This design comes from an exercise in tuning for small area and a short achievable clock period on the open sky130 flow, not from production work. In this exercise RTL edits were held to simulation tests only and were not proved equivalent to the original. Some runs may be left out. An edit can pass the tests and still lose a function that they never use.

### Cell classes on the final placement, run 1

The bar under the picture is 50 um long. Fill, decap, tap and diode cells in grey.
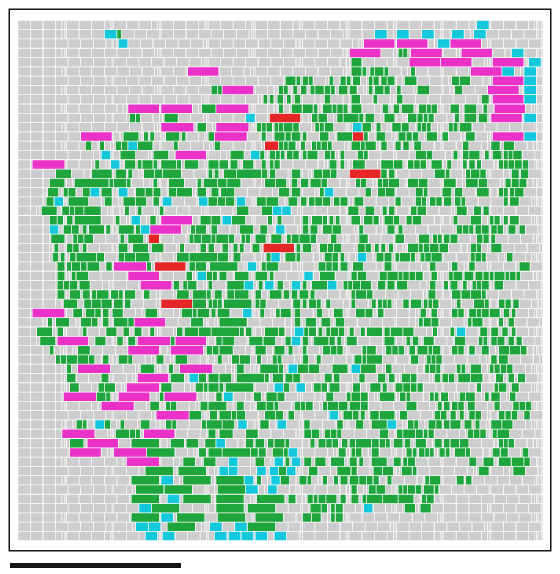
### Worst path highlighted, run 1

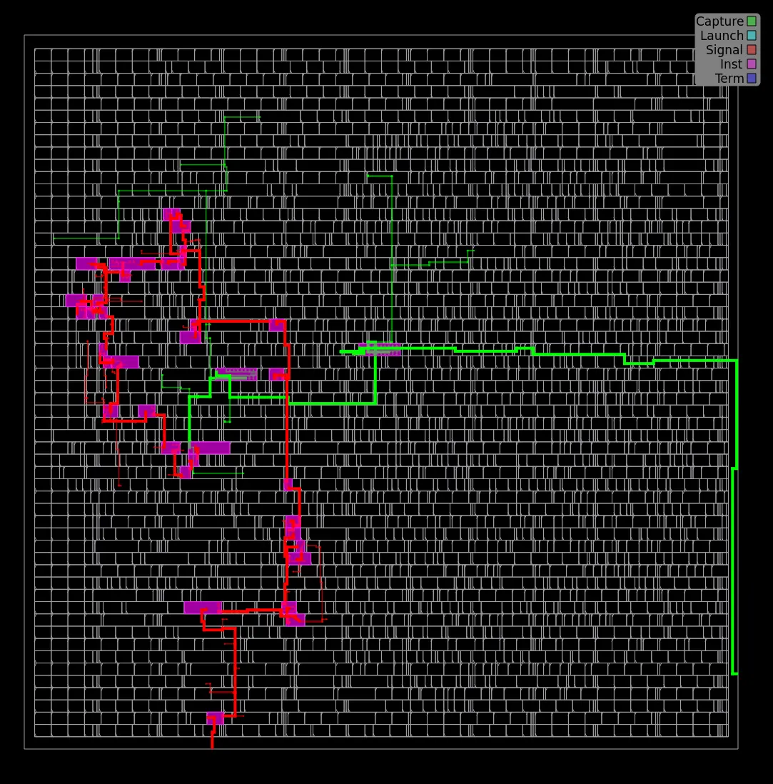
### Register map, names as in the netlist, run 1

The bar under the picture is 50 um long. Other cells in grey.
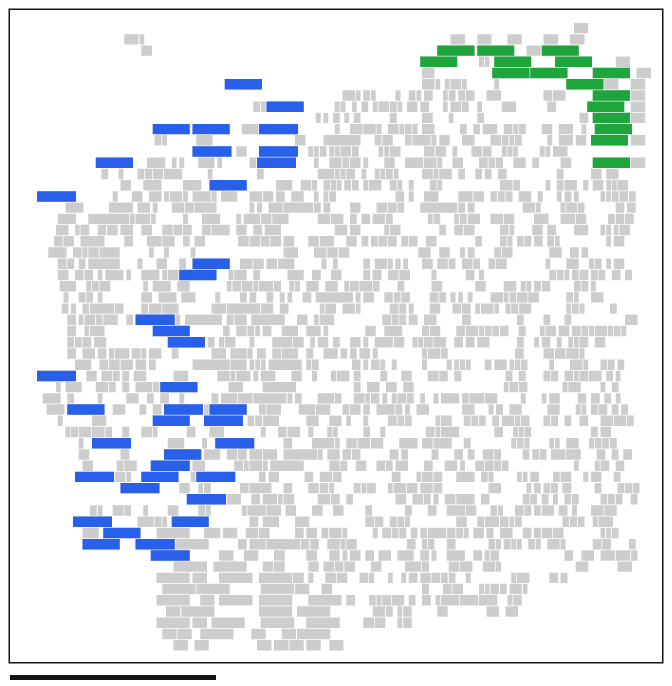
**config.mk**
```make
export PLATFORM = sky130hd
export DESIGN_NAME = RR_arbiter
export DESIGN_NICKNAME = RR_arbiter
export VERILOG_FILES = /design/flow/design.v
export SDC_FILE = /design/flow/constraint.sdc
export NUM_CORES = 4
export LEC_CHECK = 0
export CAP_MARGIN = 20
export CORE_MARGIN = 2
export CORE_UTILIZATION = 40
export SLEW_MARGIN = 20
```
**constraint.sdc**
```tcl
create_clock -name core_clock -period 10.0 [get_ports {clk}]
set_input_delay 2.0000 -clock core_clock [delete_from_list [all_inputs] [get_ports {clk}]]
set_output_delay 2.0000 -clock core_clock [all_outputs]
set_load 0.01 [all_outputs]
```
**design.v**
```verilog
module RR_arbiter(input clk,rst,input [15:0] req,output [15:0] gnt);
 reg [15:0] gnt_d,gnt_nxt;
 reg [3:0]  RR_0 ;
 reg [3:0]  RR_1 ;
 reg [3:0]  RR_2 ;
 reg [3:0]  RR_3 ;
 reg [3:0]  RR_4 ;
 reg [3:0]  RR_5 ;
 reg [3:0]  RR_6 ;
 reg [3:0]  RR_7 ;
 reg [3:0]  RR_8 ;
 reg [3:0]  RR_9 ;
 reg [3:0]  RR_10;
 reg [3:0]  RR_11;
 reg [3:0]  RR_12;
 reg [3:0]  RR_13;
 reg [3:0]  RR_14;
 reg [3:0]  RR_15;
assign gnt = gnt_d;
 reg [3:0] req_vec_rr[0:15],req_vec_rr_d[0:15],gnt_won,gnt_last; 
 always@(posedge clk or posedge rst) begin 
   if(rst) begin
     gnt_d <= 0; 
     gnt_last <= 0;
   end else begin 
              gnt_d <= gnt_nxt;
              gnt_last <= (gnt_nxt==0) ? gnt_last : gnt_nxt;
            end
 end
always @(*) begin 
  gnt_nxt = 16'h0000;
  gnt_won = 4'b0000;
  case(1) 
   req[req_vec_rr[0]] : begin 
                          gnt_nxt[req_vec_rr[0]]=1'b1;
                          gnt_won = req_vec_rr[0];
                        end
   req[req_vec_rr[1]] : begin 
                          gnt_nxt[req_vec_rr[1]]=1'b1;
                          gnt_won = req_vec_rr[1];
                        end
   req[req_vec_rr[2]] : begin 
                          gnt_nxt[req_vec_rr[2]]=1'b1;
                          gnt_won = req_vec_rr[2];
                        end
   req[req_vec_rr[3]] : begin 
                          gnt_nxt[req_vec_rr[3]]=1'b1;
                          gnt_won = req_vec_rr[3];
                        end
   req[req_vec_rr[4]] : begin 
                          gnt_nxt[req_vec_rr[4]]=1'b1;
                          gnt_won = req_vec_rr[4];
                        end
   req[req_vec_rr[5]] : begin 
                        gnt_nxt[req_vec_rr[5]]=1'b1;
                          gnt_won = req_vec_rr[5];
                        end
   req[req_vec_rr[6]] : begin 
                        gnt_nxt[req_vec_rr[6]]=1'b1;
                          gnt_won = req_vec_rr[6];
                        end
   req[req_vec_rr[7]] : begin 
                        gnt_nxt[req_vec_rr[7]]=1'b1;
                          gnt_won = req_vec_rr[7];
                        end
   req[req_vec_rr[8]] : begin 
                        gnt_nxt[req_vec_rr[8]]=1'b1;
                          gnt_won = req_vec_rr[8];
                        end
   req[req_vec_rr[9]] : begin 
                        gnt_nxt[req_vec_rr[9]]=1'b1;
                          gnt_won = req_vec_rr[9];
                        end
   req[req_vec_rr[10]] : begin 
                        gnt_nxt[req_vec_rr[10]]=1'b1;
                          gnt_won = req_vec_rr[10];
                        end
   req[req_vec_rr[11]] : begin 
                        gnt_nxt[req_vec_rr[11]]=1'b1;
                          gnt_won = req_vec_rr[11];
                         end
   req[req_vec_rr[12]] : begin 
                         gnt_nxt[req_vec_rr[12]]=1'b1;
                          gnt_won = req_vec_rr[12];
                         end
   req[req_vec_rr[13]] : begin 
                         gnt_nxt[req_vec_rr[13]]=1'b1;
                          gnt_won = req_vec_rr[13];
                         end
   req[req_vec_rr[14]] : begin 
                         gnt_nxt[req_vec_rr[14]]=1'b1;
                          gnt_won = req_vec_rr[14];
                         end 
   req[req_vec_rr[15]] : begin 
                         gnt_nxt[req_vec_rr[15]]=1'b1;
                          gnt_won = req_vec_rr[15];
                         end
 endcase
end
always @(*) begin 
   for(integer i=0;i<16;i++) begin 
   req_vec_rr_d[i] = req_vec_rr[i];
   end
   if(gnt_nxt!=0) begin 
   req_vec_rr_d[0] = (gnt_won==15)?0:gnt_won+1;
   for(integer i=1;i<16;i++) begin 
   req_vec_rr_d[i] = (req_vec_rr_d[i-1]==15)?0:(req_vec_rr_d[i-1]+1);
   end
   end
end
 always @(posedge clk or posedge rst) begin
   if(rst) begin 
        for(integer i=0;i<16;i++) begin 
          req_vec_rr[i] <= i;   
        end
   end else begin 
        for(integer i=0;i<16;i++) begin 
             req_vec_rr[i] <= req_vec_rr_d[i]; 
        end
            end
 end
always @(*) begin 
 RR_0 =req_vec_rr[0];
 RR_1 =req_vec_rr[1];
 RR_2 =req_vec_rr[2];
 RR_3 =req_vec_rr[3];
 RR_4 =req_vec_rr[4];
 RR_5 =req_vec_rr[5];
 RR_6 =req_vec_rr[6];
 RR_7 =req_vec_rr[7];
 RR_8 =req_vec_rr[8];
 RR_9 =req_vec_rr[9];
 RR_10=req_vec_rr[10];
 RR_11=req_vec_rr[11];
 RR_12=req_vec_rr[12];
 RR_13=req_vec_rr[13];
 RR_14=req_vec_rr[14];
 RR_15=req_vec_rr[15];
 end
endmodule 
```
**run.sh**
```bash
#!/bin/bash
# synth_recipe.tcl (not shown) runs the flow's synth.tcl, then flattens the netlist and writes it again
# the make line also repeats each setting of config.mk as NAME=value (left out here)
make -C /OpenROAD-flow-scripts/flow DESIGN_CONFIG=/design/flow/config.mk WORK_HOME=/design/flow/orfs CLKGATE_MAP_FILE= SYNTH_SCRIPT=/design/flow/synth_recipe.tcl finish
```
==> run_results.csv, run 1 <==
group,metric,value,unit
outcome,status,"complete, no violations",
grt,grt_pass1_vias,10095,
min_path,min_path_cells,2,
worst_setup_path,worstSetupPathType,"in -> reg",
drt,wire_per_inst,24.4,um
drt,drtIter0Drc,1495,
worst_setup_path,endpoint_kind,"flip-flop",
logic_synthesis,synth_common_cells,"152 x nand2_1, 117 x a21oi_1, 115 x nor2_1, 95 x clkbuf_1, 63 x nand3_1",
logic_synthesis,synth_most_common_cell,"nand2_1",
drt,ant_nets,0,
worst_setup_path,crit_arrival,9.76,ns
cells_and_area,largest_cell_class,"multi-input combinational cells",
logic_synthesis,syn_area,9500,sq um
logic_synthesis,syn_inst,1320,
clock_network,clock_latency,0.32,ns
drt,routed_wirelength,39500,um
worst_setup_path,timing.critical_path.from_type,"input port",
cells_and_area,layout.nets,1350,
grt,antenna_found_initial,0,
worst_setup_path,ff2ff_path_depth,34,
clock_network,cts.sinks,54,
drt,via_per_inst,6.92,
timing,final_hold_viol_count,0,
worst_setup_path,cp_max_fo,7,
logic_synthesis,yosys_warnings,3,
drt,drc,0,
drt,dr.pass1.iters,6,
timing,max_clock_freq,105,MHz
logic_synthesis,synth_cell_types,87,
cells_and_area,seq_share,0.132,
grt,grt_pass1_wl,59800,um
cells_and_area,multi_input_area_share,0.724,
clock_network,htreeDepth,2,
clock_network,cts_setup_buffers,0,
worst_setup_path,critPathRequiredTime,10.24,ns
drt,wl_met1,16200,um
timing,fin_crit_sh,0.952,
cells_and_area,syn_to_final_growth,9.33,%
floorplan,tap_cells,319,
timing,worst_pin_slew,1.10,ns
worst_setup_path,rrSetupSlack,1.57,ns
floorplan,core,23400,sq um
logic_synthesis,synth-seq-cells,54,
floorplan,die_w,158,um
cells_and_area,buffers,92,
cells_and_area,multi_input_area,7520,sq um
worst_setup_path,crit_end,"req_vec_rr[11][2]",
timing,min_period,9.52,ns
cells_and_area,buf_share,0.0745,
About 'Cell classes on the final placement':
sequential cells: drawn in magenta, cells 54, share of their area 14%. remaining buffers and delay cells: drawn in cyan, cells 92, share of their area 7.7%. clock drivers and dummy loads: drawn in red, cells 8, share of their area 1.5%. combinational and other logic: drawn in green, cells 1,146, share of their area 77%.

About 'Worst path highlighted':
fin util: 0.444
PnR worst setup slack: 0.477 ns

About 'Register map, names as in the netlist':
`gnt_d`: drawn in green, sequential cells 16, where upper right. `req_vec_rr`: drawn in blue, sequential cells 38, where a column on the left.

-- run 1: kinds of logic (layout without fill, tap and decap cells) --
kind of cell | after synthesis | after routing | share of synthesized area
AND/OR/NAND/NOR | 507 | 507 | 0.257
AO/OA/AOI/OAI | 453 | 453 | 0.330
buffers and inverters | 163 | 143 | 0.0680
multiplexers | 83 | 83 | 0.132
flip-flops | 54 | 54 | 0.145
adder cells (fa/ha/maj) | 33 | 33 | 0.0435
XOR/XNOR | 27 | 27 | 0.0249
-- run 1: state kept, by name, indices dropped and copies added, names as in the netlist --
signal / cells
req_vec_rr: 38
gnt_d: 16
-- run 1: cells in the final DEF, fill, tap and decap left out, types with 15 or more instances in the layout --
cell type | netlist | layout
inv_1 | 36 | 35
buf_4 | 2 | 59
mux4_2 | 31 | 31
nor2_1 | 115 | 114
o21ai_0 | 56 | 55
dfrtp_1 | 35 | 35
and3_1 | 18 | 18
nor3_1 | 33 | 32
nand2_1 | 152 | 152
mux2i_1 | 24 | 22
nor2b_1 | 18 | 18
a21oi_1 | 117 | 116
and2_1 | 21 | 21
nand3_1 | 63 | 63
dfstp_2 | 19 | 19
clkdlybuf4s50_1 | 0 | 33
nand2b_1 | 21 | 21
mux2_2 | 19 | 19
xnor2_1 | 22 | 22
ha_1 | 33 | 33
a22oi_1 | 17 | 17
a211oi_1 | 15 | 15
o31ai_1 | 25 | 24
a31oi_1 | 38 | 38
-- run 1: critical path: cells and delay by family --
family	cells	cell delay [ns]
AO/OA/AOI/OAI	19	4.11
AND/OR/NAND/NOR	6	1.13
adder cells (fa/ha/maj)	4	0.88
multiplexers	2	0.84
buffers and inverters	4	0.77
-- run 1: metrics by stage --
step	setup TNS [ns]	worst slack (ns)	std cells	cell area [sq um]
floorplan	0	0.399	1320	9500
global placement	0	0.273	1610	10200
detailed placement	0	0.103	1610	10200
CTS	0	0.433	1618	10300
global route	-0.0332	-0.0294	1619	10400
finish	0	0.477	1619	10400
### Cell placement, run 1

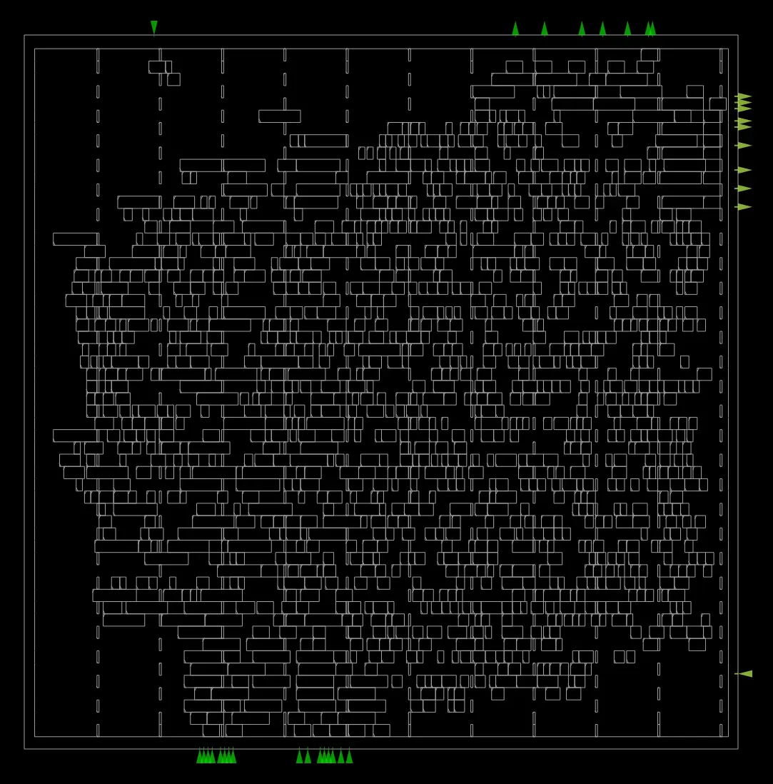

==> inputs of run 2 (changes only) <==
==> design.v (replaced) <==
module rr_gnt_dec(input v, input [3:0] p, output [15:0] gnt);
  wire [3:0] lo_n = ~({4{v}} & (4'b0001 << p[1:0]));
  wire [3:0] hi_n = ~(4'b0001 << p[3:2]);
  genvar i;
  generate
    for (i = 0; i < 16; i = i + 1) begin : g
      assign gnt[i] = ~(hi_n[((i + 1) % 16) / 4] | lo_n[(i + 1) % 4]);
    end
  endgenerate
endmodule
module rr_next(input [15:0] req, input [3:0] p, output [3:0] p_nxt);
  wire [15:0] hi = req & (16'hFFFF << p);
  function [3:0] lowest_plus1(input [15:0] x);
    integer i;
    begin
      lowest_plus1 = 4'd1;
      for (i = 15; i >= 0; i = i - 1)
        if (x[i]) lowest_plus1 = i + 1;
    end
  endfunction
  assign p_nxt = (|hi) ? lowest_plus1(hi) : (|req) ? lowest_plus1(req) : p;
endmodule
module RR_arbiter(input clk, rst, input [15:0] req, output [15:0] gnt);
  reg        v;
  reg  [3:0] p;
  wire [3:0] p_nxt;
  rr_gnt_dec u_dec (.v(v), .p(p), .gnt(gnt));
  rr_next    u_nxt (.req(req), .p(p), .p_nxt(p_nxt));
  always @(posedge clk or posedge rst) begin
    if (rst) begin
      v <= 1'b0;
      p <= 4'd0;
    end else begin
      v <= |req;
      p <= p_nxt;
    end
  end
endmodule
==> flow/run.sh (new file) <==
#!/bin/bash
set -euo pipefail
export BUFFER_PORTS_ARGS="-buffer_cell sky130_fd_sc_hd__buf_1"
export SETUP_SLACK_MARGIN=6.9
bash standard.sh > standard.log 2>&1
==> standard.sh (new file) <==
#!/bin/bash
# synth_recipe.tcl (not shown) runs the flow's synth.tcl, then flattens the netlist and writes it again
# the make line also repeats each setting of config.mk as NAME=value (left out here)
make -C /OpenROAD-flow-scripts/flow DESIGN_CONFIG=/design/flow/config.mk WORK_HOME=/design/flow/orfs CLKGATE_MAP_FILE= SYNTH_SCRIPT=/design/flow/synth_recipe.tcl "${@:-finish}"
--- a/config.mk
+++ b/config.mk
@@ -6,6 +6,9 @@
 export NUM_CORES = 4
 export LEC_CHECK = 0
+export ABC_AREA = 1
 export CAP_MARGIN = 20
-export CORE_MARGIN = 2
-export CORE_UTILIZATION = 40
+export CORE_AREA = 2 2 60 60
+export DIE_AREA = 0 0 62 62
 export SLEW_MARGIN = 20
+export SYNTH_HIERARCHICAL = 1
+export SYNTH_MINIMUM_KEEP_SIZE = 0
removed: run.sh
### Cell placement, run 2

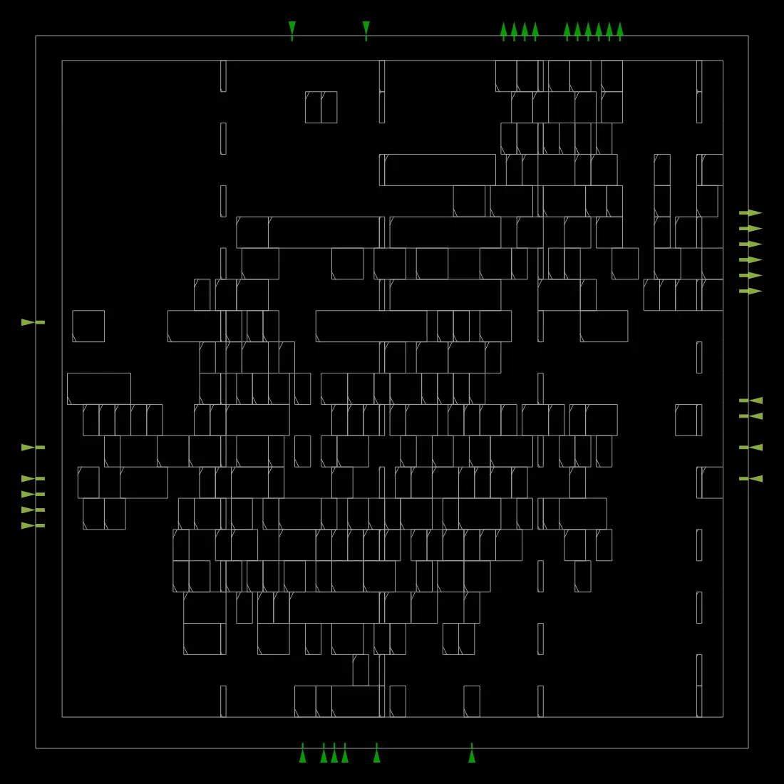
Seq/total area: 0.101
FP Rows: 21

### Pin map, run 2

The bar under the picture is 20 um long. Pins as bars across the die edge, other pins in grey.
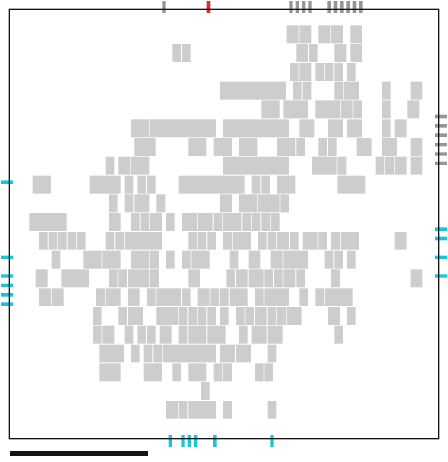
`req`: drawn in cyan, pins 16, direction input, edge 6 bottom, 6 left, 4 right. `clk`: drawn in red, pins 1, direction input, edge top.

### Gate families picked out, run 2

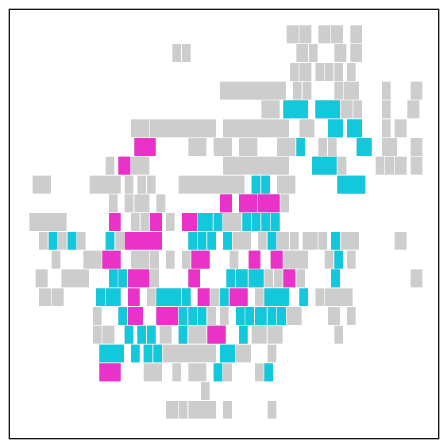
nand cells: drawn in cyan, cells 60. aoi and oai cells: drawn in magenta, cells 23.

==> run 2 against run 1 <==
Still clean on timing, DRC and antenna. Cell count down 84%. Sequential share of layout area shrank 3.1 points. Non-clock buffer count shrank 48. Area after synthesis decreased by 91%. Critical path depth down 31.
==> run_results.csv, run 2 <==
group,metric,value,unit
worst_setup_path,crit_arrival,1.10,ns
logic_synthesis,muxShareOfSynthArea,0,
placement,place_inst,245,
floorplan,die_w,62,um
clock_network,cts.sinks,5,
worst_setup_path,timing.critical_path.from_type,"flip-flop",
worst_setup_path,worstSetupPathType,"reg -> out",
logic_synthesis,synth_fa_ha_area_frac,0,
drt,via_per_inst,4.68,
timing,setup_tns,0,ns
timing,fin_crit_sh,0.310,
logic_synthesis,synth_most_common_cell,"nand2_1",
drt,dr.pass1.iters,4,
logic_synthesis,synth_xor_area_frac,0,
cells_and_area,fin_cells,260,
placement,placed_area,1010,sq um
drt,wl_met1,1320,um
grt,grt_pass1_vias,961,
worst_setup_path,cp_max_fo,5,
drt,routed_wirelength,2910,um
drt,drtIter0Drc,79,
cells_and_area,largest_register,"p",
cells_and_area,largest_register_ffs,4,
logic_synthesis,syn_inst,166,
cells_and_area,top_regs,"p: 4 flops, v: 1 flops",
cells_and_area,final_cell_mix,"44 x nand2_1, 34 x nor2_1, 17 x inv_1",
clock_network,clock_latency,0.24,ns
drt,wire_per_inst,11.2,um
cells_and_area,fin_area,1300,sq um
logic_synthesis,synth_cell_types,25,
grt,antenna_found_initial,0,
outcome,status,"complete, no violations",
min_path,min_path_cells,3,
logic_synthesis,synth_simple_gate_area_frac,0.555,
logic_synthesis,yosys_warnings,8,
timing,final_hold_viol_count,0,
timing,max_clock_freq,322,MHz
worst_setup_path,ff2ff_path_depth,9,
drt,ant_nets,0,
floorplan,core,3280,sq um
logic_synthesis,synth_top_family_by_area,"simple AND/OR/NAND/NOR gates",
-- run 2: stage by stage --
step	worst slack, ns	hold slack [ns]	utilization
2_1_floorplan	6.90	0.681	-
3_3_place_gp	6.41	0.740	0.307
3_5_place_dp	6.46	0.745	0.307
4_1_cts	6.88	0.803	0.336
5_1_grt	6.80	0.883	0.395
6_report	6.90	0.829	0.395
-- run 2: per-layer routing --
metal | vias to the layer above | GRT usage
met3 | 2 | 0.0311
li1 | 626 | -
met2 | 56 | 0.234
met5 | - | 0
met4 | 0 | 0.0304
met1 | 534 | 0.198
-- run 2: worst max-delay path, delay by kind of cell, from the launching register on --
family,cells,cell delay (ns)
DFF,1,0.44
and+or+nand+nor,3,0.30
buffers and inverters,1,0.13
-- run 2: repair_timing --
action | CTS | global route
resized for setup | 21 | 68
setup endpoints to repair | 19 | 20
buffers inserted | 5 | 6
pin swaps | 2 | 25
-- run 2: how the worst max path moves through the flow --
stage | end | startpoint | cells past startpoint
5_1_grt | gnt[0] | p[1] | 4
3_3_place_gp | p[2] | req[7] | 9
2_1_floorplan | p[2] | req[7] | 8
6_report | gnt[11] | p[0] | 4
4_1_cts | gnt[11] | p[0] | 4
3_5_place_dp | p[2] | req[7] | 9
-- run 2: area by class of cell --
class,instances,area [sq um],area share
multi-input cells,134,708,0.546
repair buffers,44,272,0.209
clock buffers,4,26.3,0.0203
inverters,27,101,0.0782
flip-flops and latches,5,131,0.101
well taps,46,57.6,0.0444
-- run 2: cell families (layout without fill, tap and decap cells) --
kind of cell	Yosys count	in the layout
simple gates	111	111
buf+inv	27	75
compound gates	23	23
flops	5	5
-- run 2: modules after synthesis, one instance, submodules excluded --
module	times used	cell area, sq um	cells inside	flip-flops and latches
rr_next	1	529	116	0
RR_arbiter	1	185	21	5
rr_gnt_dec	1	113	29	0
### Signal wires by layer, run 2

Only two layers are drawn.
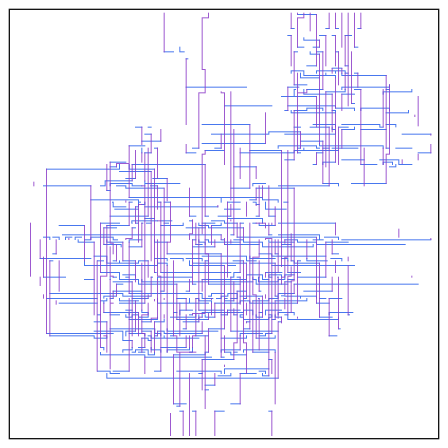

==> inputs of run 3 (changes only) <==
==> flow/run.sh (replaced) <==
#!/bin/bash
set -euo pipefail
export BUFFER_PORTS_ARGS="-buffer_cell sky130_fd_sc_hd__buf_1"
export SETUP_SLACK_MARGIN=7.2
bash standard.sh > standard.log 2>&1
### Signal wires by layer, run 3

Only two layers are drawn.
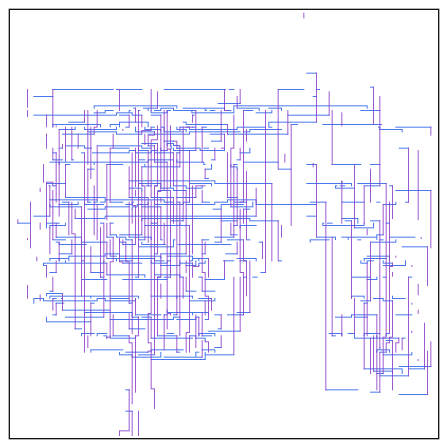
metal 2: drawn in purple, wire length 1,440 um. metal 1: drawn in blue, wire length 1,140 um.

### Cell classes on the final placement, run 3

The bar under the picture is 20 um long. Fill, decap, tap and diode cells in grey.
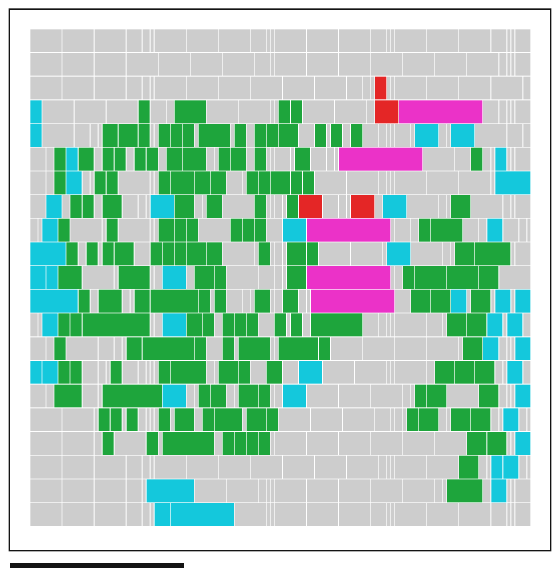
clock drivers and dummy loads: drawn in red, cells 4, share of their area 2.0%. combinational and other logic: drawn in green, cells 161, share of their area 67%. sequential cells: drawn in magenta, cells 5, share of their area 9.8%. remaining buffers and delay cells: drawn in cyan, cells 44, share of their area 21%.

==> run 3 against run 2 <==
Sequential share of layout area is 0.71 points lower. Flip-flop and latch count stayed put. Die area is the same. Critical path depth unchanged. Synthesized cell count unchanged. Critical path type unchanged. Largest cell class unchanged.
==> run_results.csv, run 3 <==
group,metric,value,unit
cells_and_area,largest_register_ffs,4,
cells_and_area,fin_cells,260,
timing,max_clock_freq,319,MHz
cells_and_area,syn_to_final_growth,68.5,%
cells_and_area,fin_area,1390,sq um
drt,ant_nets,0,
drt,routed_wirelength,2790,um
drt,drtIter0Drc,35,
cells_and_area,largest_register,"p",
cells_and_area,final_cell_mix,"42 x nand2_1, 22 x nor2_2, 21 x nor2_1",
timing,min_period,3.13,ns
drt,wire_per_inst,10.7,um
timing,final_hold_viol_count,0,
floorplan,die_w,62,um
timing,fin_crit_sh,0.313,
grt,antenna_found_initial,0,
cells_and_area,layout.nets,233,
clock_network,clock_latency,0.23,ns
timing,setup_tns,0,ns
logic_synthesis,synth-seq-cells,5,
drt,dr.pass1.iters,4,
worst_setup_path,worstSetupPathType,"reg -> out",
worst_setup_path,crit_arrival,1.13,ns
outcome,status,"complete, no violations",
### Cell placement, run 3

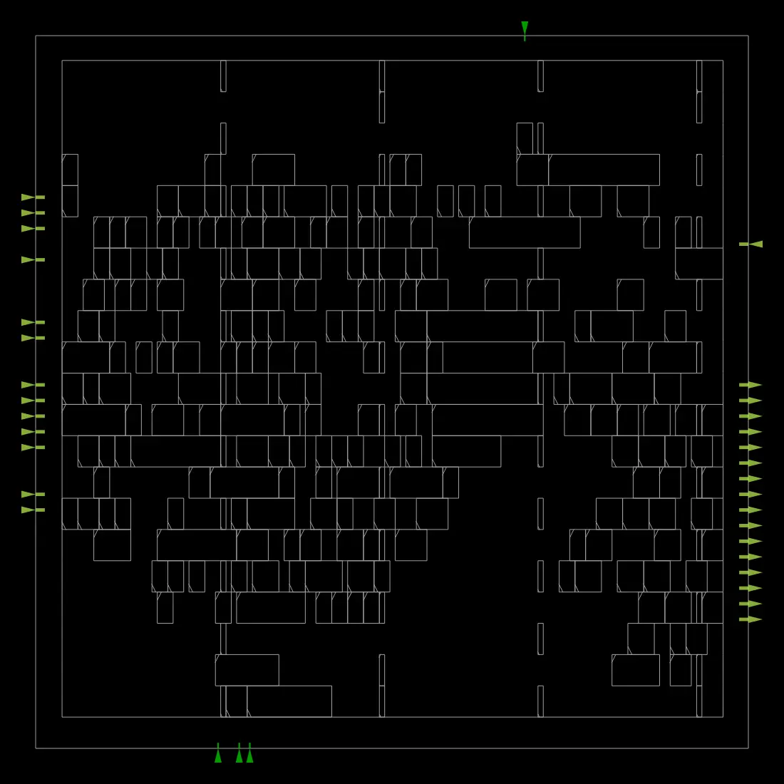
fin util: 0.424
Seq/total area: 0.0943
core region area: 3280 sq um
Seq cells: 5

==> run 3: changes by cell type in the layout (fill, tap and decap cells not counted), moves of 3 or more <==
| cell | previous run | this run |
|---|---|---|
| inv_1 | 17 | 20 |
| nor2_1 | 34 | 21 |
| nor2_2 | 9 | 22 |
| buf_4 | 14 | 11 |
| inv_2 | 9 | 4 |
==> run 3: critical path, stage by stage, from the launching register on <==
cell	delay [ns]
dfrtp_2	0.44
nor2_2	0.12
nand2_2	0.11
nor2_4	0.12
buf_6	0.10
==> run 3: cell families after synthesis <==
logic type / Yosys count / share of synthesized area
flops: 5 / 0.151
simple gates: 111 / 0.555
buf+inv: 27 / 0.123
compound gates: 23 / 0.171
==> run 3: final cells by class <==
class | instances | area (sq um)
Clock buffer | 4 | 26.3
Fill cell | 364 | 1890
Sequential cell | 5 | 131
Multi-Input combinational cell | 134 | 785
Tap cell | 46 | 57.6
Timing Repair Buffer | 44 | 287
Inverter | 27 | 108
==> run 3: path summary, 6_finish.rpt <==
kind / from / to / cells past startpoint
max: p[1] / gnt[11] / 4
min: p[1] / p[1] / 3
max reg2reg: p[2] / p[0] / 11
min reg2reg: p[1] / p[1] / 3
max in group asynchronous: rst / p[3] / 2
min in group asynchronous: rst / p[1] / 2
==> run 3: through the flow <==
| step | setup WS [ns] | hold WS [ns] | util |
|---|---|---|---|
| floorplan | 7.01 | 0.679 | - |
| global placement | 6.52 | 0.742 | 0.345 |
| detailed placement | 6.54 | 0.761 | 0.345 |
| CTS | 6.86 | 0.829 | 0.389 |
| global route | 6.79 | 0.875 | 0.424 |
| finish | 6.87 | 0.838 | 0.424 |
==> run 3: per-module statistics from Yosys (local to each module, per instance) <==
| module | times used | cells | area, sq um |
|---|---|---|---|
| RR_arbiter | 1 | 21 | 185 |
| rr_gnt_dec | 1 | 29 | 113 |
| rr_next | 1 | 116 | 529 |
==> run 3: metal layers <==
metal	share of wire	wire length (um)	track usage	vias up
met4	0.013	36	0.0426	0
met1	0.41	1140	0.189	508
met5	0	0	0	-
li1	-	-	-	623
met3	0.063	175	0.0186	4
met2	0.52	1440	0.278	47
### Pin map, run 3

The bar under the picture is 20 um long. Pins as bars across the die edge, other pins in grey.
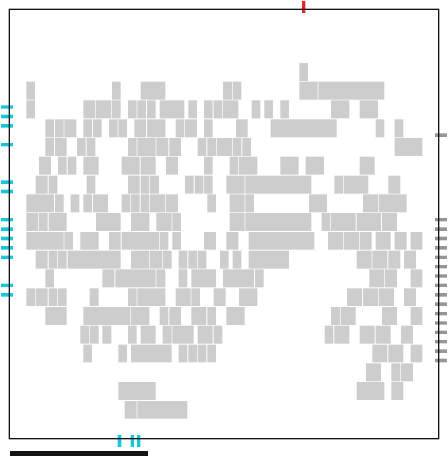

==> inputs of run 4 (changes only) <==
==> flow/run.sh (replaced) <==
#!/bin/bash
# The standard layout, with the port buffers made from the smallest plain
# buffer instead of the one buffer_ports picks by default.
set -euo pipefail
export BUFFER_PORTS_ARGS="-buffer_cell sky130_fd_sc_hd__buf_1"
bash standard.sh > standard.log 2>&1
### Pin map, run 4

The bar under the picture is 20 um long. Pins as bars across the die edge, other pins in grey.
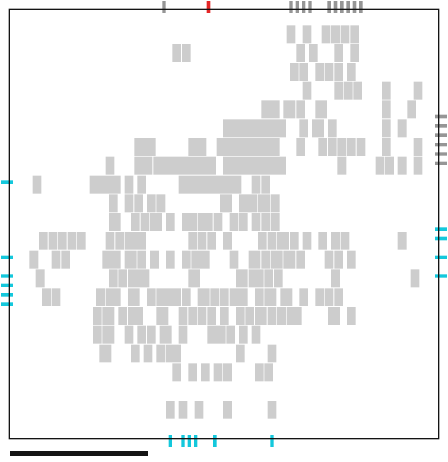
`req`: drawn in cyan, pins 16, direction input, edge 6 bottom, 6 left, 4 right. `clk`: drawn in red, pins 1, direction input, edge top.

### Worst path highlighted, run 4

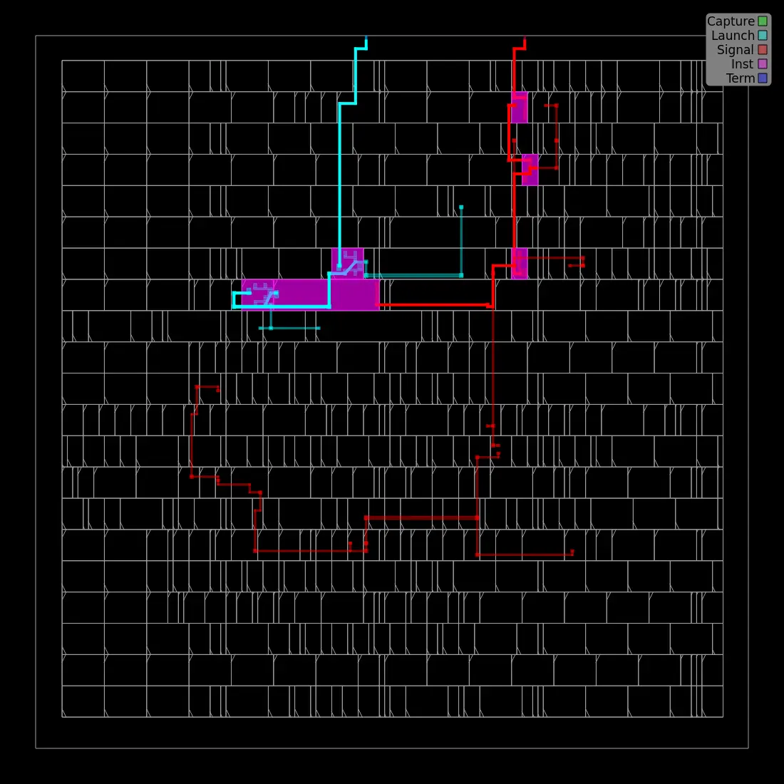
fin util: 0.315
Cell Count, Final, Fillers Out: 249
final setup TNS: 0 ns
Tmin final: 3.29 ns
PnR worst setup slack: 6.71 ns

==> run 4 against run 3 <==
Utilization fell by 11 points. Synthesized cell count stayed put. Still clean on timing, DRC and antenna. First-iteration DRC count grew 57%. Die area did not move. Via count shrank 4.5%.
==> run_results.csv, run 4 <==
group,metric,value,unit
drt,drc,0,
cells_and_area,layout.nets,222,
timing,fin_crit_sh,0.329,
grt,antenna_found_initial,0,
clock_network,cts_setup_buffers,0,
clock_network,clock_latency,0.24,ns
drt,wire_per_inst,10.5,um
worst_setup_path,worstSetupPathType,"reg -> out",
logic_synthesis,synth_common_cells,"49 x nand2_1, 43 x nor2_1, 25 x inv_1, 7 x nand3_1",
worst_setup_path,cp_max_fo,10,
logic_synthesis,synth_cell_types,25,
outcome,status,"complete, no violations",
worst_setup_path,critPathRequiredTime,8.00,ns
grt,grt_pass1_wl,4020,um
drt,drtIter0Drc,55,
timing,worst_pin_slew,0.437,ns
floorplan,core,3280,sq um
worst_setup_path,timing.critical_path.from_type,"flip-flop",
drt,routed_wirelength,2610,um
timing,max_clock_freq,304,MHz
placement,place_inst,245,
worst_setup_path,path_buf_inv,1,
worst_setup_path,path_cells,"nand2_1 -> nor2_1 -> buf_1",
worst_setup_path,cpPeakStageDelay,0.57,ns
logic_synthesis,synth-seq-cells,5,
logic_synthesis,syn_inst,166,
cells_and_area,final_common_cell,"nand2_1",
floorplan,rows,21,
cells_and_area,largest_register_ffs,4,
worst_setup_path,cp_slowest_cell,"dfrtp_1",
logic_synthesis,synth_most_common_cell,"nand2_1",
cells_and_area,final_cell_mix,"49 x nand2_1, 43 x nor2_1, 33 x buf_1",
placement,dp_hpwl,2140,um
logic_synthesis,synth.area.top_cells,"nand2_1 22%, nor2_1 20%, dfrtp_1 15%, inv_1 11%, nand3_1 4.2%",
worst_setup_path,endpoint_kind,"primary output",
clock_network,cts_resized,0,
placement,port_buffers,33,
drt,dr.pass1.iters,4,
clock_network,htreeDepth,1,
worst_setup_path,crit_arrival,1.29,ns
logic_synthesis,yosys_warnings,8,
logic_synthesis,syn_area,827,sq um
floorplan,die_w,62,um
timing,slew_violations,0,
cells_and_area,syn_to_final_growth,25.1,%
clock_network,cts.sinks,5,
grt,grt_pass1_vias,948,
cells_and_area,insertedDiodeCount,0,
worst_setup_path,crit_family,"flip-flops",
timing,final_hold_viol_count,0,
clock_network,cts_made_buffers,3,
drt,ant_nets,0,
### Gate families picked out, run 4

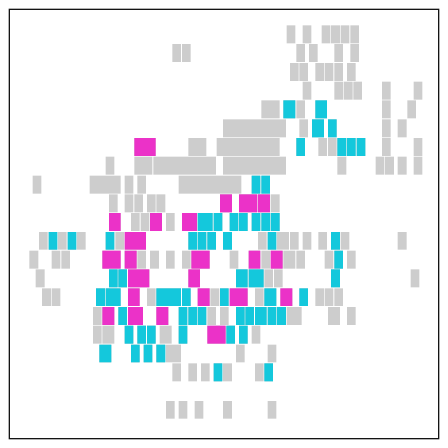
aoi and oai cells: drawn in magenta, cells 23. nand cells: drawn in cyan, cells 60.

[run 4: Yosys stat by module, one instance, submodules excluded]
module      times used  cells inside  flip-flops and latches
rr_next              1           116                       0
RR_arbiter           1            21                       5
rr_gnt_dec           1            29                       0
[run 4: layout make-up]
class | count | area [sq um]
Timing Repair Buffer | 33 | 124
Tap cell | 46 | 57.6
Sequential cell | 5 | 125
Clock buffer | 4 | 26.3
Inverter | 27 | 101
Multi-Input combinational cell | 134 | 601
Fill cell | 390 | 2250
[run 4: kinds of logic after synthesis]
kind of cell,share of synthesized area
and+or+nand+nor,0.555
AOI/OAI and AO/OA,0.171
DFF,0.151
buffers and inverters,0.123
[run 4: per-layer routing]
layer / vias up / part of all wire / global-route usage
li1: 609 / - / -
met3: 4 / 0.064 / 0.0290
met1: 472 / 0.49 / 0.195
met2: 44 / 0.43 / 0.216
met5: - / 0 / 0
met4: 0 / 0.013 / 0.0426
[run 4: tightest hold or removal path, stage by stage (launching register included)]
cell and delay [ns]:
dfrtp_1 0.46, inv_1 0.08, a21oi_1 0.06, nand2_1 0.06, nand2_1 0.05
[run 4: final timing paths]
check | endpoint | slack [ns] | startpoint | depth (start not counted)
min | p[0] | 0.75 | p[0] | 4
max reg2reg | p[0] | 8.07 | p[3] | 19
min reg2reg | p[0] | 0.75 | p[0] | 4
max in group asynchronous | p[3] | 8.21 | rst | 2
min in group asynchronous | p[0] | 1.62 | rst | 2
max | gnt[11] | 6.71 | p[3] | 3
[run 4: per-stage QoR]
stage               instance area, sq um  setup WS [ns]  hold slack, ns   util
detailed placement                  1010           6.46           0.745  0.307
global placement                    1010           6.41           0.740  0.307
finish                              1030           6.71           0.753  0.315
floorplan                            827           6.90           0.681      -
global route                        1030           6.54           0.802  0.315
CTS                                 1030           6.71           0.755  0.315
### Cell placement, run 4

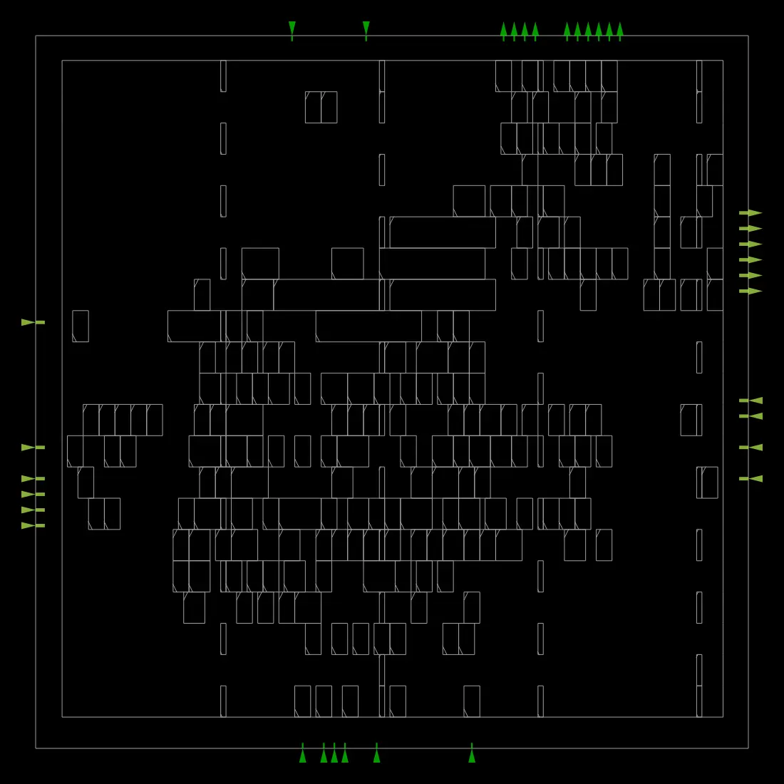

==> inputs of run 5 (changes only) <==
==> design.v (replaced) <==
module rr_gnt_dec(input v, input [3:0] w_n, output [15:0] gnt);
  wire [3:0] w    = ~w_n;
  wire [3:0] lo_n = ~({4{v}} & (4'b0001 << w[1:0]));
  wire [3:0] hi_n = ~(4'b0001 << w[3:2]);
  genvar i;
  generate
    for (i = 0; i < 16; i = i + 1) begin : g
      assign gnt[i] = ~(hi_n[i / 4] | lo_n[i % 4]);
    end
  endgenerate
endmodule
module rr_next(input [15:0] req, input [3:0] w_n, output [3:0] w_n_nxt, output any);
  wire [3:0]  w  = ~w_n;
  wire [15:0] hi = req & (16'hFFFE << w);
  function [3:0] lowest(input [15:0] x);
    integer i;
    begin
      lowest = 4'd0;
      for (i = 15; i >= 0; i = i - 1)
        if (x[i]) lowest = i;
    end
  endfunction
  assign any     = |req;
  assign w_n_nxt = ~((|hi) ? lowest(hi) : any ? lowest(req) : w);
endmodule
module RR_arbiter(input clk, rst, input [15:0] req, output [15:0] gnt);
  reg        v;
  reg  [3:0] w_n;
  wire [3:0] w_n_nxt;
  wire       any;
  rr_gnt_dec u_dec (.v(v), .w_n(w_n), .gnt(gnt));
  rr_next    u_nxt (.req(req), .w_n(w_n), .w_n_nxt(w_n_nxt), .any(any));
  always @(posedge clk or posedge rst) begin
    if (rst) begin
      v   <= 1'b0;
      w_n <= 4'd0;
    end else begin
      v   <= any;
      w_n <= w_n_nxt;
    end
  end
endmodule
==> flow/run.sh (replaced) <==
#!/bin/bash
# The standard layout with two changes:
#  - synthesis maps the logic with the ABC script in flow/abc.script instead of
#    ORFS's abc_area.script (the registers and their names are untouched: they
#    are mapped before ABC runs);
#  - the port buffers are the smallest plain buffer, buf_1.
set -euo pipefail
W=$PWD
rm -rf "$W/scripts"
cp -r "$FLOW_HOME/scripts" "$W/scripts"
cp "$W/flow/abc.script" "$W/scripts/abc_area.script"
export BUFFER_PORTS_ARGS="-buffer_cell sky130_fd_sc_hd__buf_1"
SCRIPTS_DIR="$W/scripts" bash standard.sh synth > synth.log 2>&1
bash standard.sh > standard.log 2>&1
==> flow/abc.script (new file) <==
strash
&get -n
&deepsyn -J 200 -S 5
&put
map -a
### Cell placement, run 5

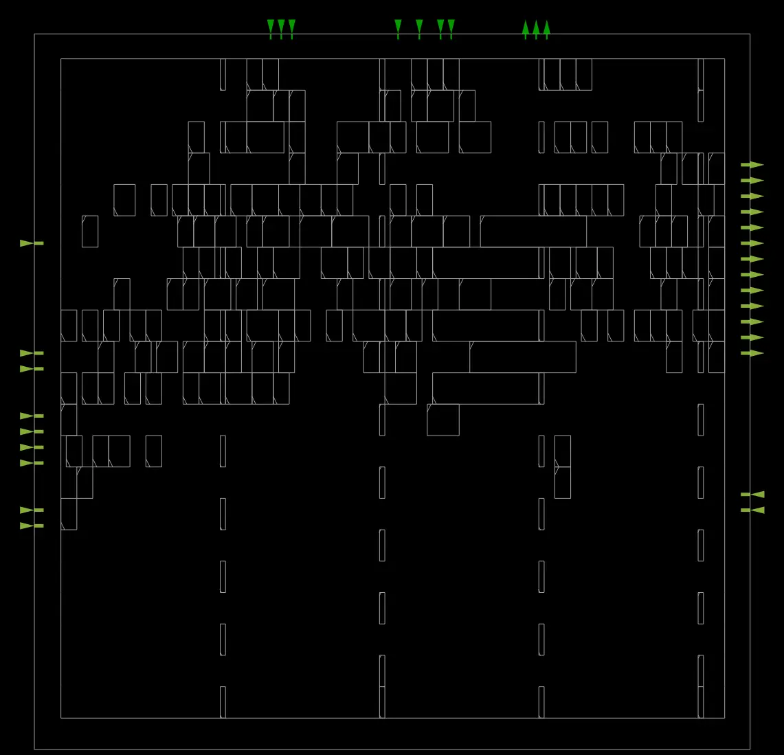
# Taps: 46
Seq/total area: 0.142

### Signal wires by layer, run 5

Only two layers are drawn.
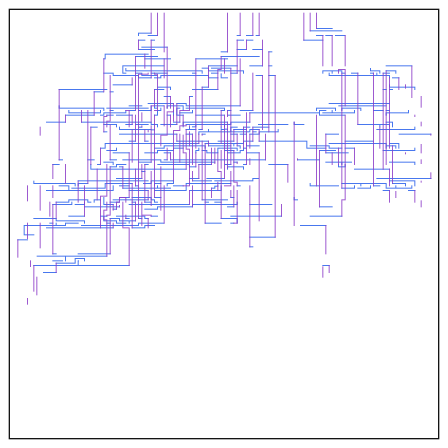
metal 1: drawn in blue, wire length 943 um. metal 2: drawn in purple, wire length 846 um.

### Worst path highlighted, run 5

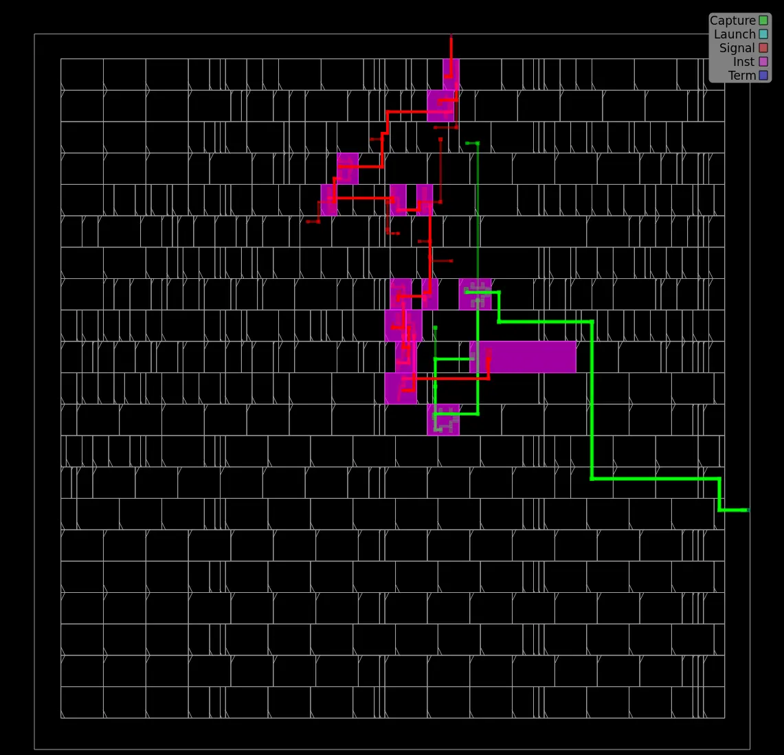
PnR worst setup slack: 6.62 ns
fin util: 0.269
Tmin final: 3.38 ns
Cell Count, Final, Fillers Out: 208

==> run 5 against run 4 <==
Cell count shrank 16%. Synthesized cell count shrank 25%. Critical path type is now in -> reg. Critical path depth grew 9. Largest cell class unchanged. Highest routed layer unchanged. Still clean on timing, DRC and antenna.
==> run_results.csv, run 5 <==
group,metric,value,unit
cells_and_area,n_fill_cell,382,
cells_and_area,insertedDiodeCount,0,
timing,fin_crit_sh,0.338,
cells_and_area,multi_input_area,470,sq um
placement,placed_area,856,sq um
drt,ant_nets,0,
floorplan,die_w,62,um
logic_synthesis,synth_most_common_cell,"nor2_1",
worst_setup_path,cp_max_fo,3,
worst_setup_path,rrSetupSlack,7.89,ns
cells_and_area,fin_area,882,sq um
logic_synthesis,syn_area,674,sq um
worst_setup_path,crit_family,"simple AND/OR/NAND/NOR gates",
worst_setup_path,path_buf_inv,2,
timing,slew_violations,0,
logic_synthesis,yosys_warnings,8,
grt,grt_pass1_vias,808,
floorplan,core,3280,sq um
outcome,status,"complete, no violations",
drt,dr.pass1.iters,4,
cells_and_area,largest_register,"w_n",
floorplan,rows,21,
worst_setup_path,crit_arrival,3.50,ns
worst_setup_path,critPathRequiredTime,10.11,ns
worst_setup_path,cpPeakStageDelay,0.30,ns
timing,final_hold_viol_count,0,
cells_and_area,regArea,125,sq um
worst_setup_path,crit_end,"w_n[1]",
clock_network,htreeDepth,1,
logic_synthesis,syn_inst,125,
clock_network,clock_latency,0.24,ns
run 5: how the worst min path moves through the flow:
| stage | start | end | slack [ns] | depth (start not counted) |
|---|---|---|---|---|
| floorplan | w_n[3] | w_n[3] | 0.67 | 2 |
| global placement | w_n[3] | w_n[3] | 0.78 | 2 |
| detailed placement | w_n[0] | w_n[0] | 0.78 | 2 |
| CTS | w_n[0] | w_n[0] | 0.79 | 2 |
| global route | w_n[3] | w_n[3] | 0.85 | 2 |
| finish | w_n[3] | w_n[3] | 0.79 | 2 |
run 5: logic make-up (layout without fill, tap and decap cells):
kind of cell | count (synthesis) | in the layout | share of synthesized area
buffers and inverters | 21 | 58 | 0.117
and+or+nand+nor | 68 | 68 | 0.419
DFF | 5 | 5 | 0.186
AOI/OAI and AO/OA | 31 | 31 | 0.278
run 5: cell type report:
type | count | share of cell area
Tap cell | 46 | 0.0652
Timing Repair Buffer | 33 | 0.140
Sequential cell | 5 | 0.142
Clock buffer | 4 | 0.0298
Multi-Input combinational cell | 99 | 0.533
Inverter | 21 | 0.0894
run 5: routing by layer:
| metal | up-vias | track usage | share of wire |
|---|---|---|---|
| met5 | - | 0 | 0 |
| met4 | 0 | 0.0608 | 0.013 |
| met3 | 4 | 0.0186 | 0.097 |
| met2 | 49 | 0.161 | 0.42 |
| met1 | 398 | 0.157 | 0.47 |
| li1 | 496 | - | - |
run 5: worst register-to-register path, delay by kind of cell, from the launching register on:
kind                   cells  cell delay, ns
AND/OR/NAND/NOR            3            0.92
flip-flops                 1            0.54
buffers and inverters      2            0.29
AO/OA/AOI/OAI              2            0.22
run 5: metrics by stage:
step	instances	hold WS, ns
final	208	0.786
after global routing	208	0.851
after CTS	208	0.787
after detailed placement	204	0.780
after global placement	204	0.777
after floorplan	125	0.666
run 5: Yosys stat by module (local to each module, per instance):
| module | times used | cells | area (sq um) | flip-flops and latches |
|---|---|---|---|---|
| rr_gnt_dec | 1 | 28 | 110 | 0 |
| rr_next | 1 | 91 | 435 | 0 |
| RR_arbiter | 1 | 6 | 129 | 5 |
### Pin map, run 5

The bar under the picture is 20 um long. Pins as bars across the die edge, other pins in grey.
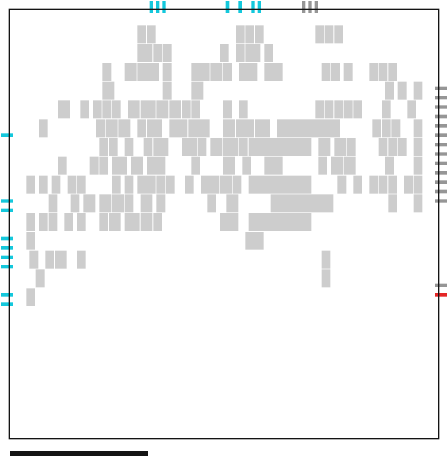

==> inputs of run 6 (changes only) <==
==> flow/abc.script (replaced) <==
strash
&get -n
&deepsyn -J 200 -S 5
&put
map
### Pin map, run 6

The bar under the picture is 20 um long. Pins as bars across the die edge, other pins in grey.
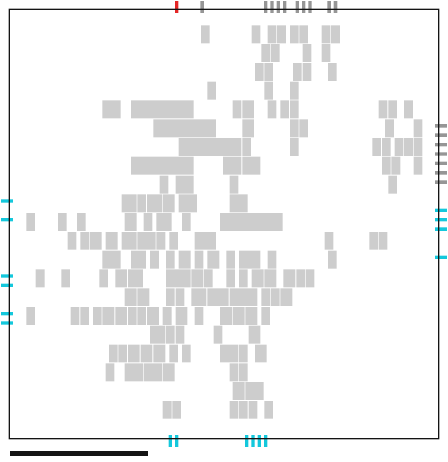
`req`: drawn in cyan, pins 16, direction input, edge 6 left, 6 bottom, 4 right. `clk`: drawn in red, pins 1, direction input, edge top.
All pins by edge: 11 top, 11 right, 6 left, 6 bottom.

### Cell classes on the final placement, run 6

The bar under the picture is 20 um long. Fill, decap, tap and diode cells in grey.
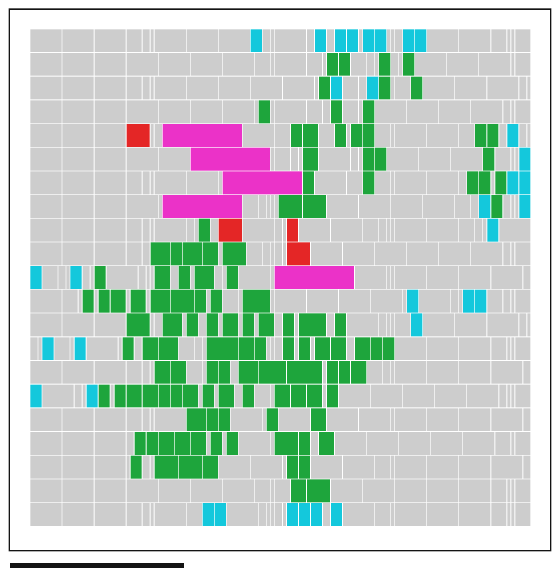
remaining buffers and delay cells: drawn in cyan, cells 33, share of their area 15%. clock drivers and dummy loads: drawn in red, cells 4, share of their area 3.1%. sequential cells: drawn in magenta, cells 5, share of their area 15%. combinational and other logic: drawn in green, cells 119, share of their area 67%.

### Cell placement, run 6

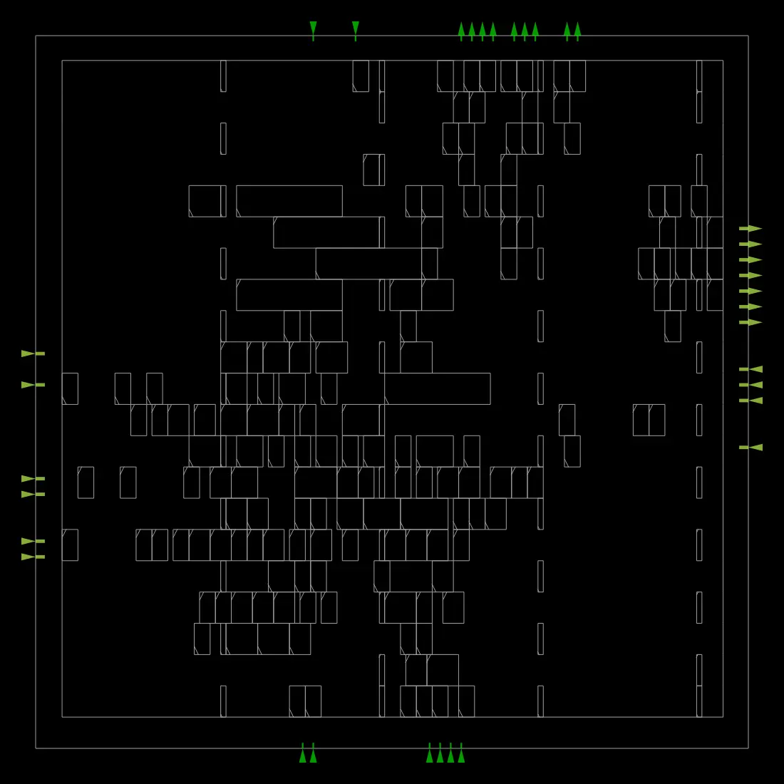
fin util: 0.274
Seq/total area: 0.139
Filler cells: 383

==> run 6 against run 5 <==
Synthesized cell count is 0.80% lower. Still clean on timing, DRC and antenna. Setup slack better by 0.030 ns. Final area is 2.0% higher. Count of clock-buffer cells in the layout stayed put.
==> run_results.csv, run 6 <==
group,metric,value,unit
worst_setup_path,crit_path_start,"w_n[2]",
min_path,min_from,"w_n[3]",
timing,worst_pin_slew,0.450,ns
grt,grt_pass1_vias,822,
worst_setup_path,cp_slowest_cell,"dfrtp_1",
clock_network,htreeDepth,1,
cells_and_area,insertedDiodeCount,0,
clock_network,cts_resized,0,
placement,dp_hpwl,1870,um
logic_synthesis,synth_common_cells,"28 x nor2_1, 21 x clkinv_1, 18 x nand2_1, 13 x a21oi_1, 11 x o21ai_0",
grt,grt_pass1_wl,3580,um
clock_network,clock_latency,0.24,ns
outcome,status,"complete, no violations",
placement,port_buffers,33,
worst_setup_path,r2r-end,"w_n[0]",
grt,grt_use_met3,0.0248,
drt,wire_per_inst,10.8,um
worst_setup_path,timing.critical_path.from_type,"flip-flop",
cells_and_area,syn_to_final_growth,30.0,%
timing,fin_crit_sh,0.335,
clock_network,cts_setup_buffers,0,
logic_synthesis,yosys_warnings,8,
timing,setup_tns,0,ns
cells_and_area,top_regs,"w_n: 4 flops, v: 1 flops",
drt,drtIter0Drc,21,
drt,drc,0,
worst_setup_path,endpoint_kind,"primary output",
logic_synthesis,synth_cell_types,22,
floorplan,core,3280,sq um
logic_synthesis,synth-seq-cells,5,
cells_and_area,final_common_cell,"buf_1",
placement,placed_area,873,sq um
drt,via_per_inst,4.69,
worst_setup_path,crit_arrival,1.35,ns
run 6: how the worst max path moves through the flow:
stage,end
floorplan,w_n[1]
global placement,w_n[1]
detailed placement,w_n[1]
CTS,gnt[14]
global route,gnt[1]
finish,gnt[3]
run 6: cell type report:
type	instances	area, sq um
tap	46	57.6
multi-input combinational	98	488
clock buffer	4	26.3
fill	383	2380
timing repair buffer	33	124
inverter	21	78.8
sequential	5	125
run 6: tightest hold or removal path, cell delays in order (launching register included):
cell	delay [ns]
dfrtp_1	0.49
nand3_1	0.16
o22ai_1	0.08
run 6: metal layers:
layer	vias to the layer above	wire length, um
met5	-	0
met4	0	0
li1	512	-
met3	0	181
met1	413	1040
met2	46	1020
run 6: cells by family after synthesis:
group / Yosys count / share of synthesized area
buffers and inverters: 21 / 0.114
AND/OR/NAND/NOR: 58 / 0.351
AO/OA/AOI/OAI: 40 / 0.354
flip-flops: 5 / 0.181
run 6: per-stage QoR:
| step | utilization | hold slack [ns] | setup slack (ns) |
|---|---|---|---|
| CTS | 0.274 | 0.776 | 6.65 |
| global placement | 0.266 | 0.768 | 6.59 |
| finish | 0.274 | 0.774 | 6.65 |
| floorplan | - | 0.672 | 6.86 |
| global route | 0.274 | 0.810 | 6.49 |
| detailed placement | 0.266 | 0.779 | 6.53 |
run 6: Yosys stat by module (local to each module, per instance):
module,cells inside,times used
rr_gnt_dec,28,1
RR_arbiter,6,1
rr_next,90,1
### Gate families picked out, run 6

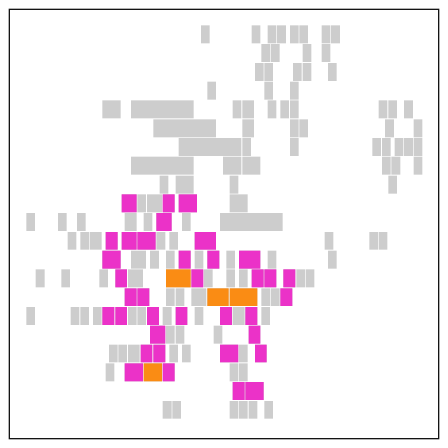

==> inputs of run 7 (changes only) <==
==> flow/abc.script (replaced) <==
strash
&get -n
&deepsyn -J 200 -S 3
&put
map -a
topo
stime -c
upsize -c
dnsize -c
### Gate families picked out, run 7

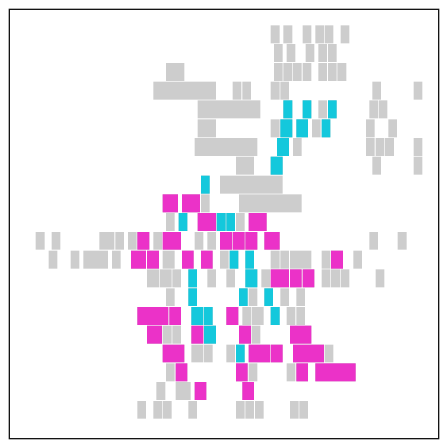
aoi and oai cells: drawn in magenta, cells 35. nand cells: drawn in cyan, cells 24.

### Cell placement, run 7

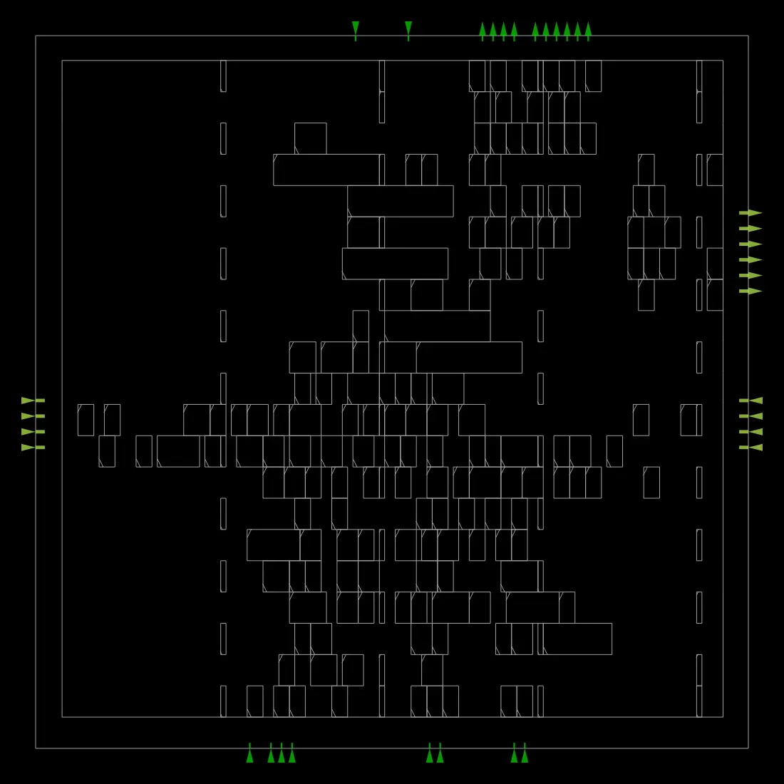
fin util: 0.285
Cell Count, Final, Fillers Out: 214
Filler cells: 396
Seq/total area: 0.134

### Cell classes on the final placement, run 7

The bar under the picture is 20 um long. Fill, decap, tap and diode cells in grey.
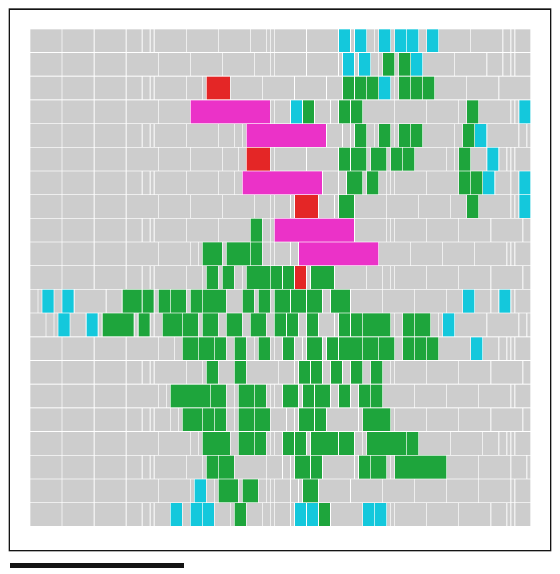
sequential cells: drawn in magenta, cells 5, share of their area 14%. combinational and other logic: drawn in green, cells 126, share of their area 69%. remaining buffers and delay cells: drawn in cyan, cells 33, share of their area 14%. clock drivers and dummy loads: drawn in red, cells 4, share of their area 3.0%.

==> run 7 against run 6 <==
Still clean on timing, DRC and antenna. Die area unchanged. Flip-flop and latch count unchanged. Clock skew is 0.0036 ns lower. Synthesized cell count grew 5.6%. Routed wire length decreased by 1.5%. Critical endpoint is now w_n[1]. Highest routed layer unchanged.
==> run_results.csv, run 7 <==
group,metric,value,unit
outcome,status,"complete, no violations",
timing,slew_violations,0,
clock_network,cts_setup_buffers,0,
clock_network,clock_latency,0.23,ns
timing,fin_crit_sh,0.330,
timing,min_period,3.30,ns
clock_network,cts_resized,0,
cells_and_area,final_common_cell,"buf_1",
logic_synthesis,synth_cell_types,27,
cells_and_area,syn_to_final_growth,28.5,%
grt,grt_pass1_wl,3610,um
placement,dp_hpwl,1880,um
floorplan,die_w,62,um
logic_synthesis,yosys_warnings,8,
cells_and_area,insertedDiodeCount,0,
drt,via_per_inst,4.51,
cells_and_area,largest_register_ffs,4,
logic_synthesis,syn_inst,131,
clock_network,htreeDepth,1,
timing,max_clock_freq,303,MHz
timing,fin_ws,6.70,ns
logic_synthesis,synth_most_common_cell,"nor2_1",
logic_synthesis,synth_common_cells,"30 x nor2_1, 17 x nand2_1, 11 x inv_1, 10 x a21oi_1, 9 x clkinv_1",
worst_setup_path,critPathRequiredTime,10.12,ns
timing,setup_tns,0,ns
clock_network,cts_made_buffers,3,
-- run 7: cell types whose count changed in the layout (fill, tap and decap cells not counted), moves of 2 or more --
cell	change
clkinv_1	-12
inv_1	+11
inv_2	+8
o21ai_0	-7
o21ai_1	+6
nor3_1	+4
a21oi_1	-3
nand4_1	-3
a211oi_2	+2
nand3_1	+2
nand3b_1	-2
nor2_1	+2
o21bai_1	-2
-- run 7: routing by layer --
layer	track usage	part of all wire	vias up
met3	0.0124	0.044	0
met4	0.0334	0	0
li1	-	-	510
met1	0.169	0.46	436
met2	0.199	0.49	20
met5	0	0	-
-- run 7: final timing paths --
kind                        start     end  slack [ns]  cells after the start
max                        req[7]  w_n[1]        6.70                     11
min                        w_n[0]  w_n[0]        0.79                      2
max reg2reg                w_n[2]  w_n[0]        8.07                      9
min reg2reg                w_n[0]  w_n[0]        0.79                      2
max in group asynchronous     rst  w_n[1]        8.28                      2
min in group asynchronous     rst  w_n[0]        1.60                      2
-- run 7: cell type report --
cell class	count	area, sq um	share of cell area
Multi-Input combinational cell	98	498	0.532
Tap cell	46	57.6	0.0615
Timing Repair Buffer	33	124	0.132
Inverter	28	105	0.112
Sequential cell	5	125	0.134
Clock buffer	4	26.3	0.0281
-- run 7: logic make-up (layout without fill, tap and decap cells) --
logic type      after synthesis  in the layout  synth area share
simple gates                 62             62             0.356
buf+inv                      28             65             0.144
flops                         5              5             0.172
compound gates               36             36             0.328
-- run 7: modules after synthesis, one instance, submodules excluded --
module / times used / flops+latches / cell area (sq um) / cells inside
rr_gnt_dec: 1 / 0 / 110 / 28
rr_next: 1 / 0 / 489 / 97
RR_arbiter: 1 / 5 / 129 / 6
-- run 7: critical path: stages --
cell      delay (ns)
buf_1           0.11
nor4_1          0.41
nand2_1         0.12
nor2_1          0.17
inv_1           0.10
o21ai_1         0.12
o21ai_1         0.07
a21boi_1        0.14
o21ai_1         0.07
nand2_1         0.06
nand2_1         0.05
### Signal wires by layer, run 7

Only two layers are drawn.
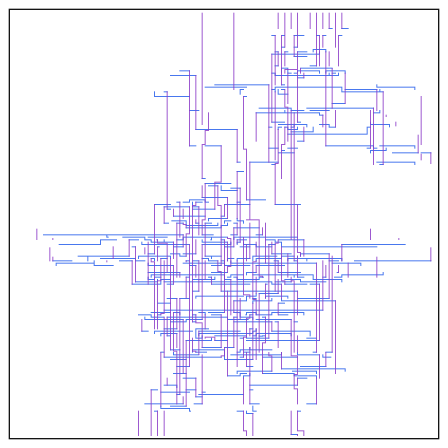

==> inputs of run 8 (changes only) <==
==> flow/abc.script (replaced) <==
strash
&get -n
&deepsyn -J 200 -S 5
&put
map
--- a/config.mk
+++ b/config.mk
@@ -9,4 +9,7 @@
 export CAP_MARGIN = 20
 export CORE_AREA = 2 2 60 60
+export CTS_BUF_LIST = sky130_fd_sc_hd__clkbuf_2
+export CTS_CLUSTER_DIAMETER = 100
+export CTS_CLUSTER_SIZE = 10
 export DIE_AREA = 0 0 62 62
 export SLEW_MARGIN = 20
### Signal wires by layer, run 8

Only two layers are drawn.
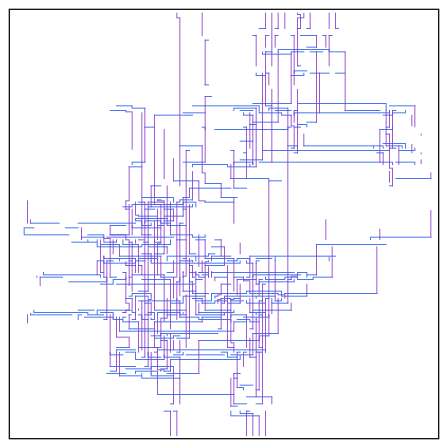
metal 1: drawn in blue, wire length 1,050 um. metal 2: drawn in purple, wire length 1,020 um.

### Cell placement, run 8

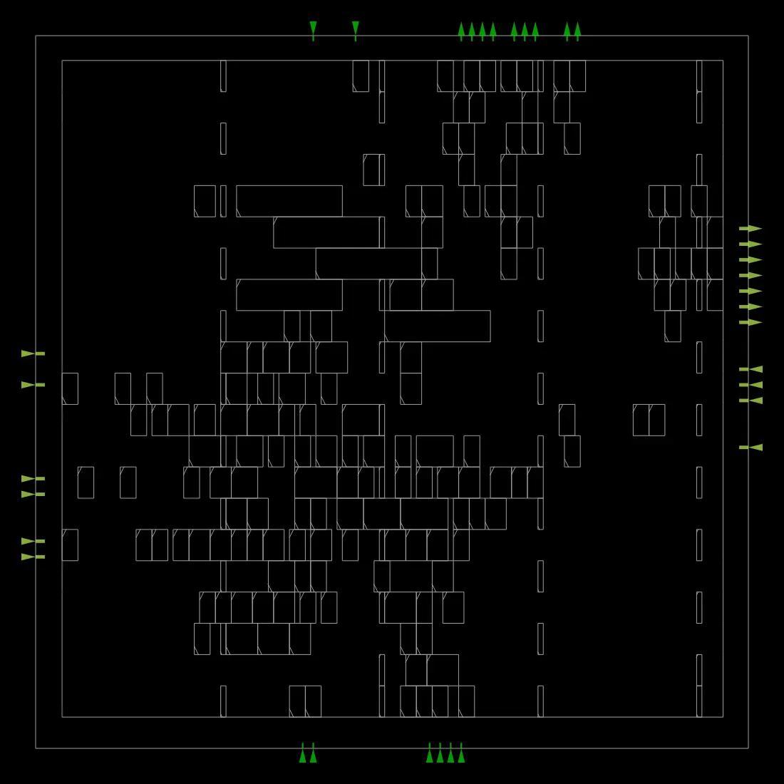
Filler cells: 383
Seq/total area: 0.140

==> run 8 against run 7 <==
Still clean. Worst hold slack better by 0.0024 ns. Flip-flop and latch count unchanged. Final area down 4.5%. Clock skew up 0.0022 ns. Synthesized cell count down 5.3%. Area after synthesis down 5.0%. Critical endpoint is now gnt[3]. Highest routed layer unchanged.
==> run_results.csv, run 8 <==
group,metric,value,unit
logic_synthesis,syn_area,692,sq um
cells_and_area,multi_input_area,488,sq um
floorplan,rows,21,
logic_synthesis,synth_most_common_cell,"nor2_1",
drt,routed_wirelength,2240,um
timing,slew_violations,0,
logic_synthesis,synth_common_cells,"28 x nor2_1, 21 x clkinv_1, 18 x nand2_1, 13 x a21oi_1, 11 x o21ai_0",
timing,worst_pin_slew,0.455,ns
cells_and_area,insertedDiodeCount,0,
clock_network,htreeDepth,1,
timing,fin_crit_sh,0.334,
clock_network,cts.sinks,5,
worst_setup_path,cp_max_fo,13,
cells_and_area,utilization,0.272,
worst_setup_path,timing.critical_path.from_type,"flip-flop",
timing,fin_ws,6.66,ns
floorplan,core,3280,sq um
placement,dp_hpwl,1870,um
outcome,status,"complete, no violations",
logic_synthesis,synth.area.top_cells,"dfrtp_1 18%, nor2_1 15%, clkinv_1 11%, nand2_1 9.8%, a21oi_1 9.4%",
floorplan,die_w,62,um
timing,min_period,3.34,ns
timing,setup_tns,0,ns
worst_setup_path,crit_arrival,1.34,ns
drt,drtIter0Drc,24,
worst_setup_path,crit_family,"flip-flops",
cells_and_area,regArea,125,sq um
cells_and_area,fin_cells,207,
placement,placed_area,873,sq um
placement,port_buffers,33,
cells_and_area,largest_register,"w_n",
grt,grt_pass1_vias,818,
worst_setup_path,path_cells,"nand2_1 -> nor2_1 -> buf_1",
worst_setup_path,critPathRequiredTime,8.00,ns
clock_network,cts_resized,0,
placement,place_inst,203,
worst_setup_path,worstSetupPathType,"reg -> out",
cells_and_area,final_common_cell,"buf_1",
cells_and_area,syn_to_final_growth,29.1,%
timing,final_hold_viol_count,0,
worst_setup_path,endpoint_kind,"primary output",
worst_setup_path,cpPeakStageDelay,0.62,ns
placement,pre_cts_slack,6.53,ns
cells_and_area,layout.nets,180,
logic_synthesis,synth-seq-cells,5,
drt,wire_per_inst,10.8,um
cells_and_area,largest_register_ffs,4,
### Cell classes on the final placement, run 8

The bar under the picture is 20 um long. Fill, decap, tap and diode cells in grey.
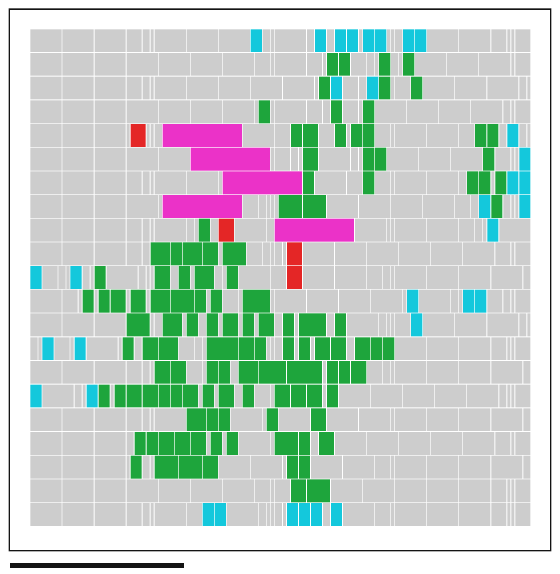
sequential cells: drawn in magenta, cells 5, share of their area 15%. clock drivers and dummy loads: drawn in red, cells 4, share of their area 2.4%. remaining buffers and delay cells: drawn in cyan, cells 33, share of their area 15%. combinational and other logic: drawn in green, cells 119, share of their area 68%.

-- run 8: changes by cell type after synthesis, moves of 3 or more --
cell / before / now
nand4_1: 0 / 3
o21ai_0: 4 / 11
clkinv_1: 9 / 21
nor3_1: 5 / 1
inv_2: 8 / 0
a21oi_1: 10 / 13
inv_1: 11 / 0
o21ai_1: 6 / 0
-- run 8: final timing paths --
kind                             start     end  slack [ns]  cells after the start
worst max-delay path            w_n[2]  gnt[3]        6.66                      3
worst min-delay path            w_n[3]  w_n[1]        0.79                      2
worst max register to register  w_n[1]  w_n[0]        7.89                      9
worst min register to register  w_n[3]  w_n[1]        0.79                      2
max in group asynchronous          rst  w_n[0]        8.24                      2
min in group asynchronous          rst       v        1.62                      2
-- run 8: modules after synthesis, one instance, submodules excluded --
module,cells inside,area (sq um)
RR_arbiter,6,129
rr_gnt_dec,28,115
rr_next,90,448
-- run 8: cell families after synthesis --
family,synth area share
and+or+nand+nor,0.351
DFF,0.181
AOI/OAI and AO/OA,0.354
buffers and inverters,0.114
-- run 8: worst register-to-register path, delay by kind of cell (launching register included) --
family,cells,cell delay [ns]
simple gates,2,0.22
flops,1,0.53
compound gates,4,0.72
buf+inv,3,0.50
-- run 8: cell type report --
type | instances | area share
timing repair buffer | 33 | 0.139
clock buffer | 4 | 0.0224
tap | 46 | 0.0644
multi-input combinational | 98 | 0.546
sequential | 5 | 0.140
inverter | 21 | 0.0882
-- run 8: routing by layer --
| layer | track usage | part of all wire |
|---|---|---|
| met5 | 0 | 0 |
| met4 | 0.0365 | 0 |
| met1 | 0.171 | 0.47 |
| met3 | 0.0248 | 0.073 |
| met2 | 0.186 | 0.46 |

==> layout pictures side by side <==
Pin map.
(a)
The bar under the picture is 20 um long. Pins as bars across the die edge, other pins in grey.
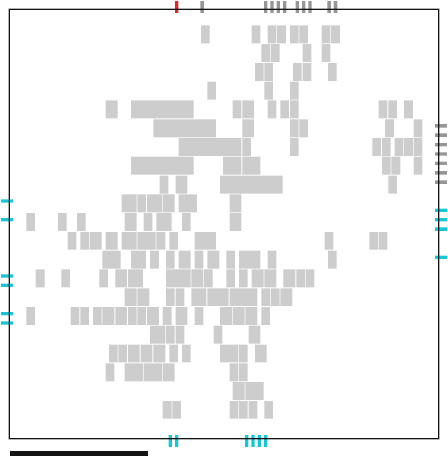
(b)
The bar under the picture is 20 um long. Pins as bars across the die edge, other pins in grey.
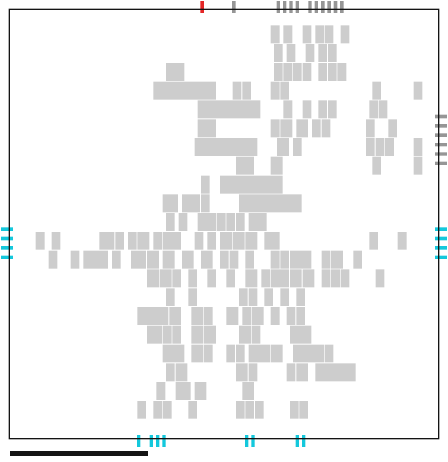
(c)
The bar under the picture is 50 um long. Pins as bars across the die edge, other pins in grey.
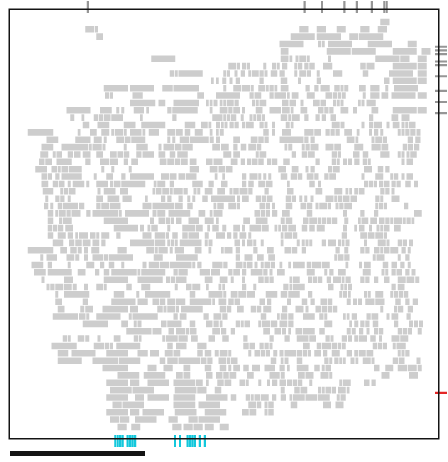
- (a) = run 8
- (b) = run 7
- (c) = run 1
The one with the largest die is (c).

Key to (c):
`clk`: drawn in red, pins 1, direction input, edge right. `req`: drawn in cyan, pins 16, direction input, edge bottom.


==> notes/layouts.md <==
Pictures saved along the way, in no particular order.

Cell classes on the final placement.
The bar under the picture is 20 um long. Fill, decap, tap and diode cells in grey.
picture 1
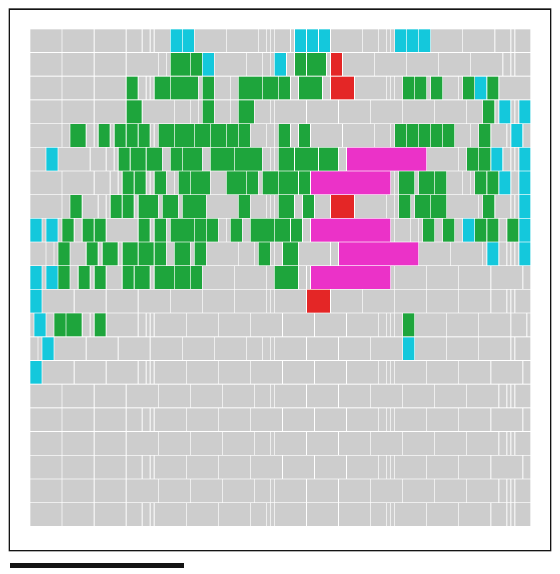
picture 2
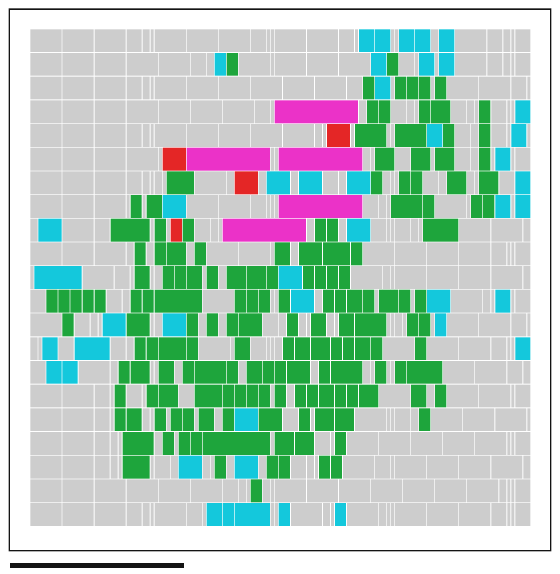
The one with the most cells is picture 2.
The one with the highest utilization is picture 2.
picture 1: run 5
picture 2: run 2

-- static timing again, ports no longer ideal --
No port has a modelled driver above. Below, the same layouts with a new extraction and two added sets of constraints. Step 1: set_driving_cell puts a clkbuf_16 on clk and a buf_2 on each other input, an assumption about the parent block. Step 2 moves the port delays by t, midway between the first and last clock arrival at a register: inputs arrive t later, outputs are due t later. That takes back most of the time a late clock gives input paths. Three values: no drivers, after step 1, after step 2; two values: the first two.
| run | t, ns | slack for setup (ns) | hold WS [ns] | slew at the worst register clock pin (ns) |
|---|---|---|---|---|
| run 1 | 0.361 | 0.477 / 0.506 / 0.145 | 0.604 / 0.604 / 0.604 | 0.08 / 0.08 |
| run 2 | 0.252 | 6.897 / 6.881 / 6.694 | 0.829 / 0.829 / 0.829 | 0.04 / 0.04 |
| run 3 | 0.251 | 6.867 / 6.849 / 6.684 | 0.838 / 0.838 / 0.838 | 0.04 / 0.04 |
| run 4 | 0.254 | 6.710 / 6.694 / 6.454 | 0.753 / 0.753 / 0.753 | 0.04 / 0.04 |
| run 5 | 0.256 | 6.618 / 6.619 / 6.363 | 0.786 / 0.786 / 0.786 | 0.04 / 0.04 |
| run 6 | 0.254 | 6.648 / 6.632 / 6.500 | 0.774 / 0.774 / 0.774 | 0.04 / 0.04 |
| run 7 | 0.249 | 6.703 / 6.699 / 6.449 | 0.787 / 0.787 / 0.787 | 0.04 / 0.04 |
| run 8 | 0.230 | 6.661 / 6.645 / 6.476 | 0.789 / 0.789 / 0.789 | 0.06 / 0.06 |
After both steps every run listed still meets setup and hold. The setup slack of run 1, which loses most, moves by +0.029 ns with the drivers and by -0.332 ns with both steps.
